From an optimization exercise on the open Yosys and OpenROAD flow, aimed at small area and a short achievable clock period; shortcuts taken in it are not production practice.
Only simulation tests tie the RTL to the original design; equivalence was not proved.
Not every run is shown, and edits may drop behaviour that the tests do not exercise.

==> flow/design.v, too long to show whole: its modules and the start of the top module <==
// module atan_poly: 709 lines
// module sqrt_lut: 2222 lines
// module cal_abs_angle: 192 lines
// module divstep_fast: 10 lines
// module divstep_slow: 19 lines
module cal_abs_angle(
    input           clk     ,
    input [7:0]     real_i  ,
    input [7:0]     imag_i  ,
    input           val_i   ,
    output [7:0]    abs_o   ,
    output [15:0]   angle_o ,
    output          val_o
    );
  // ...
==> flow/flow/run.sh <==
#!/bin/bash
# Own layout flow: the standard flow (standard.sh) with two changes:
#  - synthesis is synth_recipe.tcl's, but ABC maps the logic with the
#    area-oriented flow/abc_area.script instead of ORFS's speed script
#    (same registers: ABC only maps the combinational logic), and without
#    the extraction of adder cells before ABC;
#  - the port buffers that buffer_ports inserts are sky130_fd_sc_hd__buf_2.
# Each step's output goes to a log file of its own in the work folder.
set -euo pipefail
W=$PWD
export OWN_ABC_SCRIPT=$W/flow/abc_area.script
sed "s#SYNTH_SCRIPT=[^ ]*#SYNTH_SCRIPT=$W/flow/synth.tcl#" standard.sh > "$W/own_synth.sh"
bash "$W/own_synth.sh" synth > "$W/flow_synth.log" 2>&1
export BUFFER_PORTS_ARGS="-buffer_cell sky130_fd_sc_hd__buf_2"
bash standard.sh > "$W/flow_layout.log" 2>&1
==> flow/flow/abc_area.script <==
strash
&get -n
&dch -f
&nf -R 1000
&put
topo
stime -c
==> flow/flow/synth.tcl <==
# synth_recipe.tcl (the standard synthesis), except that ABC maps the logic with
# flow/abc_area.script instead of ORFS's speed script, and that adders are not
# first extracted into half/full-adder cells (ABC maps that logic with the rest).
# Neither touches the registers, which come from the same passes as in the
# standard synthesis.
proc synth {args} { yosys synth -nofsm -noshare {*}$args }
proc abc {args} {
  set i [lsearch -exact $args -script]
  if {$i >= 0} { lset args [expr {$i + 1}] $::env(OWN_ABC_SCRIPT) }
  yosys abc {*}$args
}
proc extract_fa {args} { puts "extract_fa skipped by the own flow" }
source $::env(SCRIPTS_DIR)/synth.tcl
# left out here: clear keep_hierarchy, flatten, clean up, hide names made inside functions, write 1_2_yosys.v
==> flow/standard.sh <==
#!/bin/bash
# synth_recipe.tcl (not shown) runs the flow's synth.tcl, then flattens the netlist and writes it again
# the make line also repeats each setting of config.mk as NAME=value (left out here)
make -C /OpenROAD-flow-scripts/flow DESIGN_CONFIG=/design/flow/config.mk WORK_HOME=/design/flow/orfs CLKGATE_MAP_FILE= SYNTH_SCRIPT=/design/flow/synth_recipe.tcl "${@:-finish}"
==> flow/config.mk <==
export PLATFORM = sky130hd
export DESIGN_NAME = cal_abs_angle
export DESIGN_NICKNAME = cal_abs_angle
export VERILOG_FILES = /design/flow/design.v
export SDC_FILE = /design/flow/constraint.sdc
export NUM_CORES = 4
export LEC_CHECK = 0
export CAP_MARGIN = 20
export CORE_MARGIN = 2
export CORE_UTILIZATION = 40
export SLEW_MARGIN = 20
export SYNTH_MEMORY_MAX_BITS = 262144
==> flow/constraint.sdc <==
create_clock -name core_clock -period 28.0 [get_ports {clk}]
set_input_delay 5.6000 -clock core_clock [delete_from_list [all_inputs] [get_ports {clk}]]
set_output_delay 5.6000 -clock core_clock [all_outputs]
set_load 0.01 [all_outputs]
Figure 1. Routing congestion (run 1).
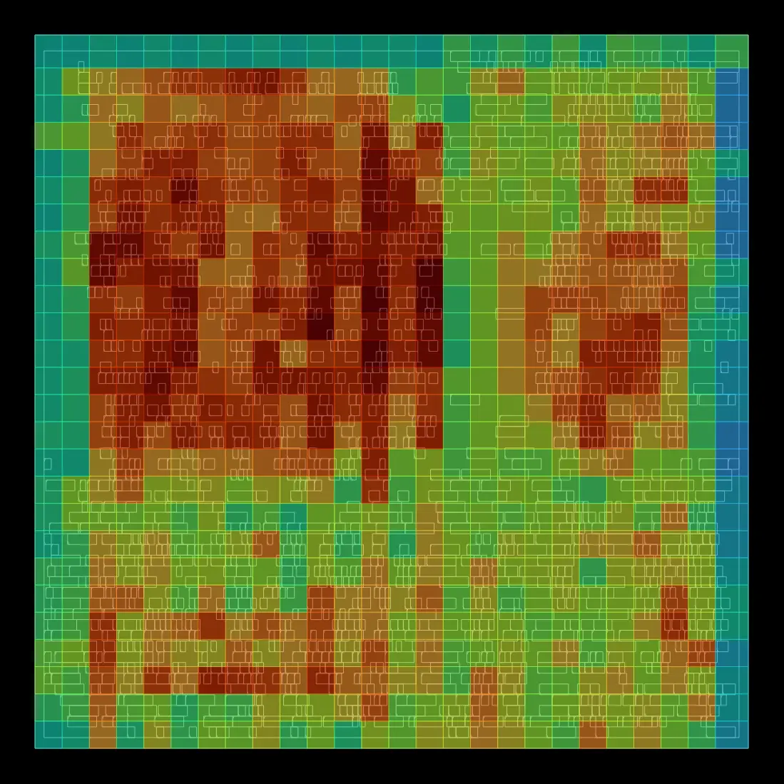
DR WL/cell: 21.8 um
met3 Track Usage GR: 8.73%
met1 Usage GRT: 38.4%
M2 GR Usage: 46.3%
layer with the highest usage: met2

Figure 2. Wires after detailed routing (run 1).
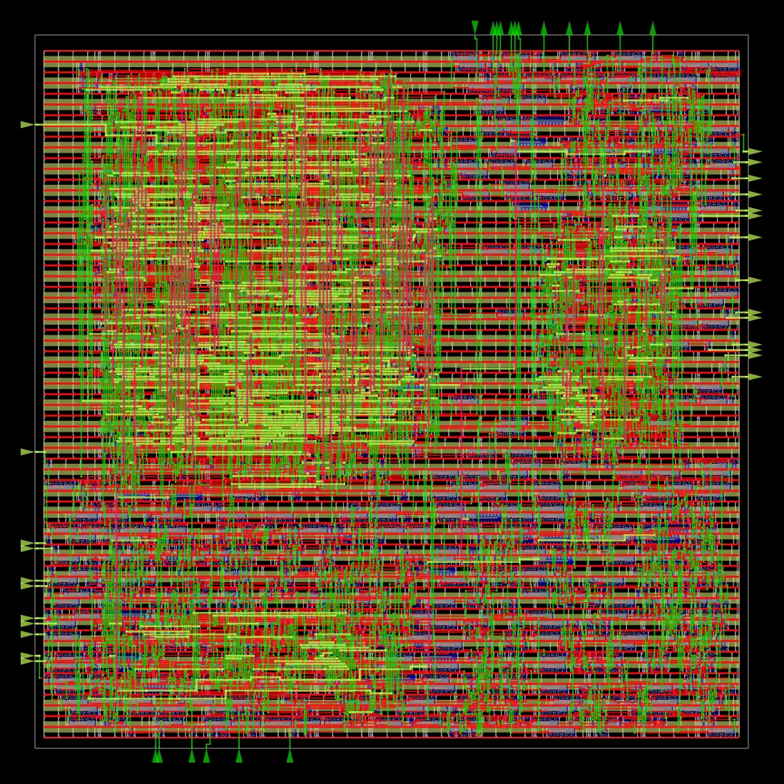
met3 wire length: 5290 um
met2 wire length: 21,400 um

Figure 3. M4 wires (run 1).
The bar under the picture is 50 um long. Supply wires on this layer in gray.
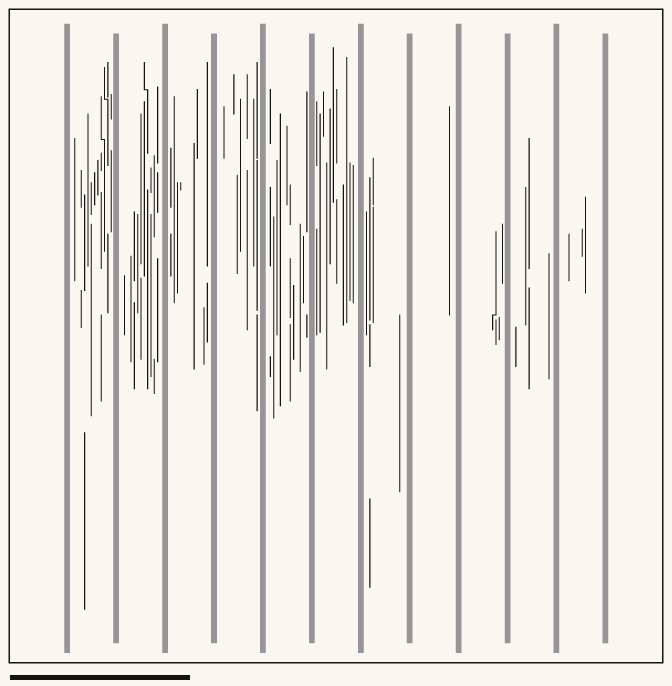
- wire length on this layer: 2,910 um
- nets with wire on the layer: 84

==> reports/qor.yml, run 1 <==
outcome: "finished clean"
cts_resized: 0
dieArea_mm2: 0.0327
hpwl_um: 35900
period_share_pct: 23.1
slowest_delay_ns: 0.31
start_util_pct: 40.8
nNetsFinal: 1896
regArea_mm2: 0.00360
syn_area_per_cell_um2: 7.05
root_buffer: "clkbuf_16"
period_needed_ns: 6.48
cts_tree: "built"
grt_pass1_vias: 13700
final_common_cell: "nand2_1"
clock_skew_ns: 0.00873
yosysTopAreaCellShare_pct: 28.8
fin_area_mm2: 0.0141
n_fill_cell: 3157
postCtsHoldBufs: 0
slew_headroom_pct: 26.1
clkLatencyLatePin_ns: 0.44
vias: 14400
die_w_um: 181
layout.cells.non_filler: 2286
yosysMostFrequentCell: "nand2_1"
placedCellCount: 2255
cts.clk_slew.worst_paths_ns: 0.07
hold-worst-slack_ns: 0.323
num_io_pins: 43
cts_sinks: 180
grt_max_degree: 55
reg2regPathDepth: 21
cp.depth: 1
post-place-ws_ns: 21.99
num_rows: 64
fmax_mhz: 154
critical_path.slowest_cell: "dfxtp_1"
crit_arrival_ns: 0.88
synth_top_area_cell: "dfxtp_1"
setup_ws_ns: 21.52
drt-vias-per-instance: 6.29
hold_viol_final: 0
setup_viol: 0
[run 1: kinds of logic after synthesis]
group	count (synthesis)	synth area share, %
XOR/XNOR	171	12.0
AO/OA/AOI/OAI	568	27.8
multiplexers	4	0.320
flip-flops	180	28.8
buffers and inverters	46	1.38
other	1	0.0300
adder cells (fa/ha/maj)	21	1.68
AND/OR/NAND/NOR	784	28.0
[run 1: per-layer routing]
layer  wire [um]  up-vias  global-route usage (%)
met4        2910        0                    16.3
met5           0        -                       0
met3        5290      232                    8.73
met2       21400      845                    46.3
li1            -     6650                       -
met1       20300     6650                    38.4
[run 1: layout make-up]
cell class / count / area share (%)
Multi-Input combinational cell: 1549 / 61.8
Inverter: 46 / 1.22
Sequential cell: 180 / 25.5
Clock inverter: 13 / 1.23
Tap cell: 396 / 3.50
Timing Repair Buffer: 84 / 3.71
Clock buffer: 18 / 3.10
Figure 4. The metal 2 layer (run 1).
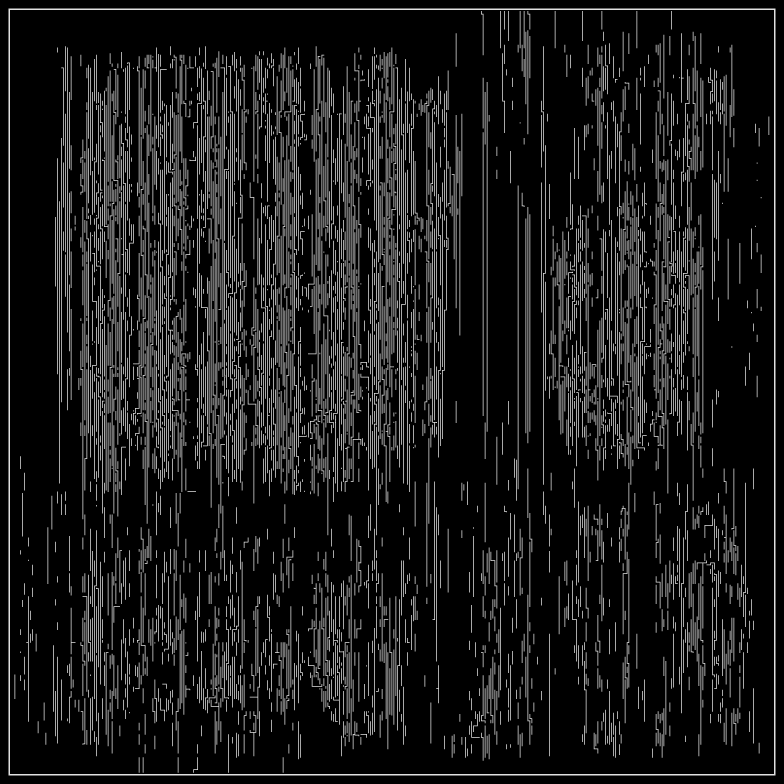

==> inputs of run 2 (changes only) <==
--- a/flow/flow/run.sh
+++ b/flow/flow/run.sh
@@ -2,8 +2,8 @@
 # Own layout flow: the standard flow (standard.sh) with two changes:
 #  - synthesis is synth_recipe.tcl's, but ABC maps the logic with the
 #    area-oriented flow/abc_area.script instead of ORFS's speed script
-#    (same registers: ABC only maps the combinational logic), and without
-#    the extraction of adder cells before ABC;
+#    (same registers: ABC only maps the combinational logic), and with full
+#    adder cells extracted only in the sum-of-squares tree (flow/synth.tcl);
 #  - the port buffers that buffer_ports inserts are sky130_fd_sc_hd__buf_2.
 # Each step's output goes to a log file of its own in the work folder.
 set -euo pipefail
==> flow/flow/synth.tcl (replaced) <==
# synth_recipe.tcl (the standard synthesis), except that ABC maps the logic with
# flow/abc_area.script instead of ORFS's speed script, and that half/full-adder
# cells are extracted only as full adders and only in the logic that feeds the
# sum-of-squares registers s3 (the carry-save tree); ABC maps the rest.
# Neither touches the registers, which come from the same passes as in the
# standard synthesis.
proc synth {args} { yosys synth -nofsm -noshare {*}$args }
proc abc {args} {
  set i [lsearch -exact $args -script]
  if {$i >= 0} { lset args [expr {$i + 1}] $::env(OWN_ABC_SCRIPT) }
  yosys abc {*}$args
}
proc extract_fa {args} { yosys extract_fa -fa {*}$args c:s3* %ci* }
source $::env(SCRIPTS_DIR)/synth.tcl
# left out here: clear keep_hierarchy, flatten, clean up, hide names made inside functions, write 1_2_yosys.v
--- a/flow/config.mk
+++ b/flow/config.mk
@@ -8,5 +8,6 @@
 export CAP_MARGIN = 20
 export CORE_MARGIN = 2
 export CORE_UTILIZATION = 40
+export CTS_BUF_LIST = sky130_fd_sc_hd__clkbuf_8
 export SLEW_MARGIN = 20
 export SYNTH_MEMORY_MAX_BITS = 262144
Figure 5. The metal 2 layer (run 2).
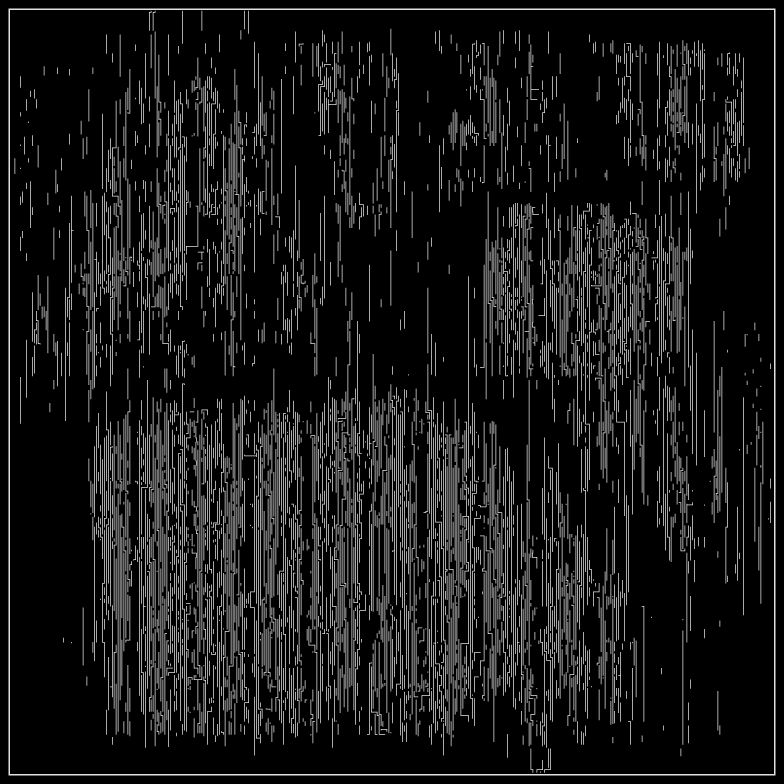
- longest straight run: 56.1 um
- nets with wire on the layer: 1,487
- share of all routed wire: 40%
- wire length on this layer: 19,500 um

Figure 6. Routing congestion (run 2).
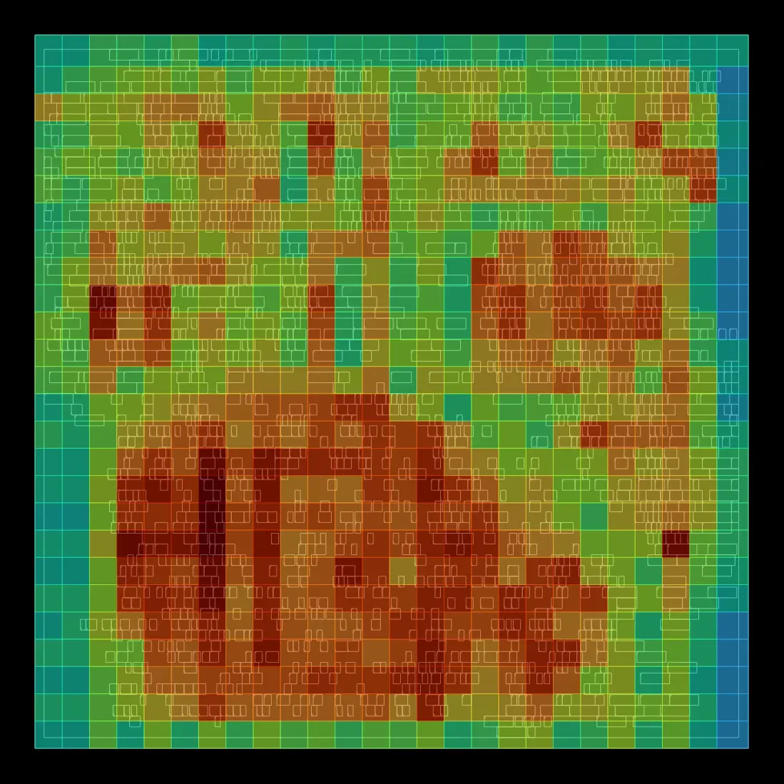
met1 Usage GRT: 41.4%
met3 Track Usage GR: 9.80%

==> run 2 against run 1 <==
Against the previous run:
- critical path depth stayed put
- non-clock buffer count is 4 lower
- via count is 4.0% lower
- sequential share of layout area is 0.50 points higher
- die area is 0.43% lower
- area after synthesis is 0.44% lower
- routed wire length is 1.9% lower
- global-route usage is 0.64 points lower
- final cell count is 3.4% lower
- critical endpoint is now abs_o[1]
==> reports/qor.yml, run 2 <==
fmax_mhz: 153
slew_headroom_pct: 23.5
layout.cells.non_filler: 2208
synth-compound-area-share_pct: 28.8
num_io_pins: 43
post-place-ws_ns: 21.97
synth_xor_area_share_pct: 10.5
hold_viol_final: 0
grt_pass1_vias: 12800
cp.depth: 1
num_rows: 64
clkLatencyLatePin_ns: 0.50
synth_top_family_by_area: "compound AO/OA/AOI/OAI gates"
cts.clk_slew.worst_paths_ns: 0.11
dieArea_mm2: 0.0326
drt-vias-per-instance: 6.25
cts_tree: "built"
period_share_pct: 23.4
placedCellCount: 2175
final_common_cell: "nand2_1"
yosysTopAreaCellShare_pct: 28.9
wl_per_cell_um: 22.2
synth_top_area_cell: "dfxtp_1"
clock_skew_ns: 0.0217
cts_sinks: 180
syn_area_per_cell_um2: 7.33
nNetsFinal: 1840
hold-worst-slack_ns: 0.334
cts_resized: 0
reg2regPathDepth: 23
setup_ws_ns: 21.46
root_buffer: "clkbuf_8"
outcome: "finished clean"
start_util_pct: 40.7
synthMuxAreaShare_pct: 0.161
fin_area_mm2: 0.0139
postCtsHoldBufs: 0
grt_max_degree: 57
hpwl_um: 35700
vias: 13800
slowest_delay_ns: 0.33
n_fill_cell: 3165
Figure 7. Metal 3 (run 2).
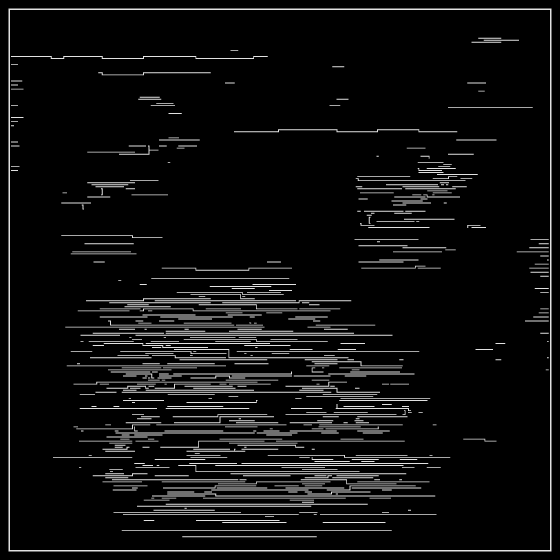
- share of all routed wire: 13%
- wire length on this layer: 6,380 um
- longest straight run: 89.9 um
- nets with wire on the layer: 284
- main direction: horizontal

-- run 2: cell types whose count changed after synthesis, sizes merged, moves of 7 or more --
cell    change
a21oi      -10
nand4       -7
clkinv     +11
o21ai       +8
xor2        -8
or2         -7
maj3        -8
nand2      -57
nand3      -19
fa         +24
xnor2      -13
a22oi      +10
-- run 2: final cells by class --
cell class              count  area (um2)  share of cell area, %
multi-input cells        1462        8640                   62.2
flip-flops and latches    180        3610                   26.0
repair buffers             80         495                   3.57
well taps                 396         495                   3.57
clock buffers              17         234                   1.69
inverters                  57         214                   1.54
clock inverters            15         198                   1.42
diodes                      1        2.50                 0.0180
-- run 2: metal layers --
metal / vias up / part of all wire (%) / track usage (%)
li1: 6387 / - / -
met1: 6352 / 43 / 41.4
met2: 904 / 40 / 41.6
met3: 152 / 13 / 9.80
met4: 4 / 3.6 / 11.8
met5: - / 0.14 / 1.19
-- run 2: cells by family after synthesis --
| kind of cell | Yosys count |
|---|---|
| AOI/OAI and AO/OA | 578 |
| muxes | 2 |
| xor gates and xnor gates | 150 |
| adders and majority gates | 37 |
| buffers and inverters | 57 |
| DFF | 180 |
| other | 1 |
| and+or+nand+nor | 694 |
Figure 8. Wires after detailed routing (run 2).
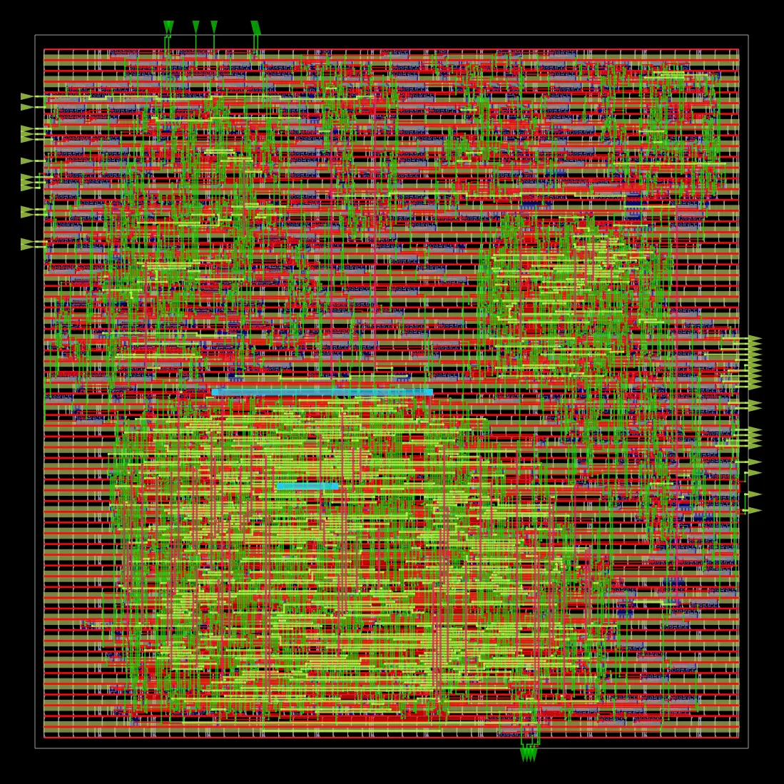

--- run 3: outline of the changes from run 2 ---
flow/design.v: 3152 -> 33160 lines; modules unchanged: 0
  atan_poly: edited, 709 -> 266 lines
  sqrt_lut: edited, 2222 -> 32778 lines
  cal_abs_angle: edited, 192 -> 116 lines
  removed: divstep_fast, divstep_slow
==> module atan_poly as of run 3 <==
module atan_poly(
    input      [7:0]  q,
    output reg [12:0] p
    );
    always @(*) begin
        case (q)
            8'd0: p = 13'd8170;
            8'd1: p = 13'd13;
            8'd2: p = 13'd47;
            8'd3: p = 13'd81;
            8'd4: p = 13'd115;
            8'd5: p = 13'd149;
            8'd6: p = 13'd183;
            8'd7: p = 13'd216;
            8'd8: p = 13'd250;
            8'd9: p = 13'd283;
            8'd10: p = 13'd316;
            8'd11: p = 13'd349;
            8'd12: p = 13'd382;
            8'd13: p = 13'd415;
            8'd14: p = 13'd447;
            8'd15: p = 13'd479;
            8'd16: p = 13'd512;
            8'd17: p = 13'd544;
            8'd18: p = 13'd576;
            8'd19: p = 13'd608;
            8'd20: p = 13'd639;
            8'd21: p = 13'd671;
            8'd22: p = 13'd702;
            8'd23: p = 13'd734;
            8'd24: p = 13'd765;
            8'd25: p = 13'd796;
            8'd26: p = 13'd826;
            8'd27: p = 13'd857;
            8'd28: p = 13'd888;
            8'd29: p = 13'd918;
            8'd30: p = 13'd948;
            8'd31: p = 13'd978;
            8'd32: p = 13'd1008;
            8'd33: p = 13'd1038;
            8'd34: p = 13'd1068;
            8'd35: p = 13'd1097;
            8'd36: p = 13'd1127;
            8'd37: p = 13'd1156;
            8'd38: p = 13'd1185;
            8'd39: p = 13'd1214;
            8'd40: p = 13'd1243;
            8'd41: p = 13'd1271;
            8'd42: p = 13'd1300;
            8'd43: p = 13'd1328;
            8'd44: p = 13'd1356;
            8'd45: p = 13'd1384;
            8'd46: p = 13'd1412;
            8'd47: p = 13'd1440;
            8'd48: p = 13'd1468;
            8'd49: p = 13'd1495;
            8'd50: p = 13'd1523;
            8'd51: p = 13'd1550;
            8'd52: p = 13'd1577;
            8'd53: p = 13'd1604;
            8'd54: p = 13'd1631;
            8'd55: p = 13'd1657;
            8'd56: p = 13'd1684;
            8'd57: p = 13'd1710;
            8'd58: p = 13'd1736;
            8'd59: p = 13'd1762;
            8'd60: p = 13'd1788;
            8'd61: p = 13'd1814;
            8'd62: p = 13'd1839;
            8'd63: p = 13'd1865;
            8'd64: p = 13'd1890;
            8'd65: p = 13'd1915;
            8'd66: p = 13'd1940;
            8'd67: p = 13'd1965;
            8'd68: p = 13'd1990;
            8'd69: p = 13'd2015;
            8'd70: p = 13'd2039;
            8'd71: p = 13'd2063;
            8'd72: p = 13'd2088;
            8'd73: p = 13'd2112;
            8'd74: p = 13'd2136;
            8'd75: p = 13'd2159;
            8'd76: p = 13'd2183;
            8'd77: p = 13'd2206;
            8'd78: p = 13'd2230;
            8'd79: p = 13'd2253;
            8'd80: p = 13'd2276;
            8'd81: p = 13'd2299;
            8'd82: p = 13'd2321;
            8'd83: p = 13'd2344;
            8'd84: p = 13'd2366;
            8'd85: p = 13'd2389;
            8'd86: p = 13'd2411;
            8'd87: p = 13'd2433;
            8'd88: p = 13'd2455;
            8'd89: p = 13'd2476;
            8'd90: p = 13'd2498;
            8'd91: p = 13'd2519;
            8'd92: p = 13'd2541;
            8'd93: p = 13'd2562;
            8'd94: p = 13'd2583;
            8'd95: p = 13'd2604;
            8'd96: p = 13'd2624;
            8'd97: p = 13'd2645;
            8'd98: p = 13'd2665;
            8'd99: p = 13'd2685;
            8'd100: p = 13'd2706;
            8'd101: p = 13'd2726;
            8'd102: p = 13'd2745;
            8'd103: p = 13'd2765;
            8'd104: p = 13'd2785;
            8'd105: p = 13'd2804;
            8'd106: p = 13'd2823;
            8'd107: p = 13'd2842;
            8'd108: p = 13'd2861;
            8'd109: p = 13'd2880;
            8'd110: p = 13'd2899;
            8'd111: p = 13'd2917;
            8'd112: p = 13'd2936;
            8'd113: p = 13'd2954;
            8'd114: p = 13'd2972;
            8'd115: p = 13'd2990;
            8'd116: p = 13'd3008;
            8'd117: p = 13'd3026;
            8'd118: p = 13'd3043;
            8'd119: p = 13'd3060;
            8'd120: p = 13'd3078;
            8'd121: p = 13'd3095;
            8'd122: p = 13'd3112;
            8'd123: p = 13'd3128;
            8'd124: p = 13'd3145;
            8'd125: p = 13'd3162;
            8'd126: p = 13'd3178;
            8'd127: p = 13'd3194;
            8'd128: p = 13'd3210;
            8'd129: p = 13'd3210;
            8'd130: p = 13'd3210;
            8'd131: p = 13'd3210;
            8'd132: p = 13'd3210;
            8'd133: p = 13'd3210;
            8'd134: p = 13'd3210;
            8'd135: p = 13'd3210;
            8'd136: p = 13'd3210;
            8'd137: p = 13'd3210;
            8'd138: p = 13'd3210;
            8'd139: p = 13'd3210;
            8'd140: p = 13'd3210;
            8'd141: p = 13'd3210;
            8'd142: p = 13'd3210;
            8'd143: p = 13'd3210;
            8'd144: p = 13'd3210;
            8'd145: p = 13'd3210;
            8'd146: p = 13'd3210;
            8'd147: p = 13'd3210;
            8'd148: p = 13'd3210;
            8'd149: p = 13'd3210;
            8'd150: p = 13'd3210;
            8'd151: p = 13'd3210;
            8'd152: p = 13'd3210;
            8'd153: p = 13'd3210;
            8'd154: p = 13'd3210;
            8'd155: p = 13'd3210;
            8'd156: p = 13'd3210;
            8'd157: p = 13'd3210;
            8'd158: p = 13'd3210;
            8'd159: p = 13'd3210;
            8'd160: p = 13'd3210;
            8'd161: p = 13'd3210;
            8'd162: p = 13'd3210;
            8'd163: p = 13'd3210;
            8'd164: p = 13'd3210;
            8'd165: p = 13'd3210;
            8'd166: p = 13'd3210;
            8'd167: p = 13'd3210;
            8'd168: p = 13'd3210;
            8'd169: p = 13'd3210;
            8'd170: p = 13'd3210;
            8'd171: p = 13'd3210;
            8'd172: p = 13'd3210;
            8'd173: p = 13'd3210;
            8'd174: p = 13'd3210;
            8'd175: p = 13'd3210;
            8'd176: p = 13'd3210;
            8'd177: p = 13'd3210;
            8'd178: p = 13'd3210;
            8'd179: p = 13'd3210;
            8'd180: p = 13'd3210;
            8'd181: p = 13'd3210;
            8'd182: p = 13'd3210;
            8'd183: p = 13'd3210;
            8'd184: p = 13'd3210;
            8'd185: p = 13'd3210;
            8'd186: p = 13'd3210;
            8'd187: p = 13'd3210;
            8'd188: p = 13'd3210;
            8'd189: p = 13'd3210;
            8'd190: p = 13'd3210;
            8'd191: p = 13'd3210;
            8'd192: p = 13'd3210;
            8'd193: p = 13'd3210;
            8'd194: p = 13'd3210;
            8'd195: p = 13'd3210;
            8'd196: p = 13'd3210;
            8'd197: p = 13'd3210;
            8'd198: p = 13'd3210;
            8'd199: p = 13'd3210;
            8'd200: p = 13'd3210;
            8'd201: p = 13'd3210;
            8'd202: p = 13'd3210;
            8'd203: p = 13'd3210;
            8'd204: p = 13'd3210;
            8'd205: p = 13'd3210;
            8'd206: p = 13'd3210;
            8'd207: p = 13'd3210;
            8'd208: p = 13'd3210;
            8'd209: p = 13'd3210;
            8'd210: p = 13'd3210;
            8'd211: p = 13'd3210;
            8'd212: p = 13'd3210;
            8'd213: p = 13'd3210;
            8'd214: p = 13'd3210;
            8'd215: p = 13'd3210;
            8'd216: p = 13'd3210;
            8'd217: p = 13'd3210;
            8'd218: p = 13'd3210;
            8'd219: p = 13'd3210;
            8'd220: p = 13'd3210;
            8'd221: p = 13'd3210;
            8'd222: p = 13'd3210;
            8'd223: p = 13'd3210;
            8'd224: p = 13'd3210;
            8'd225: p = 13'd3210;
            8'd226: p = 13'd3210;
            8'd227: p = 13'd3210;
            8'd228: p = 13'd3210;
            8'd229: p = 13'd3210;
            8'd230: p = 13'd3210;
            8'd231: p = 13'd3210;
            8'd232: p = 13'd3210;
            8'd233: p = 13'd3210;
            8'd234: p = 13'd3210;
            8'd235: p = 13'd3210;
            8'd236: p = 13'd3210;
            8'd237: p = 13'd3210;
            8'd238: p = 13'd3210;
            8'd239: p = 13'd3210;
            8'd240: p = 13'd3210;
            8'd241: p = 13'd3210;
            8'd242: p = 13'd3210;
            8'd243: p = 13'd3210;
            8'd244: p = 13'd3210;
            8'd245: p = 13'd3210;
            8'd246: p = 13'd3210;
            8'd247: p = 13'd3210;
            8'd248: p = 13'd3210;
            8'd249: p = 13'd3210;
            8'd250: p = 13'd3210;
            8'd251: p = 13'd3210;
            8'd252: p = 13'd3210;
            8'd253: p = 13'd3210;
            8'd254: p = 13'd3210;
            8'd255: p = 13'd3210;
            default: p = 13'd0;
        endcase
    end
endmodule
==> module cal_abs_angle as of run 3 <==
module cal_abs_angle(
    input           clk     ,
    input [7:0]     real_i  ,
    input [7:0]     imag_i  ,
    input           val_i   ,
    output [7:0]    abs_o   ,
    output [15:0]   angle_o ,
    output          val_o
    );
    reg [7:0] val_r;
    always @(posedge clk) val_r <= {val_r[6:0], val_i};
    assign val_o = val_r[7];
    reg [7:0] re1, im1, re2, im2, re3, im3;
    always @(posedge clk) begin
        re1 <= real_i; im1 <= imag_i;
        re2 <= re1;    im2 <= im1;
        re3 <= re2;    im3 <= im2;
    end
    wire       rs = re3[7];
    wire       is = im3[7];
    wire [7:0] a  = rs ? -re3 : re3;
    wire [7:0] b  = is ? -im3 : im3;
    wire       rz = (re3 == 8'd0);
    wire       iz = (im3 == 8'd0);
    wire       ge = (a >= b);
    wire       eq = (a == b);
    wire       ds = (rs ^ is) & ~iz & ~rz;
    reg  [2:0] cs_a;
    always @(*) begin
        if (rz & iz)       cs_a = 3'd0;
        else if (ge)       cs_a = ds ? (rs ? 3'd2 : 3'd3) : (rs ? 3'd0 : 3'd1);
        else               cs_a = (~ds & ~(rz & is)) ? (rs ? 3'd4 : 3'd5) : (rs ? 3'd6 : 3'd7);
    end
    wire [7:0] mn = ge ? b : a;
    wire [7:0] mx = ge ? a : b;
    wire       q7_a = eq & ~rz;
    wire [7:0] r0   = eq ? 8'd0 : mn;
    wire [7:0] d_a  = {mx[7:1], mx[0] | (rz & iz)};
    wire [8:0] t6   = {r0, 1'b0} - {1'b0, d_a};
    wire       q6_a = ~t6[8];
    wire [7:0] r1_a = q6_a ? t6[7:0] : {r0[6:0], 1'b0};
    wire [14:0] s_a = a * a + b * b;
    reg [14:0] s4;
    reg [7:0]  rem4, d4;
    reg [1:0]  q4;
    reg [2:0]  cs4;
    always @(posedge clk) begin
        s4   <= s_a;
        rem4 <= r1_a;
        d4   <= d_a;
        q4   <= {q7_a, q6_a};
        cs4  <= cs_a;
    end
    wire [7:0] abs_b;
    sqrt_lut sqrt_lut_inst(.s(s4), .v(abs_b));
    wire [8:0] t5 = {rem4, 1'b0} - {1'b0, d4};
    wire       q5 = ~t5[8];
    wire [7:0] u5 = q5 ? t5[7:0] : {rem4[6:0], 1'b0};
    wire [8:0] t4 = {u5, 1'b0} - {1'b0, d4};
    wire       q4b = ~t4[8];
    wire [7:0] u4 = q4b ? t4[7:0] : {u5[6:0], 1'b0};
    wire [8:0] t3 = {u4, 1'b0} - {1'b0, d4};
    wire       q3 = ~t3[8];
    wire [7:0] u3 = q3 ? t3[7:0] : {u4[6:0], 1'b0};
    reg [7:0] abs5, rem5, d5;
    reg [4:0] q5r;
    reg [2:0] cs5;
    always @(posedge clk) begin
        abs5 <= abs_b;
        rem5 <= u3;
        d5   <= d4;
        q5r  <= {q4, q5, q4b, q3};
        cs5  <= cs4;
    end
    wire [8:0] t2 = {rem5, 1'b0} - {1'b0, d5};
    wire       q2 = ~t2[8];
    wire [7:0] u2 = q2 ? t2[7:0] : {rem5[6:0], 1'b0};
    wire [8:0] t1 = {u2, 1'b0} - {1'b0, d5};
    wire       q1 = ~t1[8];
    wire [7:0] u1 = q1 ? t1[7:0] : {u2[6:0], 1'b0};
    wire [8:0] t0 = {u1, 1'b0} - {1'b0, d5};
    wire       q0 = ~t0[8];
    reg [7:0] abs6, q6r;
    reg [2:0] cs6;
    always @(posedge clk) begin
        abs6 <= abs5;
        q6r  <= {q5r, q2, q1, q0};
        cs6  <= cs5;
    end
    wire [12:0] p;
    atan_poly atan_poly_inst(.q(q6r), .p(p));
    wire [15:0] ps = {{3{p[12]}}, p};
    localparam [15:0] PI   = 16'd12868;
    localparam [15:0] PI_2 = 16'd6434;
    reg [15:0] ang_d;
    always @(*) begin
        case (cs6)
            3'd0: ang_d =  ps - PI;
            3'd1: ang_d =  ps;
            3'd2: ang_d =  PI - ps;
            3'd3: ang_d = -ps;
            3'd4: ang_d = -ps - PI_2;
            3'd5: ang_d =  PI_2 - ps;
            3'd6: ang_d =  ps + PI_2;
            default: ang_d = ps - PI_2;
        endcase
    end
    reg [7:0]  abs7;
    reg [15:0] ang7;
    always @(posedge clk) begin
        abs7 <= abs6;
        ang7 <= ang_d;
    end
    assign abs_o   = abs7;
    assign angle_o = ang7;
endmodule
==> flow/run.sh (new file) <==
#!/bin/bash
# synth_recipe.tcl (not shown) runs the flow's synth.tcl, then flattens the netlist and writes it again
# the make line also repeats each setting of config.mk as NAME=value (left out here)
make -C /OpenROAD-flow-scripts/flow DESIGN_CONFIG=/design/flow/config.mk WORK_HOME=/design/flow/orfs CLKGATE_MAP_FILE= SYNTH_SCRIPT=/design/flow/synth_recipe.tcl finish
--- a/flow/config.mk
+++ b/flow/config.mk
@@ -9,5 +9,4 @@
 export CORE_MARGIN = 2
 export CORE_UTILIZATION = 40
-export CTS_BUF_LIST = sky130_fd_sc_hd__clkbuf_8
 export SLEW_MARGIN = 20
 export SYNTH_MEMORY_MAX_BITS = 262144
removed: flow/flow/run.sh
removed: flow/flow/abc_area.script
removed: flow/flow/synth.tcl
removed: flow/standard.sh
Figure 9. Wires after detailed routing (run 3).
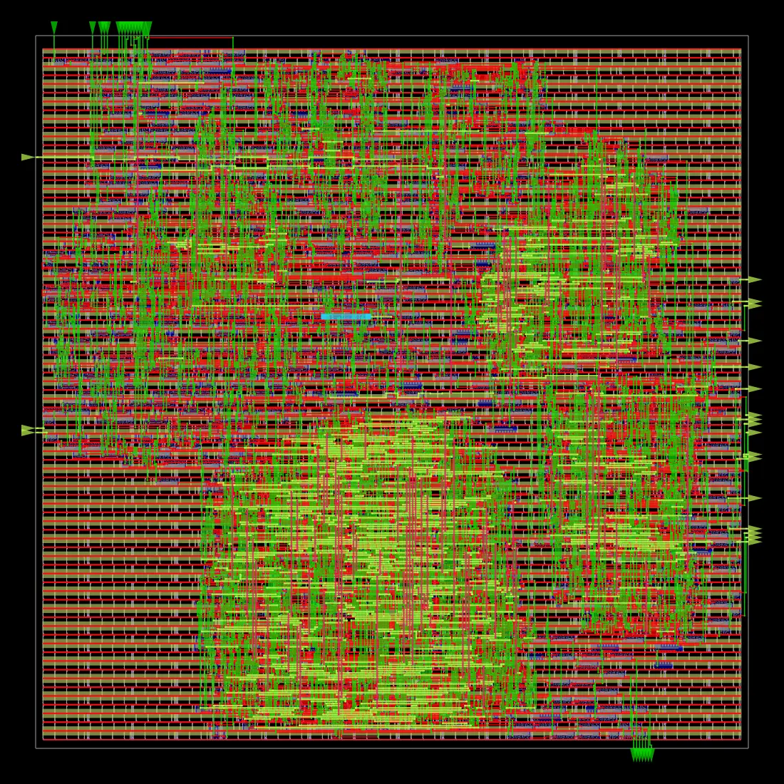
gr usage total: 25.9%
top routing layer in use: met5
met3 wire length: 6380 um
routed wire length: 65,100 um

Figure 10. Metal 3 (run 3).
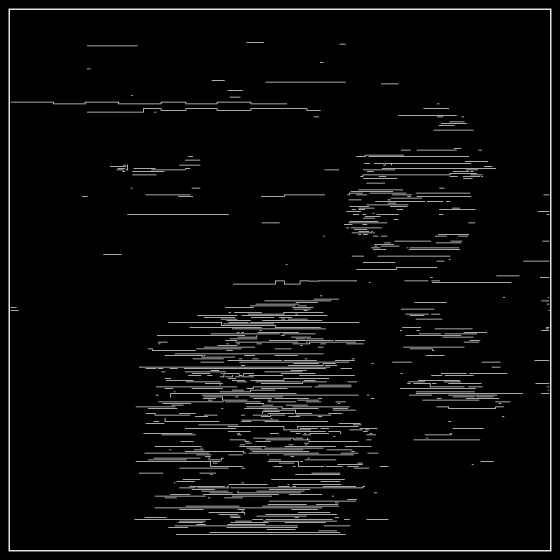
- wire length on this layer: 6,380 um
- main direction: horizontal

==> run 3 against run 2 <==
Against the previous run:
- clock skew is essentially flat
- fmax fell by 30%
- die area rose by 51%
- highest routed layer unchanged
==> reports/qor.yml, run 3 <==
outcome: "finished clean"
nonClkBufAreaFrac_pct: 3.43
multi_input_area_mm2: 0.0141
num_io_pins: 43
seq_area_share_pct: 17.0
synth_top_area_cell: "dfxtp_1"
start_util_pct: 40.7
fmax_mhz: 107
cts_resized: 0
seq_cell_count: 172
syn_area_per_cell_um2: 7.41
final-clk-cell-share_pct: 3.12
nNonClkInverters: 181
use_met3_pct: 5.92
layout.cells.non_filler: 3098
grt_pass1_vias: 18800
fin_area_mm2: 0.0204
grt_max_degree: 77
nWellTaps: 607
hold-worst-slack_ns: 0.318
slowest_delay_ns: 0.72
diodes: 0
wl_per_cell_um: 21.0
period_share_pct: 33.5
n_fill_cell: 4735
multi_input_area_share_pct: 69.4
setup_viol: 0
largest_cell_class: "multi-input combinational cells"
Figure 11. The metal 2 layer (run 3).
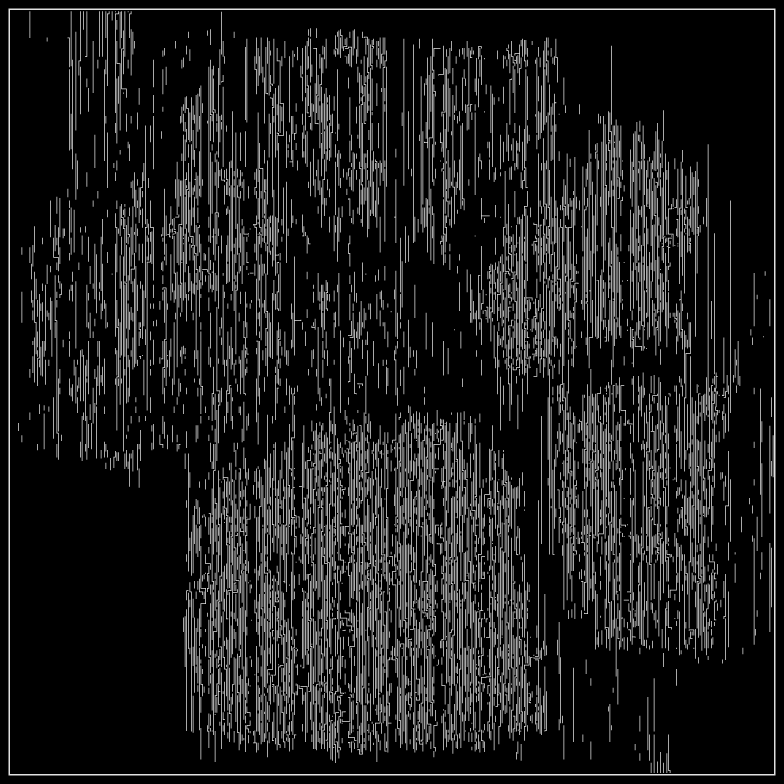
- main direction: vertical
- nets with wire on the layer: 2,214

-- run 3: cell types whose count changed after synthesis, sizes merged, moves of 32 or more --
cell    change
inv       +172
a21oi      +50
nor2       +32
buf        +47
clkinv     -48
clkbuf    +141
fa         +52
o21ai      +42
ha        +153
-- run 3: critical path, delay by kind of cell, from the launching register on --
kind / cells / cell delay [ns]
compound gates: 11 / 2.74
xor+xnor: 3 / 0.44
fa+ha+maj: 4 / 1.55
buf+inv: 5 / 1.21
flops: 1 / 0.48
mux: 2 / 0.54
simple gates: 7 / 2.24
-- run 3: stage by stage --
stage	setup WS (ns)
2_1_floorplan	20.05
3_3_place_gp	18.74
3_5_place_dp	18.76
4_1_cts	18.74
5_1_grt	18.02
6_report	18.63
==> inputs of run 4 (changes only) <==
--- a/flow/design.v
+++ b/flow/design.v
@@ -33054,20 +33054,19 @@
     reg [7:0] val_r;
     always @(posedge clk) val_r <= {val_r[6:0], val_i};
     assign val_o = val_r[7];
-    reg [7:0] re1, im1, re2, im2, re3, im3;
+    reg [7:0] re1, im1, re2, im2;
     always @(posedge clk) begin
         re1 <= real_i; im1 <= imag_i;
         re2 <= re1;    im2 <= im1;
-        re3 <= re2;    im3 <= im2;
     end
-    wire       rs = re3[7];
-    wire       is = im3[7];
-    wire [7:0] a  = rs ? -re3 : re3;
-    wire [7:0] b  = is ? -im3 : im3;
-    wire       rz = (re3 == 8'd0);
-    wire       iz = (im3 == 8'd0);
+    wire       rs = re2[7];
+    wire       is = im2[7];
+    wire [7:0] a  = rs ? -re2 : re2;
+    wire [7:0] b  = is ? -im2 : im2;
+    wire       rz = (re2 == 8'd0);
+    wire       iz = (im2 == 8'd0);
     wire       ge = (a >= b);
-    wire       eq = (a == b);
+    wire       eq = (re2 == im2) | (re2 == -im2);
     wire       ds = (rs ^ is) & ~iz & ~rz;
     reg  [2:0] cs_a;
     always @(*) begin
@@ -33083,77 +33082,160 @@
     wire [8:0] t6   = {r0, 1'b0} - {1'b0, d_a};
     wire       q6_a = ~t6[8];
     wire [7:0] r1_a = q6_a ? t6[7:0] : {r0[6:0], 1'b0};
-    wire [14:0] s_a = a * a + b * b;
-    reg [14:0] s4;
-    reg [7:0]  rem4, d4;
-    reg [1:0]  q4;
-    reg [2:0]  cs4;
-    always @(posedge clk) begin
-        s4   <= s_a;
-        rem4 <= r1_a;
-        d4   <= d_a;
-        q4   <= {q7_a, q6_a};
-        cs4  <= cs_a;
+    wire sq_0 = b[3] ^ (b[2] & b[3]) ^ (b[1] & b[4]);
+    wire sq_1 = (b[3] & (b[2] & b[3])) | (b[3] & (b[1] & b[4])) | ((b[2] & b[3]) & (b[1] & b[4]));
+    wire sq_2 = (b[2] & b[4]) ^ (b[1] & b[5]);
+    wire sq_3 = (b[2] & b[4]) & (b[1] & b[5]);
+    wire sq_4 = b[4] ^ (b[3] & b[4]) ^ (b[2] & b[5]);
+    wire sq_5 = (b[4] & (b[3] & b[4])) | (b[4] & (b[2] & b[5])) | ((b[3] & b[4]) & (b[2] & b[5]));
+    wire sq_6 = (b[1] & b[6]) ^ a[4];
+    wire sq_7 = (b[1] & b[6]) & a[4];
+    wire sq_8 = b[2] ^ (b[1] & b[2]) ^ (b[0] & b[3]);
+    wire sq_9 = (b[2] & (b[1] & b[2])) | (b[2] & (b[0] & b[3])) | ((b[1] & b[2]) & (b[0] & b[3]));
+    wire sq_10 = (b[1] & b[3]) ^ (b[0] & b[4]);
+    wire sq_11 = (b[1] & b[3]) & (b[0] & b[4]);
+    wire sq_12 = (b[0] & b[5]) ^ a[3] ^ (a[2] & a[3]);
+    wire sq_13 = ((b[0] & b[5]) & a[3]) | ((b[0] & b[5]) & (a[2] & a[3])) | (a[3] & (a[2] & a[3]));
+    wire sq_14 = (a[1] & a[4]) ^ (a[0] & a[5]);
+    wire sq_15 = (a[1] & a[4]) & (a[0] & a[5]);
+    wire sq_16 = sq_1 ^ (b[0] & b[6]) ^ (a[2] & a[4]);
+    wire sq_17 = (sq_1 & (b[0] & b[6])) | (sq_1 & (a[2] & a[4])) | ((b[0] & b[6]) & (a[2] & a[4]));
+    wire sq_18 = (a[1] & a[5]) ^ (a[0] & a[6]) ^ sq_2;
+    wire sq_19 = ((a[1] & a[5]) & (a[0] & a[6])) | ((a[1] & a[5]) & sq_2) | ((a[0] & a[6]) & sq_2);
+    wire sq_20 = sq_3 ^ (a[3] & a[4]) ^ (a[2] & a[5]);
+    wire sq_21 = (sq_3 & (a[3] & a[4])) | (sq_3 & (a[2] & a[5])) | ((a[3] & a[4]) & (a[2] & a[5]));
+    wire sq_22 = (a[1] & a[6]) ^ sq_4 ^ sq_6;
+    wire sq_23 = ((a[1] & a[6]) & sq_4) | ((a[1] & a[6]) & sq_6) | (sq_4 & sq_6);
+    wire sq_24 = sq_7 ^ sq_5 ^ (b[3] & b[5]);
+    wire sq_25 = (sq_7 & sq_5) | (sq_7 & (b[3] & b[5])) | (sq_5 & (b[3] & b[5]));
+    wire sq_26 = (b[2] & b[6]) ^ (a[3] & a[5]) ^ (a[2] & a[6]);
+    wire sq_27 = ((b[2] & b[6]) & (a[3] & a[5])) | ((b[2] & b[6]) & (a[2] & a[6])) | ((a[3] & a[5]) & (a[2] & a[6]));
+    wire sq_28 = b[5] ^ (b[4] & b[5]) ^ (b[3] & b[6]);
+    wire sq_29 = (b[5] & (b[4] & b[5])) | (b[5] & (b[3] & b[6])) | ((b[4] & b[5]) & (b[3] & b[6]));
+    wire sq_30 = a[5] ^ (a[4] & a[5]) ^ (a[3] & a[6]);
+    wire sq_31 = (a[5] & (a[4] & a[5])) | (a[5] & (a[3] & a[6])) | ((a[4] & a[5]) & (a[3] & a[6]));
+    wire sq_32 = b[1] ^ (b[0] & b[1]);
+    wire sq_33 = b[1] & (b[0] & b[1]);
+    wire sq_34 = a[2] ^ (a[1] & a[2]);
+    wire sq_35 = a[2] & (a[1] & a[2]);
+    wire sq_36 = sq_9 ^ (a[1] & a[3]) ^ (a[0] & a[4]);
+    wire sq_37 = (sq_9 & (a[1] & a[3])) | (sq_9 & (a[0] & a[4])) | ((a[1] & a[3]) & (a[0] & a[4]));
+    wire sq_38 = sq_11 ^ sq_0 ^ sq_12;
+    wire sq_39 = (sq_11 & sq_0) | (sq_11 & sq_12) | (sq_0 & sq_12);
+    wire sq_40 = sq_15 ^ sq_13 ^ sq_16;
+    wire sq_41 = (sq_15 & sq_13) | (sq_15 & sq_16) | (sq_13 & sq_16);
+    wire sq_42 = sq_19 ^ sq_17 ^ sq_20;
+    wire sq_43 = (sq_19 & sq_17) | (sq_19 & sq_20) | (sq_17 & sq_20);
+    wire sq_44 = sq_23 ^ sq_21 ^ sq_24;
+    wire sq_45 = (sq_23 & sq_21) | (sq_23 & sq_24) | (sq_21 & sq_24);
+    wire sq_46 = sq_27 ^ sq_25 ^ sq_28;
+    wire sq_47 = (sq_27 & sq_25) | (sq_27 & sq_28) | (sq_25 & sq_28);
+    wire sq_48 = sq_31 ^ sq_29 ^ (b[4] & b[6]);
+    wire sq_49 = (sq_31 & sq_29) | (sq_31 & (b[4] & b[6])) | (sq_29 & (b[4] & b[6]));
+    wire sq_50 = b[6] ^ (b[5] & b[6]) ^ a[6];
+    wire sq_51 = (b[6] & (b[5] & b[6])) | (b[6] & a[6]) | ((b[5] & b[6]) & a[6]);
+    wire sq_52 = a[1] ^ (a[0] & a[1]);
+    wire sq_53 = a[1] & (a[0] & a[1]);
+    wire sq_54 = sq_33 ^ (b[0] & b[2]) ^ (a[0] & a[2]);
+    wire sq_55 = (sq_33 & (b[0] & b[2])) | (sq_33 & (a[0] & a[2])) | ((b[0] & b[2]) & (a[0] & a[2]));
+    wire sq_56 = (a[0] & a[3]) ^ sq_8 ^ sq_34;
+    wire sq_57 = ((a[0] & a[3]) & sq_8) | ((a[0] & a[3]) & sq_34) | (sq_8 & sq_34);
+    wire sq_58 = sq_35 ^ sq_10 ^ sq_36;
+    wire sq_59 = (sq_35 & sq_10) | (sq_35 & sq_36) | (sq_10 & sq_36);
+    wire sq_60 = sq_37 ^ sq_14 ^ sq_38;
+    wire sq_61 = (sq_37 & sq_14) | (sq_37 & sq_38) | (sq_14 & sq_38);
+    wire sq_62 = sq_39 ^ sq_18 ^ sq_40;
+    wire sq_63 = (sq_39 & sq_18) | (sq_39 & sq_40) | (sq_18 & sq_40);
+    wire sq_64 = sq_41 ^ sq_22 ^ sq_42;
+    wire sq_65 = (sq_41 & sq_22) | (sq_41 & sq_42) | (sq_22 & sq_42);
+    wire sq_66 = sq_43 ^ sq_26 ^ sq_44;
+    wire sq_67 = (sq_43 & sq_26) | (sq_43 & sq_44) | (sq_26 & sq_44);
+    wire sq_68 = sq_45 ^ sq_30 ^ sq_46;
+    wire sq_69 = (sq_45 & sq_30) | (sq_45 & sq_46) | (sq_30 & sq_46);
+    wire sq_70 = sq_47 ^ (a[4] & a[6]) ^ sq_48;
+    wire sq_71 = (sq_47 & (a[4] & a[6])) | (sq_47 & sq_48) | ((a[4] & a[6]) & sq_48);
+    wire sq_72 = sq_49 ^ (a[5] & a[6]) ^ sq_50;
+    wire sq_73 = (sq_49 & (a[5] & a[6])) | (sq_49 & sq_50) | ((a[5] & a[6]) & sq_50);
+    wire [14:0] s_r0 = {a[7], sq_51, sq_72, sq_70, sq_68, sq_66, sq_64, sq_62, sq_60, sq_58, sq_56, sq_54, sq_52, 1'b0, a[0]};
+    wire [14:0] s_r1 = {b[7], sq_73, sq_71, sq_69, sq_67, sq_65, sq_63, sq_61, sq_59, sq_57, sq_55, sq_53, sq_32, 1'b0, b[0]};
+    wire [14:0] s_a  = s_r0 + s_r1;
+    reg [14:0] s3;
+    reg [7:0]  rem3, d3;
+    reg [1:0]  q3;
+    reg [2:0]  cs3;
+    always @(posedge clk) begin
+        s3   <= s_a;
+        rem3 <= r1_a;
+        d3   <= d_a;
+        q3   <= {q7_a, q6_a};
+        cs3  <= cs_a;
     end
     wire [7:0] abs_b;
-    sqrt_lut sqrt_lut_inst(.s(s4), .v(abs_b));
-    wire [8:0] t5 = {rem4, 1'b0} - {1'b0, d4};
-    wire       q5 = ~t5[8];
-    wire [7:0] u5 = q5 ? t5[7:0] : {rem4[6:0], 1'b0};
-    wire [8:0] t4 = {u5, 1'b0} - {1'b0, d4};
-    wire       q4b = ~t4[8];
-    wire [7:0] u4 = q4b ? t4[7:0] : {u5[6:0], 1'b0};
-    wire [8:0] t3 = {u4, 1'b0} - {1'b0, d4};
-    wire       q3 = ~t3[8];
-    wire [7:0] u3 = q3 ? t3[7:0] : {u4[6:0], 1'b0};
+    sqrt_lut sqrt_lut_inst(.s(s3), .v(abs_b));
+    wire [8:0] tb1 = {rem3, 1'b0} - {1'b0, d3};
+    wire       qb1 = ~tb1[8];
+    wire [7:0] ub1 = qb1 ? tb1[7:0] : {rem3[6:0], 1'b0};
+    wire [8:0] tb2 = {ub1, 1'b0} - {1'b0, d3};
+    wire       qb2 = ~tb2[8];
+    wire [7:0] ub2 = qb2 ? tb2[7:0] : {ub1[6:0], 1'b0};
+    reg [7:0] abs4, rem4, d4;
+    reg [3:0] q4;
+    reg [2:0] cs4;
+    always @(posedge clk) begin
+        abs4 <= abs_b;
+        rem4 <= ub2;
+        d4   <= d3;
+        q4   <= {q3, qb1, qb2};
+        cs4  <= cs3;
+    end
+    wire [8:0] tc1 = {rem4, 1'b0} - {1'b0, d4};
+    wire       qc1 = ~tc1[8];
+    wire [7:0] uc1 = qc1 ? tc1[7:0] : {rem4[6:0], 1'b0};
+    wire [8:0] tc2 = {uc1, 1'b0} - {1'b0, d4};
+    wire       qc2 = ~tc2[8];
+    wire [7:0] uc2 = qc2 ? tc2[7:0] : {uc1[6:0], 1'b0};
     reg [7:0] abs5, rem5, d5;
-    reg [4:0] q5r;
+    reg [5:0] q5;
     reg [2:0] cs5;
     always @(posedge clk) begin
-        abs5 <= abs_b;
-        rem5 <= u3;
+        abs5 <= abs4;
+        rem5 <= uc2;
         d5   <= d4;
-        q5r  <= {q4, q5, q4b, q3};
+        q5   <= {q4, qc1, qc2};
         cs5  <= cs4;
     end
-    wire [8:0] t2 = {rem5, 1'b0} - {1'b0, d5};
-    wire       q2 = ~t2[8];
-    wire [7:0] u2 = q2 ? t2[7:0] : {rem5[6:0], 1'b0};
-    wire [8:0] t1 = {u2, 1'b0} - {1'b0, d5};
-    wire       q1 = ~t1[8];
-    wire [7:0] u1 = q1 ? t1[7:0] : {u2[6:0], 1'b0};
-    wire [8:0] t0 = {u1, 1'b0} - {1'b0, d5};
-    wire       q0 = ~t0[8];
-    reg [7:0] abs6, q6r;
+    wire [8:0] td1 = {rem5, 1'b0} - {1'b0, d5};
+    wire       qd1 = ~td1[8];
+    wire [7:0] ud1 = qd1 ? td1[7:0] : {rem5[6:0], 1'b0};
+    wire [8:0] td2 = {ud1, 1'b0} - {1'b0, d5};
+    wire       qd2 = ~td2[8];
+    reg [7:0] abs6, q6;
     reg [2:0] cs6;
     always @(posedge clk) begin
         abs6 <= abs5;
-        q6r  <= {q5r, q2, q1, q0};
+        q6   <= {q5, qd1, qd2};
         cs6  <= cs5;
     end
     wire [12:0] p;
-    atan_poly atan_poly_inst(.q(q6r), .p(p));
-    wire [15:0] ps = {{3{p[12]}}, p};
-    localparam [15:0] PI   = 16'd12868;
-    localparam [15:0] PI_2 = 16'd6434;
-    reg [15:0] ang_d;
+    atan_poly atan_poly_inst(.q(q6), .p(p));
+    wire        neg = (cs6 == 3'd2) | (cs6 == 3'd3) | (cs6 == 3'd4) | (cs6 == 3'd5);
+    reg  [15:0] off;
     always @(*) begin
         case (cs6)
-            3'd0: ang_d =  ps - PI;
-            3'd1: ang_d =  ps;
-            3'd2: ang_d =  PI - ps;
-            3'd3: ang_d = -ps;
-            3'd4: ang_d = -ps - PI_2;
-            3'd5: ang_d =  PI_2 - ps;
-            3'd6: ang_d =  ps + PI_2;
-            default: ang_d = ps - PI_2;
+            3'd0: off = -16'd12868;
+            3'd2: off =  16'd12868;
+            3'd4, 3'd7: off = -16'd6434;
+            3'd5, 3'd6: off =  16'd6434;
+            default: off = 16'd0;
         endcase
     end
+    wire [15:0] px = {{3{p[12]}}, p} ^ {16{neg}};
+    wire [15:0] ang_e = off + px + {15'd0, neg};
     reg [7:0]  abs7;
     reg [15:0] ang7;
     always @(posedge clk) begin
         abs7 <= abs6;
-        ang7 <= ang_d;
+        ang7 <= ang_e;
     end
     assign abs_o   = abs7;
     assign angle_o = ang7;
--- a/flow/config.mk
+++ b/flow/config.mk
@@ -9,4 +9,4 @@
 export CORE_MARGIN = 2
 export CORE_UTILIZATION = 40
 export SLEW_MARGIN = 20
-export SYNTH_MEMORY_MAX_BITS = 262144
+export SYNTH_MEMORY_MAX_BITS = 65536
==> run 4 against run 3 <==
Against the previous run:
- the flow now stops in 1_2_yosys
==> reports/qor.yml, run 4 <==
outcome: "did not finish"
lastStage: "1_2_yosys"
error: "ERROR: TCL interpreter returned an error: Source files actually used in the design:"
yosys_warnings: 3
==> inputs of run 5 (changes only) <==
--- a/flow/config.mk
+++ b/flow/config.mk
@@ -9,4 +9,4 @@
 export CORE_MARGIN = 2
 export CORE_UTILIZATION = 40
 export SLEW_MARGIN = 20
-export SYNTH_MEMORY_MAX_BITS = 65536
+export SYNTH_MEMORY_MAX_BITS = 262144
Figure 12. Routing congestion (run 5).
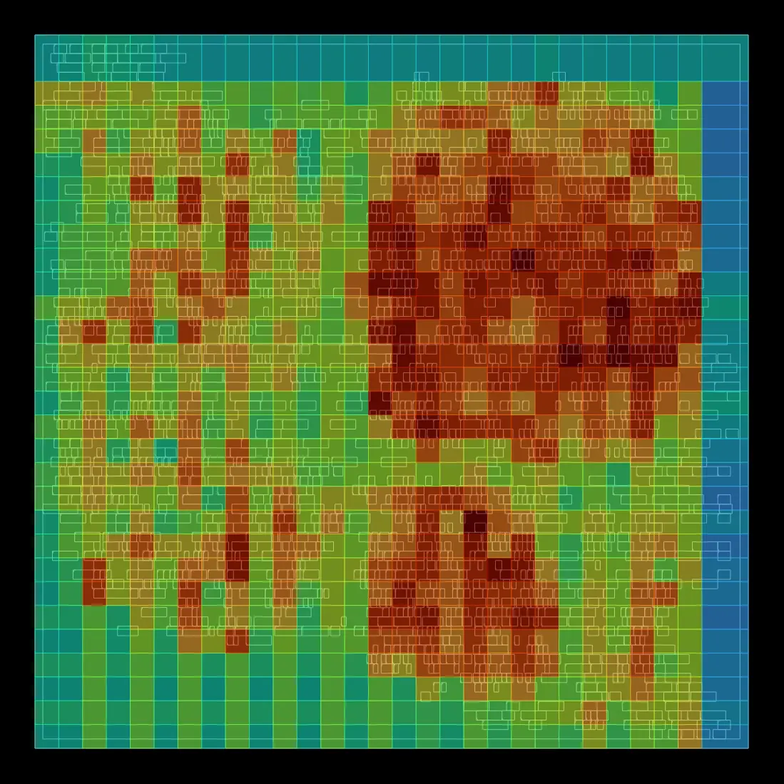
fin util: 43.8%
met1 Usage GRT: 34.0%
DR WL/cell: 20.8 um

Figure 13. M4 wires (run 5).
The bar under the picture is 50 um long. Supply wires on this layer in gray.
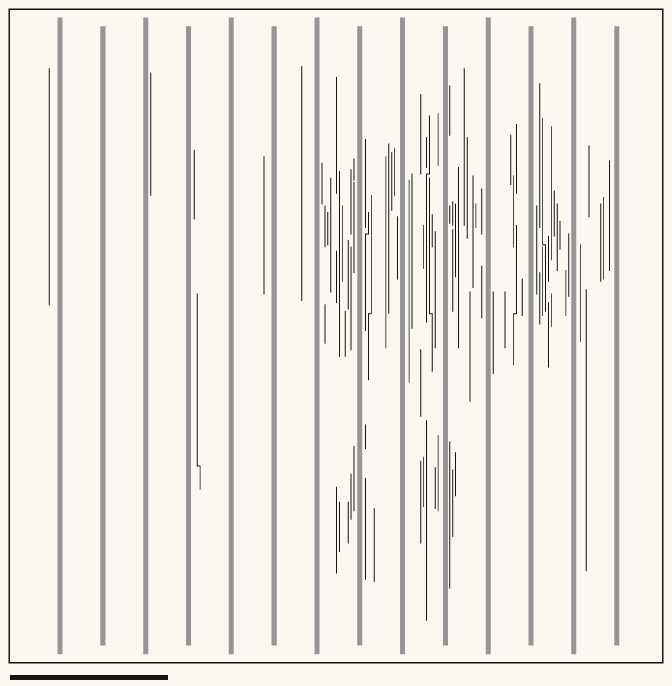
- nets with wire on the layer: 80
- share of all routed wire: 4.9%

==> run 5 against run 4 <==
Against the previous run:
- now clean on timing, DRC and antenna
==> reports/qor.yml, run 5 <==
vias: 16700
start_util_pct: 40.4
wl_um: 55700
n_fill_cell: 4091
n_all_buffers: 74
period_needed_ns: 6.93
multi_input_area_mm2: 0.0117
dieArea_mm2: 0.0427
nWellTaps: 532
seq_area_share_pct: 21.2
outcome: "finished clean"
cts_resized: 0
clock_skew_ns: 0.0104
largest_cell_class: "multi-input combinational cells"
nNetsFinal: 2305
clkLatencyLatePin_ns: 0.49
yosys_warnings: 3
hpwl_um: 39100
period_share_pct: 24.7
final_common_cell: "nor2_1"
num_io_pins: 43
cp.depth: 1
nNonClkInverters: 105
grt_max_degree: 79
num_rows: 74
nonClkBufAreaFrac_pct: 3.71
regArea_mm2: 0.00377
drt-vias-per-instance: 6.25
die_w_um: 207
synth_top_area_cell: "dfxtp_1"
root_buffer: "clkbuf_16"
critPathTopFamily: "buffers and inverters"
cts.clk_slew.worst_paths_ns: 0.08
grt_pass1_vias: 15800
reg2regPathDepth: 21
yosysTopAreaCellShare_pct: 22.9
slowest_delay_ns: 0.53
fmax_mhz: 144
cp.buffers_inverters: 1
cts_sinks: 188
Figure 14. Wires after detailed routing (run 5).
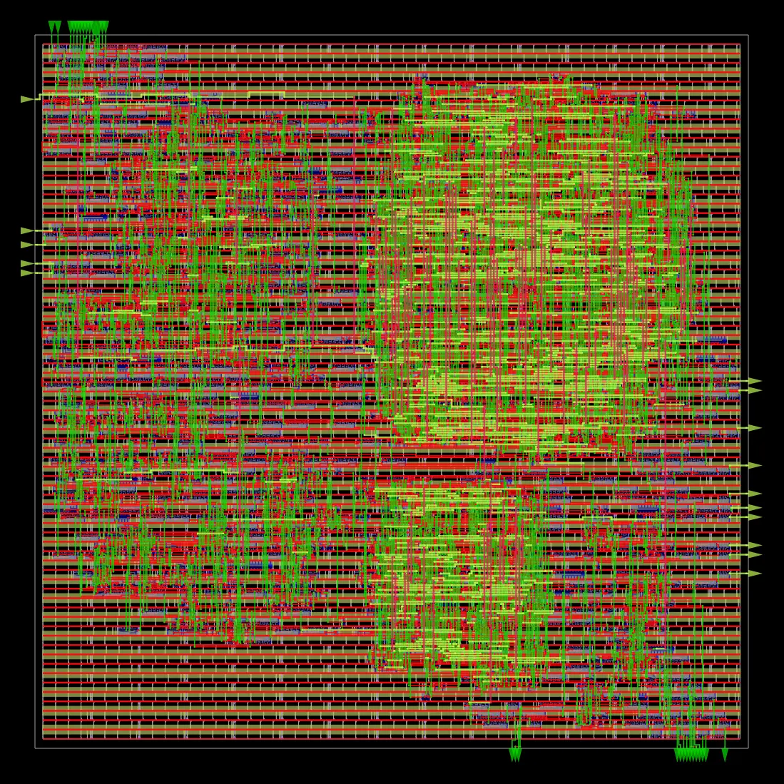
top routing layer in use: met4
wl on met1: 22,600 um
met3 wire length: 5810 um
met2 wire length: 24,600 um
gr usage total: 26.1%

-- run 5: metal layers --
layer	wire length (um)	vias to the layer above	GRT usage (%)
li1	-	7795	-
met1	22600	7705	34.0
met2	24600	1001	39.8
met3	5810	209	6.42
met4	2750	0	14.3
met5	0	-	0
-- run 5: stage by stage --
stage / setup WS, ns / hold slack (ns) / std cells / cell area, um2
2_1_floorplan: 22.07 / 0.310 / 2187 / 16400
3_3_place_gp: 21.58 / 0.310 / 2641 / 17200
3_5_place_dp: 21.31 / 0.312 / 2641 / 17200
4_1_cts: 21.02 / 0.330 / 2673 / 17800
5_1_grt: 20.76 / 0.334 / 2673 / 17800
6_report: 21.07 / 0.328 / 2673 / 17800
-- run 5: cells by family (layout without fill, tap and decap cells) --
logic type      Yosys count  count (layout)  synth area share (%)
flops                   188             188                  22.9
fa+ha+maj               160             160                  13.5
xor+xnor                113             113                  6.32
buf+inv                 257             211                  6.03
compound gates          771             771                  30.3
simple gates            664             664                  18.4
mux                      34              34                  2.54
Figure 15. Signal wires on met1 (run 5).
Supply wires on this layer in gray. Cells faint in the background.
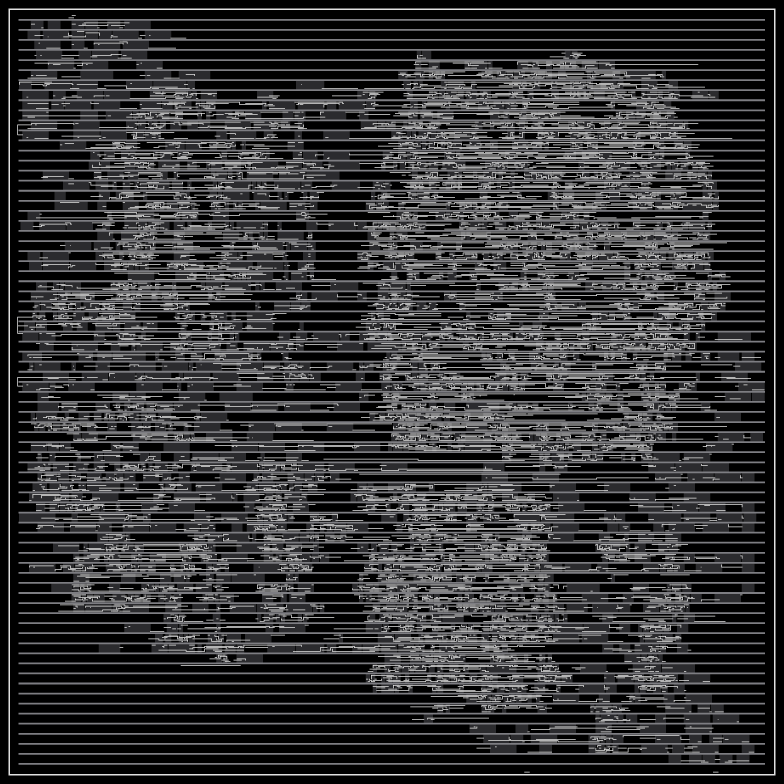

--- run 6: outline of the changes from run 5 ---
flow/design.v: 33242 -> 33750 lines; modules unchanged: 1
  atan_poly: edited, 266 -> 751 lines
  cal_abs_angle: edited, 198 -> 192 lines
  divstep_fast: new, 10 lines
  divstep_slow: new, 19 lines
==> module cal_abs_angle as of run 6 <==
module cal_abs_angle(
    input           clk     ,
    input [7:0]     real_i  ,
    input [7:0]     imag_i  ,
    input           val_i   ,
    output [7:0]    abs_o   ,
    output [15:0]   angle_o ,
    output          val_o
    );
    reg [7:0] val_r;
    always @(posedge clk) val_r <= {val_r[6:0], val_i};
    assign val_o = val_r[7];
    reg [7:0] re1, im1, re2, im2;
    always @(posedge clk) begin
        re1 <= real_i; im1 <= imag_i;
        re2 <= re1;    im2 <= im1;
    end
    wire       rs = re2[7];
    wire       is = im2[7];
    wire [7:0] a  = rs ? -re2 : re2;
    wire [7:0] b  = is ? -im2 : im2;
    wire       rz = (re2 == 8'd0);
    wire       iz = (im2 == 8'd0);
    wire       ge = (a >= b);
    wire       eq = (re2 == im2) | (re2 == -im2);
    wire       ds = (rs ^ is) & ~iz & ~rz;
    reg  [2:0] cs_a;
    always @(*) begin
        if (rz & iz)       cs_a = 3'd0;
        else if (ge)       cs_a = ds ? (rs ? 3'd2 : 3'd3) : (rs ? 3'd0 : 3'd1);
        else               cs_a = (~ds & ~(rz & is)) ? (rs ? 3'd4 : 3'd5) : (rs ? 3'd6 : 3'd7);
    end
    wire [7:0] mn = ge ? b : a;
    wire [7:0] mx = ge ? a : b;
    wire       q7_a = eq & ~rz;
    wire [7:0] r0   = eq ? 8'd0 : mn;
    wire [7:0] d_a  = {mx[7:1], mx[0] | (rz & iz)};
    wire sq_0 = b[3] ^ (b[2] & b[3]) ^ (b[1] & b[4]);
    wire sq_1 = (b[3] & (b[2] & b[3])) | (b[3] & (b[1] & b[4])) | ((b[2] & b[3]) & (b[1] & b[4]));
    wire sq_2 = (b[2] & b[4]) ^ (b[1] & b[5]);
    wire sq_3 = (b[2] & b[4]) & (b[1] & b[5]);
    wire sq_4 = b[4] ^ (b[3] & b[4]) ^ (b[2] & b[5]);
    wire sq_5 = (b[4] & (b[3] & b[4])) | (b[4] & (b[2] & b[5])) | ((b[3] & b[4]) & (b[2] & b[5]));
    wire sq_6 = (b[1] & b[6]) ^ a[4];
    wire sq_7 = (b[1] & b[6]) & a[4];
    wire sq_8 = b[2] ^ (b[1] & b[2]) ^ (b[0] & b[3]);
    wire sq_9 = (b[2] & (b[1] & b[2])) | (b[2] & (b[0] & b[3])) | ((b[1] & b[2]) & (b[0] & b[3]));
    wire sq_10 = (b[1] & b[3]) ^ (b[0] & b[4]);
    wire sq_11 = (b[1] & b[3]) & (b[0] & b[4]);
    wire sq_12 = (b[0] & b[5]) ^ a[3] ^ (a[2] & a[3]);
    wire sq_13 = ((b[0] & b[5]) & a[3]) | ((b[0] & b[5]) & (a[2] & a[3])) | (a[3] & (a[2] & a[3]));
    wire sq_14 = (a[1] & a[4]) ^ (a[0] & a[5]);
    wire sq_15 = (a[1] & a[4]) & (a[0] & a[5]);
    wire sq_16 = sq_1 ^ (b[0] & b[6]) ^ (a[2] & a[4]);
    wire sq_17 = (sq_1 & (b[0] & b[6])) | (sq_1 & (a[2] & a[4])) | ((b[0] & b[6]) & (a[2] & a[4]));
    wire sq_18 = (a[1] & a[5]) ^ (a[0] & a[6]) ^ sq_2;
    wire sq_19 = ((a[1] & a[5]) & (a[0] & a[6])) | ((a[1] & a[5]) & sq_2) | ((a[0] & a[6]) & sq_2);
    wire sq_20 = sq_3 ^ (a[3] & a[4]) ^ (a[2] & a[5]);
    wire sq_21 = (sq_3 & (a[3] & a[4])) | (sq_3 & (a[2] & a[5])) | ((a[3] & a[4]) & (a[2] & a[5]));
    wire sq_22 = (a[1] & a[6]) ^ sq_4 ^ sq_6;
    wire sq_23 = ((a[1] & a[6]) & sq_4) | ((a[1] & a[6]) & sq_6) | (sq_4 & sq_6);
    wire sq_24 = sq_7 ^ sq_5 ^ (b[3] & b[5]);
    wire sq_25 = (sq_7 & sq_5) | (sq_7 & (b[3] & b[5])) | (sq_5 & (b[3] & b[5]));
    wire sq_26 = (b[2] & b[6]) ^ (a[3] & a[5]) ^ (a[2] & a[6]);
    wire sq_27 = ((b[2] & b[6]) & (a[3] & a[5])) | ((b[2] & b[6]) & (a[2] & a[6])) | ((a[3] & a[5]) & (a[2] & a[6]));
    wire sq_28 = b[5] ^ (b[4] & b[5]) ^ (b[3] & b[6]);
    wire sq_29 = (b[5] & (b[4] & b[5])) | (b[5] & (b[3] & b[6])) | ((b[4] & b[5]) & (b[3] & b[6]));
    wire sq_30 = a[5] ^ (a[4] & a[5]) ^ (a[3] & a[6]);
    wire sq_31 = (a[5] & (a[4] & a[5])) | (a[5] & (a[3] & a[6])) | ((a[4] & a[5]) & (a[3] & a[6]));
    wire sq_32 = b[1] ^ (b[0] & b[1]);
    wire sq_33 = b[1] & (b[0] & b[1]);
    wire sq_34 = a[2] ^ (a[1] & a[2]);
    wire sq_35 = a[2] & (a[1] & a[2]);
    wire sq_36 = sq_9 ^ (a[1] & a[3]) ^ (a[0] & a[4]);
    wire sq_37 = (sq_9 & (a[1] & a[3])) | (sq_9 & (a[0] & a[4])) | ((a[1] & a[3]) & (a[0] & a[4]));
    wire sq_38 = sq_11 ^ sq_0 ^ sq_12;
    wire sq_39 = (sq_11 & sq_0) | (sq_11 & sq_12) | (sq_0 & sq_12);
    wire sq_40 = sq_15 ^ sq_13 ^ sq_16;
    wire sq_41 = (sq_15 & sq_13) | (sq_15 & sq_16) | (sq_13 & sq_16);
    wire sq_42 = sq_19 ^ sq_17 ^ sq_20;
    wire sq_43 = (sq_19 & sq_17) | (sq_19 & sq_20) | (sq_17 & sq_20);
    wire sq_44 = sq_23 ^ sq_21 ^ sq_24;
    wire sq_45 = (sq_23 & sq_21) | (sq_23 & sq_24) | (sq_21 & sq_24);
    wire sq_46 = sq_27 ^ sq_25 ^ sq_28;
    wire sq_47 = (sq_27 & sq_25) | (sq_27 & sq_28) | (sq_25 & sq_28);
    wire sq_48 = sq_31 ^ sq_29 ^ (b[4] & b[6]);
    wire sq_49 = (sq_31 & sq_29) | (sq_31 & (b[4] & b[6])) | (sq_29 & (b[4] & b[6]));
    wire sq_50 = b[6] ^ (b[5] & b[6]) ^ a[6];
    wire sq_51 = (b[6] & (b[5] & b[6])) | (b[6] & a[6]) | ((b[5] & b[6]) & a[6]);
    wire sq_52 = a[1] ^ (a[0] & a[1]);
    wire sq_53 = a[1] & (a[0] & a[1]);
    wire sq_54 = sq_33 ^ (b[0] & b[2]) ^ (a[0] & a[2]);
    wire sq_55 = (sq_33 & (b[0] & b[2])) | (sq_33 & (a[0] & a[2])) | ((b[0] & b[2]) & (a[0] & a[2]));
    wire sq_56 = (a[0] & a[3]) ^ sq_8 ^ sq_34;
    wire sq_57 = ((a[0] & a[3]) & sq_8) | ((a[0] & a[3]) & sq_34) | (sq_8 & sq_34);
    wire sq_58 = sq_35 ^ sq_10 ^ sq_36;
    wire sq_59 = (sq_35 & sq_10) | (sq_35 & sq_36) | (sq_10 & sq_36);
    wire sq_60 = sq_37 ^ sq_14 ^ sq_38;
    wire sq_61 = (sq_37 & sq_14) | (sq_37 & sq_38) | (sq_14 & sq_38);
    wire sq_62 = sq_39 ^ sq_18 ^ sq_40;
    wire sq_63 = (sq_39 & sq_18) | (sq_39 & sq_40) | (sq_18 & sq_40);
    wire sq_64 = sq_41 ^ sq_22 ^ sq_42;
    wire sq_65 = (sq_41 & sq_22) | (sq_41 & sq_42) | (sq_22 & sq_42);
    wire sq_66 = sq_43 ^ sq_26 ^ sq_44;
    wire sq_67 = (sq_43 & sq_26) | (sq_43 & sq_44) | (sq_26 & sq_44);
    wire sq_68 = sq_45 ^ sq_30 ^ sq_46;
    wire sq_69 = (sq_45 & sq_30) | (sq_45 & sq_46) | (sq_30 & sq_46);
    wire sq_70 = sq_47 ^ (a[4] & a[6]) ^ sq_48;
    wire sq_71 = (sq_47 & (a[4] & a[6])) | (sq_47 & sq_48) | ((a[4] & a[6]) & sq_48);
    wire sq_72 = sq_49 ^ (a[5] & a[6]) ^ sq_50;
    wire sq_73 = (sq_49 & (a[5] & a[6])) | (sq_49 & sq_50) | ((a[5] & a[6]) & sq_50);
    wire [14:0] s_r0 = {a[7], sq_51, sq_72, sq_70, sq_68, sq_66, sq_64, sq_62, sq_60, sq_58, sq_56, sq_54, sq_52, 1'b0, a[0]};
    wire [14:0] s_r1 = {b[7], sq_73, sq_71, sq_69, sq_67, sq_65, sq_63, sq_61, sq_59, sq_57, sq_55, sq_53, sq_32, 1'b0, b[0]};
    wire [14:0] s_a  = s_r0 + s_r1;
    reg [14:0] s3;
    reg [7:0]  rem3, d3;
    reg        q3;
    reg [2:0]  cs3;
    always @(posedge clk) begin
        s3   <= s_a;
        rem3 <= r0;
        d3   <= d_a;
        q3   <= q7_a;
        cs3  <= cs_a;
    end
    wire [7:0] abs_b;
    sqrt_lut sqrt_lut_inst(.s(s3), .v(abs_b));
    wire       qb1, qb2;
    wire [7:0] ub1, ub2;
    divstep_fast sb1(.r(rem3), .d(d3), .q(qb1), .u(ub1));
    divstep_slow sb2(.r(ub1),  .d(d3), .q(qb2), .u(ub2));
    reg [7:0] abs4, rem4, d4;
    reg [2:0] q4;
    reg [2:0] cs4;
    always @(posedge clk) begin
        abs4 <= abs_b;
        rem4 <= ub2;
        d4   <= d3;
        q4   <= {q3, qb1, qb2};
        cs4  <= cs3;
    end
    wire       qc1, qc2;
    wire [7:0] uc1, uc2;
    divstep_fast sc1(.r(rem4), .d(d4), .q(qc1), .u(uc1));
    divstep_slow sc2(.r(uc1),  .d(d4), .q(qc2), .u(uc2));
    reg [7:0] abs5, rem5, d5;
    reg [4:0] q5;
    reg [2:0] cs5;
    always @(posedge clk) begin
        abs5 <= abs4;
        rem5 <= uc2;
        d5   <= d4;
        q5   <= {q4, qc1, qc2};
        cs5  <= cs4;
    end
    wire       qd1, qd2;
    wire [7:0] ud1, ud2;
    divstep_fast sd1(.r(rem5), .d(d5), .q(qd1), .u(ud1));
    divstep_fast sd2(.r(ud1),  .d(d5), .q(qd2), .u(ud2));
    wire [8:0] td3 = {ud2, 1'b0} - {1'b0, d5};
    wire       qd3 = ~td3[8];
    reg [7:0] abs6, q6;
    reg [2:0] cs6;
    always @(posedge clk) begin
        abs6 <= abs5;
        q6   <= {q5, qd1, qd2, qd3};
        cs6  <= cs5;
    end
    wire [12:0] p;
    atan_poly atan_poly_inst(.q(q6), .p(p));
    wire        neg = (cs6 == 3'd2) | (cs6 == 3'd3) | (cs6 == 3'd4) | (cs6 == 3'd5);
    reg  [15:0] off;
    always @(*) begin
        case (cs6)
            3'd0: off = -16'd12868;
            3'd2: off =  16'd12868;
            3'd4, 3'd7: off = -16'd6434;
            3'd5, 3'd6: off =  16'd6434;
            default: off = 16'd0;
        endcase
    end
    wire [15:0] px = {{3{p[12]}}, p} ^ {16{neg}};
    wire [15:0] ang_e = off + px + {15'd0, neg};
    reg [7:0]  abs7;
    reg [15:0] ang7;
    always @(posedge clk) begin
        abs7 <= abs6;
        ang7 <= ang_e;
    end
    assign abs_o   = abs7;
    assign angle_o = ang7;
endmodule
==> module divstep_fast as of run 6 <==
module divstep_fast(
    input  [7:0] r,
    input  [7:0] d,
    output       q,
    output [7:0] u
    );
    wire [8:0] t = {r, 1'b0} - {1'b0, d};
    assign q = ~t[8];
    assign u = q ? t[7:0] : {r[6:0], 1'b0};
endmodule
==> module divstep_slow as of run 6 <==
module divstep_slow(
    input  [7:0] r,
    input  [7:0] d,
    output       q,
    output [7:0] u
    );
    wire [8:0] x = {r, 1'b0};
    wire [8:0] y = {1'b0, d};
    wire [9:0] bw;
    wire [8:0] t;
    assign bw[0] = 1'b0;
    genvar i;
    generate for (i = 0; i < 9; i = i + 1) begin : g
        assign t[i]    = x[i] ^ y[i] ^ bw[i];
        assign bw[i+1] = (~x[i] & y[i]) | (~(x[i] ^ y[i]) & bw[i]);
    end endgenerate
    assign q = ~bw[9];
    assign u = q ? t[7:0] : x[7:0];
endmodule
Figure 16. Signal wires on met1 (run 6).
Supply wires on this layer in gray. Cells faint in the background.
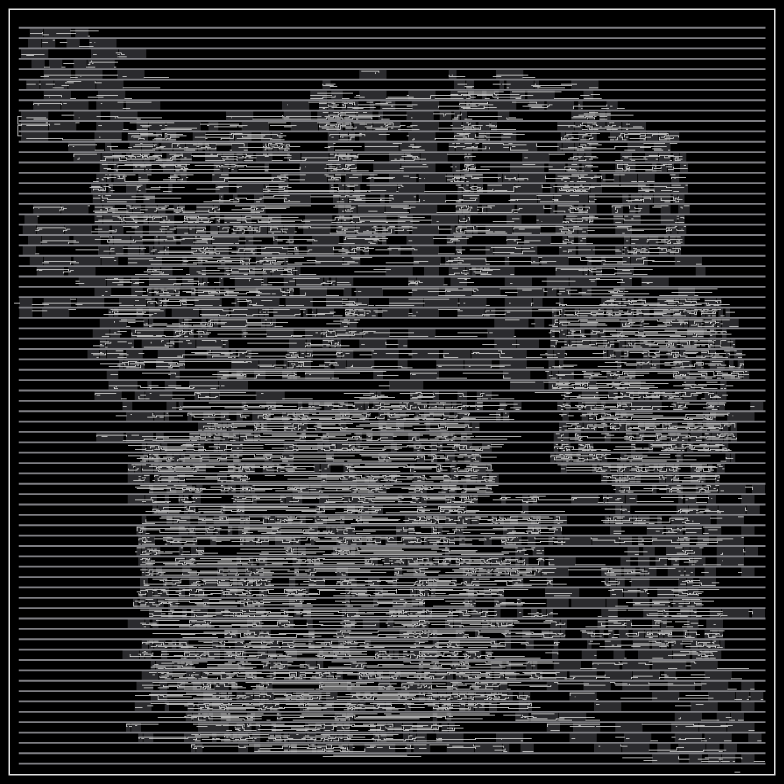
- wire length on this layer: 21.4 mm
- longest straight run: 61.6 um
- share of all routed wire: 43%

Figure 17. Metal 3 (run 6).
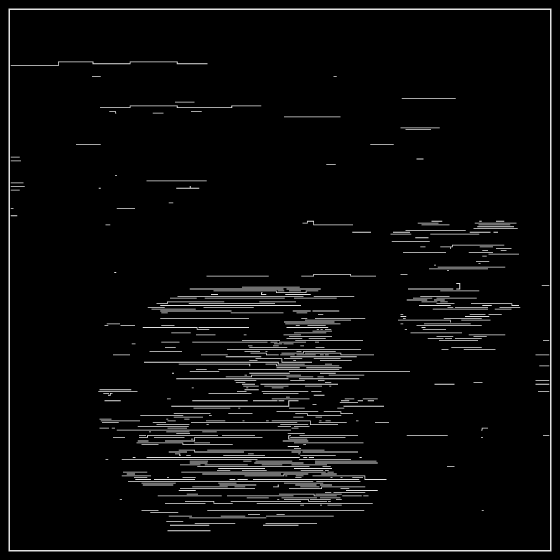
- nets with wire on the layer: 245
- longest straight run: 68.5 um
- main direction: horizontal
- share of all routed wire: 10%

Figure 18. Routing congestion (run 6).
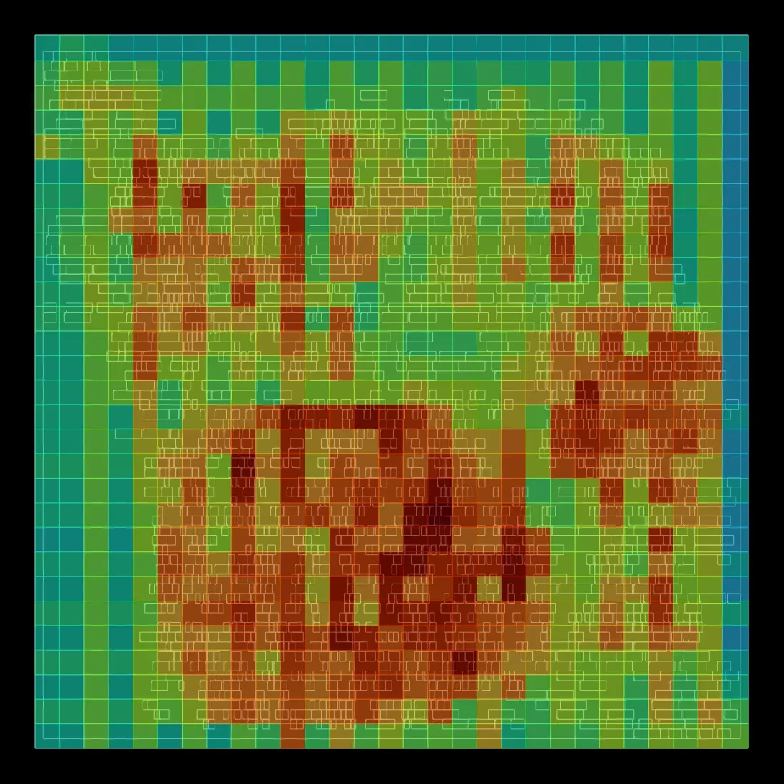
met1 Usage GRT: 32.7%
gr usage total: 23.9%

==> run 6 against run 5 <==
Against the previous run:
- setup slack improved by 0.027 ns
- routed wire length fell by 11%
- non-clock buffer count fell by 5
- global-route usage fell by 2.3 points
- sequential share of layout area rose by 0.43 points
- register-to-register slack improved by 0.93 ns
- highest routed layer unchanged
==> reports/qor.yml, run 6 <==
cts.clk_slew.worst_paths_ns: 0.08
outcome: "finished clean"
fin_util_pct: 44.1
setup_ws_ns: 21.10
clock_skew_ns: 0.0161
cts_resized: 0
die_w_um: 200
fin_area_mm2: 0.0167
cts_tree: "built"
dieArea_mm2: 0.0402
num_rows: 71
critical_path.slowest_cell: "clkdlybuf4s50_1"
layout.cells.non_filler: 2506
post-place-ws_ns: 21.55
period_needed_ns: 6.90
cts_sinks: 180
placedCellCount: 2474
synth_top_area_cell: "dfxtp_1"
yosysMostFrequentCell: "nor2_1"
dpl_cell_area_mm2: 0.0161
critPathTopFamily: "buffers and inverters"
cp.depth: 1
wl_per_cell_um: 19.7
slew_headroom_pct: 16.9
diodes: 0
syn_area_per_cell_um2: 7.54
yosys_warnings: 2
hpwl_um: 34900
root_buffer: "clkbuf_16"
clkLatencyLatePin_ns: 0.45
use_met3_pct: 5.60
wl_um: 49400
period_share_pct: 24.6
reg2regPathDepth: 20
wl_met2_um: 21300
hold-worst-slack_ns: 0.311
crit_arrival_ns: 1.30
fmax_mhz: 145
start_util_pct: 40.8
slowest_delay_ns: 0.54
hold_viol_final: 0
postCtsHoldBufs: 0
drt-vias-per-instance: 6.18
final_common_cell: "nor2_1"
yosysTopAreaCellShare_pct: 23.3
met1_length_um: 21400
grt_pass1_vias: 14400
num_io_pins: 43
nNetsFinal: 2151
run 6: cell count changes after synthesis, moves of 14 or more:
cell      change
buf_2        +19
nand2_1      -37
clkbuf_1     -23
o21ai_0      -27
ha_1         -21
a21o_1       -14
run 6: final cells by class:
| class | count | area, um2 |
|---|---|---|
| timing repair buffer | 69 | 623 |
| multi-input combinational | 1605 | 10800 |
| inverter | 109 | 409 |
| clock inverter | 14 | 178 |
| tap | 511 | 639 |
| sequential | 180 | 3610 |
| clock buffer | 18 | 439 |
| fill | 3809 | 21200 |
run 6: logic make-up (layout without fill, tap and decap cells):
family | after synthesis | count (layout) | share of synthesized area [%]
and+or+nand+nor | 618 | 618 | 18.3
adders and majority gates | 151 | 151 | 14.3
xor gates and xnor gates | 95 | 95 | 5.39
buffers and inverters | 263 | 210 | 6.89
DFF | 180 | 180 | 23.3
muxes | 36 | 36 | 2.70
AOI/OAI and AO/OA | 705 | 705 | 29.1
Figure 19. M4 wires (run 6).
The bar under the picture is 50 um long. Supply wires on this layer in gray.
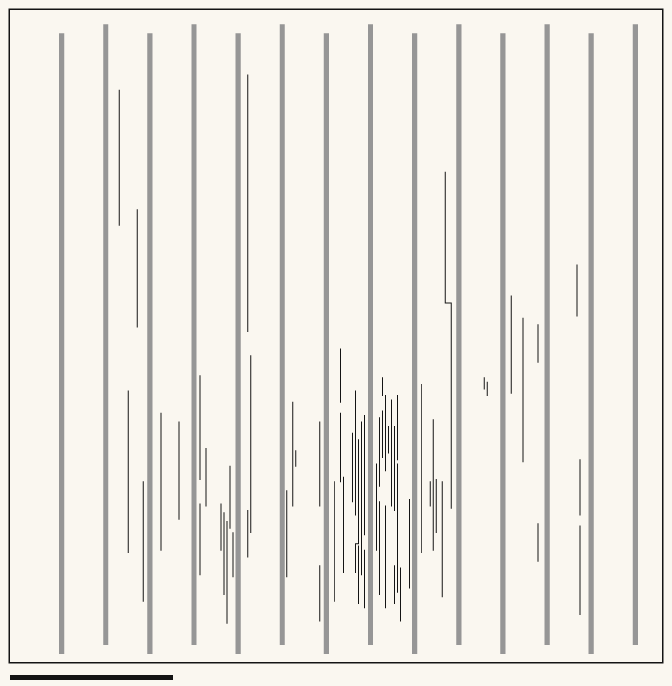

==> inputs of run 7 (changes only) <==
==> flow/flow/run.sh (new file) <==
#!/bin/bash
# Own layout flow: the standard flow (standard.sh) with two changes:
#  - synthesis is synth_recipe.tcl's, but ABC maps the logic with the
#    area-oriented flow/abc_area.script instead of ORFS's speed script
#    (same registers: ABC only maps the combinational logic);
#  - the port buffers that buffer_ports inserts are sky130_fd_sc_hd__buf_2.
# Each step's output goes to a log file of its own in the work folder.
set -euo pipefail
W=$PWD
export OWN_ABC_SCRIPT=$W/flow/abc_area.script
sed "s#SYNTH_SCRIPT=[^ ]*#SYNTH_SCRIPT=$W/flow/synth.tcl#" standard.sh > "$W/own_synth.sh"
bash "$W/own_synth.sh" synth > "$W/flow_synth.log" 2>&1
export BUFFER_PORTS_ARGS="-buffer_cell sky130_fd_sc_hd__buf_2"
bash standard.sh > "$W/flow_layout.log" 2>&1
==> flow/flow/abc_area.script (new file) <==
strash
&get -n
&dch -f
&nf -R 1000
&put
topo
stime -c
==> flow/flow/synth.tcl (new file) <==
# synth_recipe.tcl (the standard synthesis), except that ABC maps the logic with
# flow/abc_area.script instead of ORFS's speed script.
proc synth {args} { yosys synth -nofsm -noshare {*}$args }
proc abc {args} {
  set i [lsearch -exact $args -script]
  if {$i >= 0} { lset args [expr {$i + 1}] $::env(OWN_ABC_SCRIPT) }
  yosys abc {*}$args
}
source $::env(SCRIPTS_DIR)/synth.tcl
# left out here: clear keep_hierarchy, flatten, clean up, hide names made inside functions, write 1_2_yosys.v
==> flow/standard.sh (new file) <==
#!/bin/bash
# synth_recipe.tcl (not shown) runs the flow's synth.tcl, then flattens the netlist and writes it again
# the make line also repeats each setting of config.mk as NAME=value (left out here)
make -C /OpenROAD-flow-scripts/flow DESIGN_CONFIG=/design/flow/config.mk WORK_HOME=/design/flow/orfs CLKGATE_MAP_FILE= SYNTH_SCRIPT=/design/flow/synth_recipe.tcl "${@:-finish}"
removed: flow/run.sh
Figure 20. M4 wires (run 7).
The bar under the picture is 50 um long. Supply wires on this layer in gray.
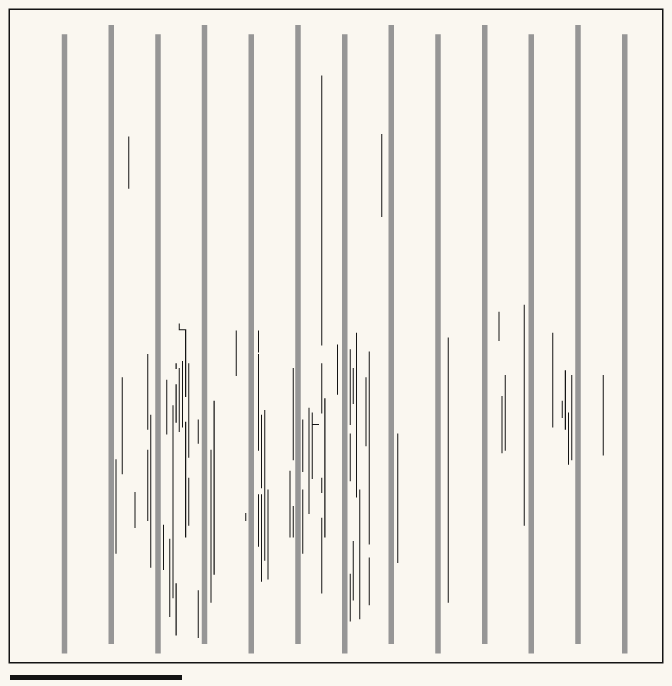
routed wire length: 45,200 um
via count: 14.3k

Figure 21. The metal 2 layer (run 7).
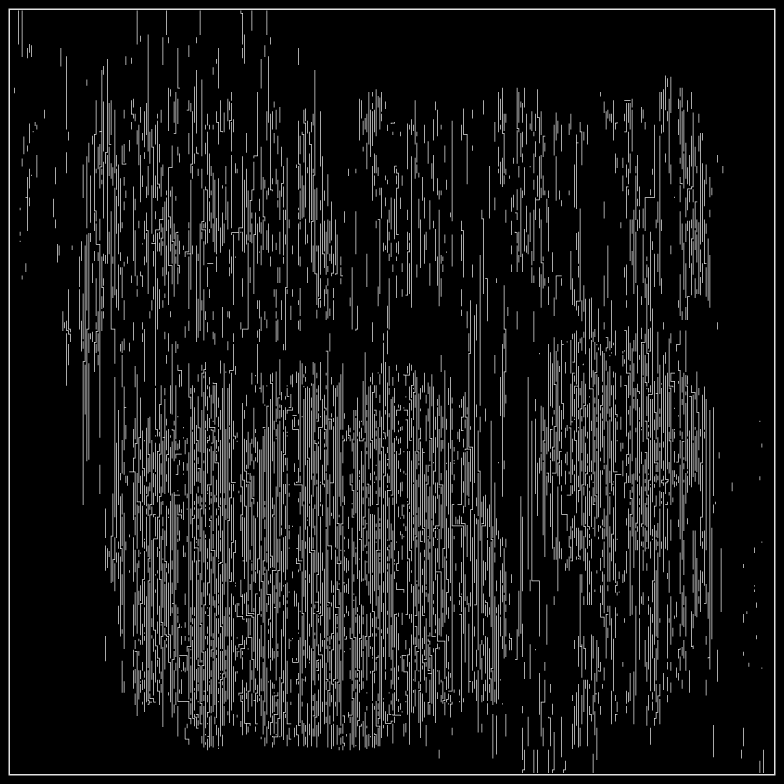
M2 GR Usage: 38.3%

Figure 22. Wires after detailed routing (run 7).
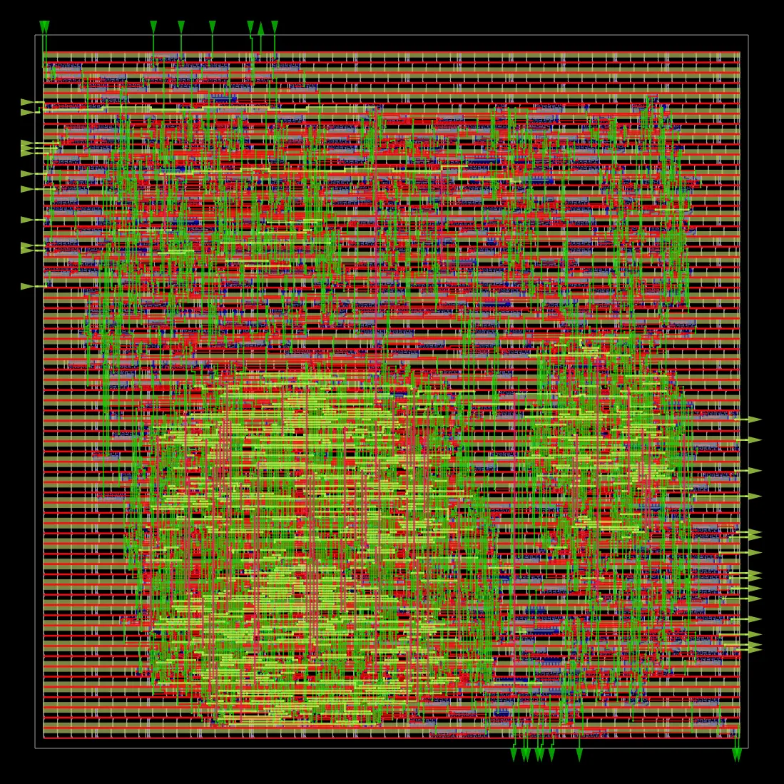
wl on met1: 18,900 um
DR WL/cell: 19.3 um
met3 wire length: 4790 um

==> run 7 against run 6 <==
Against the previous run:
- still clean on timing, DRC and antenna
- critical path type unchanged
- synthesized cell count is 13% lower
- worst hold slack better by 0.012 ns
- final area fell by 7.9%
- global-route usage grew 1.1 points
- core utilization increased by 1.5 points
- area after synthesis shrank 11%
- fmax is 6.5% higher
==> reports/qor.yml, run 7 <==
syn_area_per_cell_um2: 7.70
clock_skew_ns: 0.0223
postCtsHoldBufs: 0
outcome: "finished clean"
synth_top_area_cell: "dfxtp_1"
die_w_um: 190
clkLatencyLatePin_ns: 0.46
reg2regPathDepth: 27
busiest_layer: "met2"
setup_ws_ns: 21.52
cp.buffers_inverters: 1
cts_sinks: 180
period_needed_ns: 6.48
cts_resized: 0
fin_area_mm2: 0.0154
cts.clk_slew.worst_paths_ns: 0.07
grtUsageMet1_pct: 33.4
yosys_warnings: 2
dieArea_mm2: 0.0359
slew_headroom_pct: 29.5
critPathTopFamily: "flip-flops"
## run 7: per-layer routing
| metal | vias up | share of wire [%] |
|---|---|---|
| met5 | - | 0 |
| met4 | 0 | 3.7 |
| met3 | 155 | 11 |
| met2 | 870 | 44 |
| met1 | 6499 | 42 |
| li1 | 6732 | - |
## run 7: cell families (layout without fill, tap and decap cells)
family,Yosys count,after routing,synth area share [%]
xor gates and xnor gates,97,97,6.17
adders and majority gates,151,151,16.0
muxes,21,21,1.84
buffers and inverters,107,210,2.92
DFF,180,180,26.2
AOI/OAI and AO/OA,670,670,29.4
and+or+nand+nor,563,563,17.5
## run 7: final cells by class
type | count | area (um2)
Fill cell | 3431 | 18300
Clock buffer | 17 | 425
Multi-Input combinational cell | 1502 | 9770
Clock inverter | 15 | 163
Inverter | 106 | 398
Sequential cell | 180 | 3610
Timing Repair Buffer | 72 | 435
Tap cell | 448 | 561

-- re-timing with driven ports --
Ports are ideal in the flow. The routed layouts listed here were re-timed in OpenROAD. Step 1, drivers: a clkbuf_16 drives clk and a buf_2 each remaining input, both assumed. Step 2 also shifts input and output timing later by t, the mid clock arrival at the registers, as if the neighbouring blocks saw the same clock. a / b / c = ideal / step 1 / step 2; a / b = the first two.
| run | shift t [ns] | setup slack, ns | latest minus earliest clock arrival (ns) | worst slew at a driven data input, ns | cell pins on the clock port's net |
|---|---|---|---|---|---|
| run 1 | 0.492 | 21.523 / 21.468 / 21.961 | 0.009 / 0.009 | 0.03 | 1 |
| run 2 | 0.540 | 21.456 / 21.410 / 21.949 | 0.022 / 0.021 | 0.03 | 1 |
| run 3 | 0.526 | 18.629 / 18.629 / 18.629 | 0.022 / 0.023 | 0.04 | 1 |
| run 5 | 0.528 | 21.072 / 21.024 / 21.259 | 0.011 / 0.012 | 0.04 | 1 |
| run 6 | 0.491 | 21.099 / 21.046 / 21.538 | 0.020 / 0.021 | 0.04 | 1 |
| run 7 | 0.502 | 21.519 / 21.468 / 21.859 | 0.022 / 0.023 | 0.03 | 1 |
After both steps every run listed still meets setup and hold.
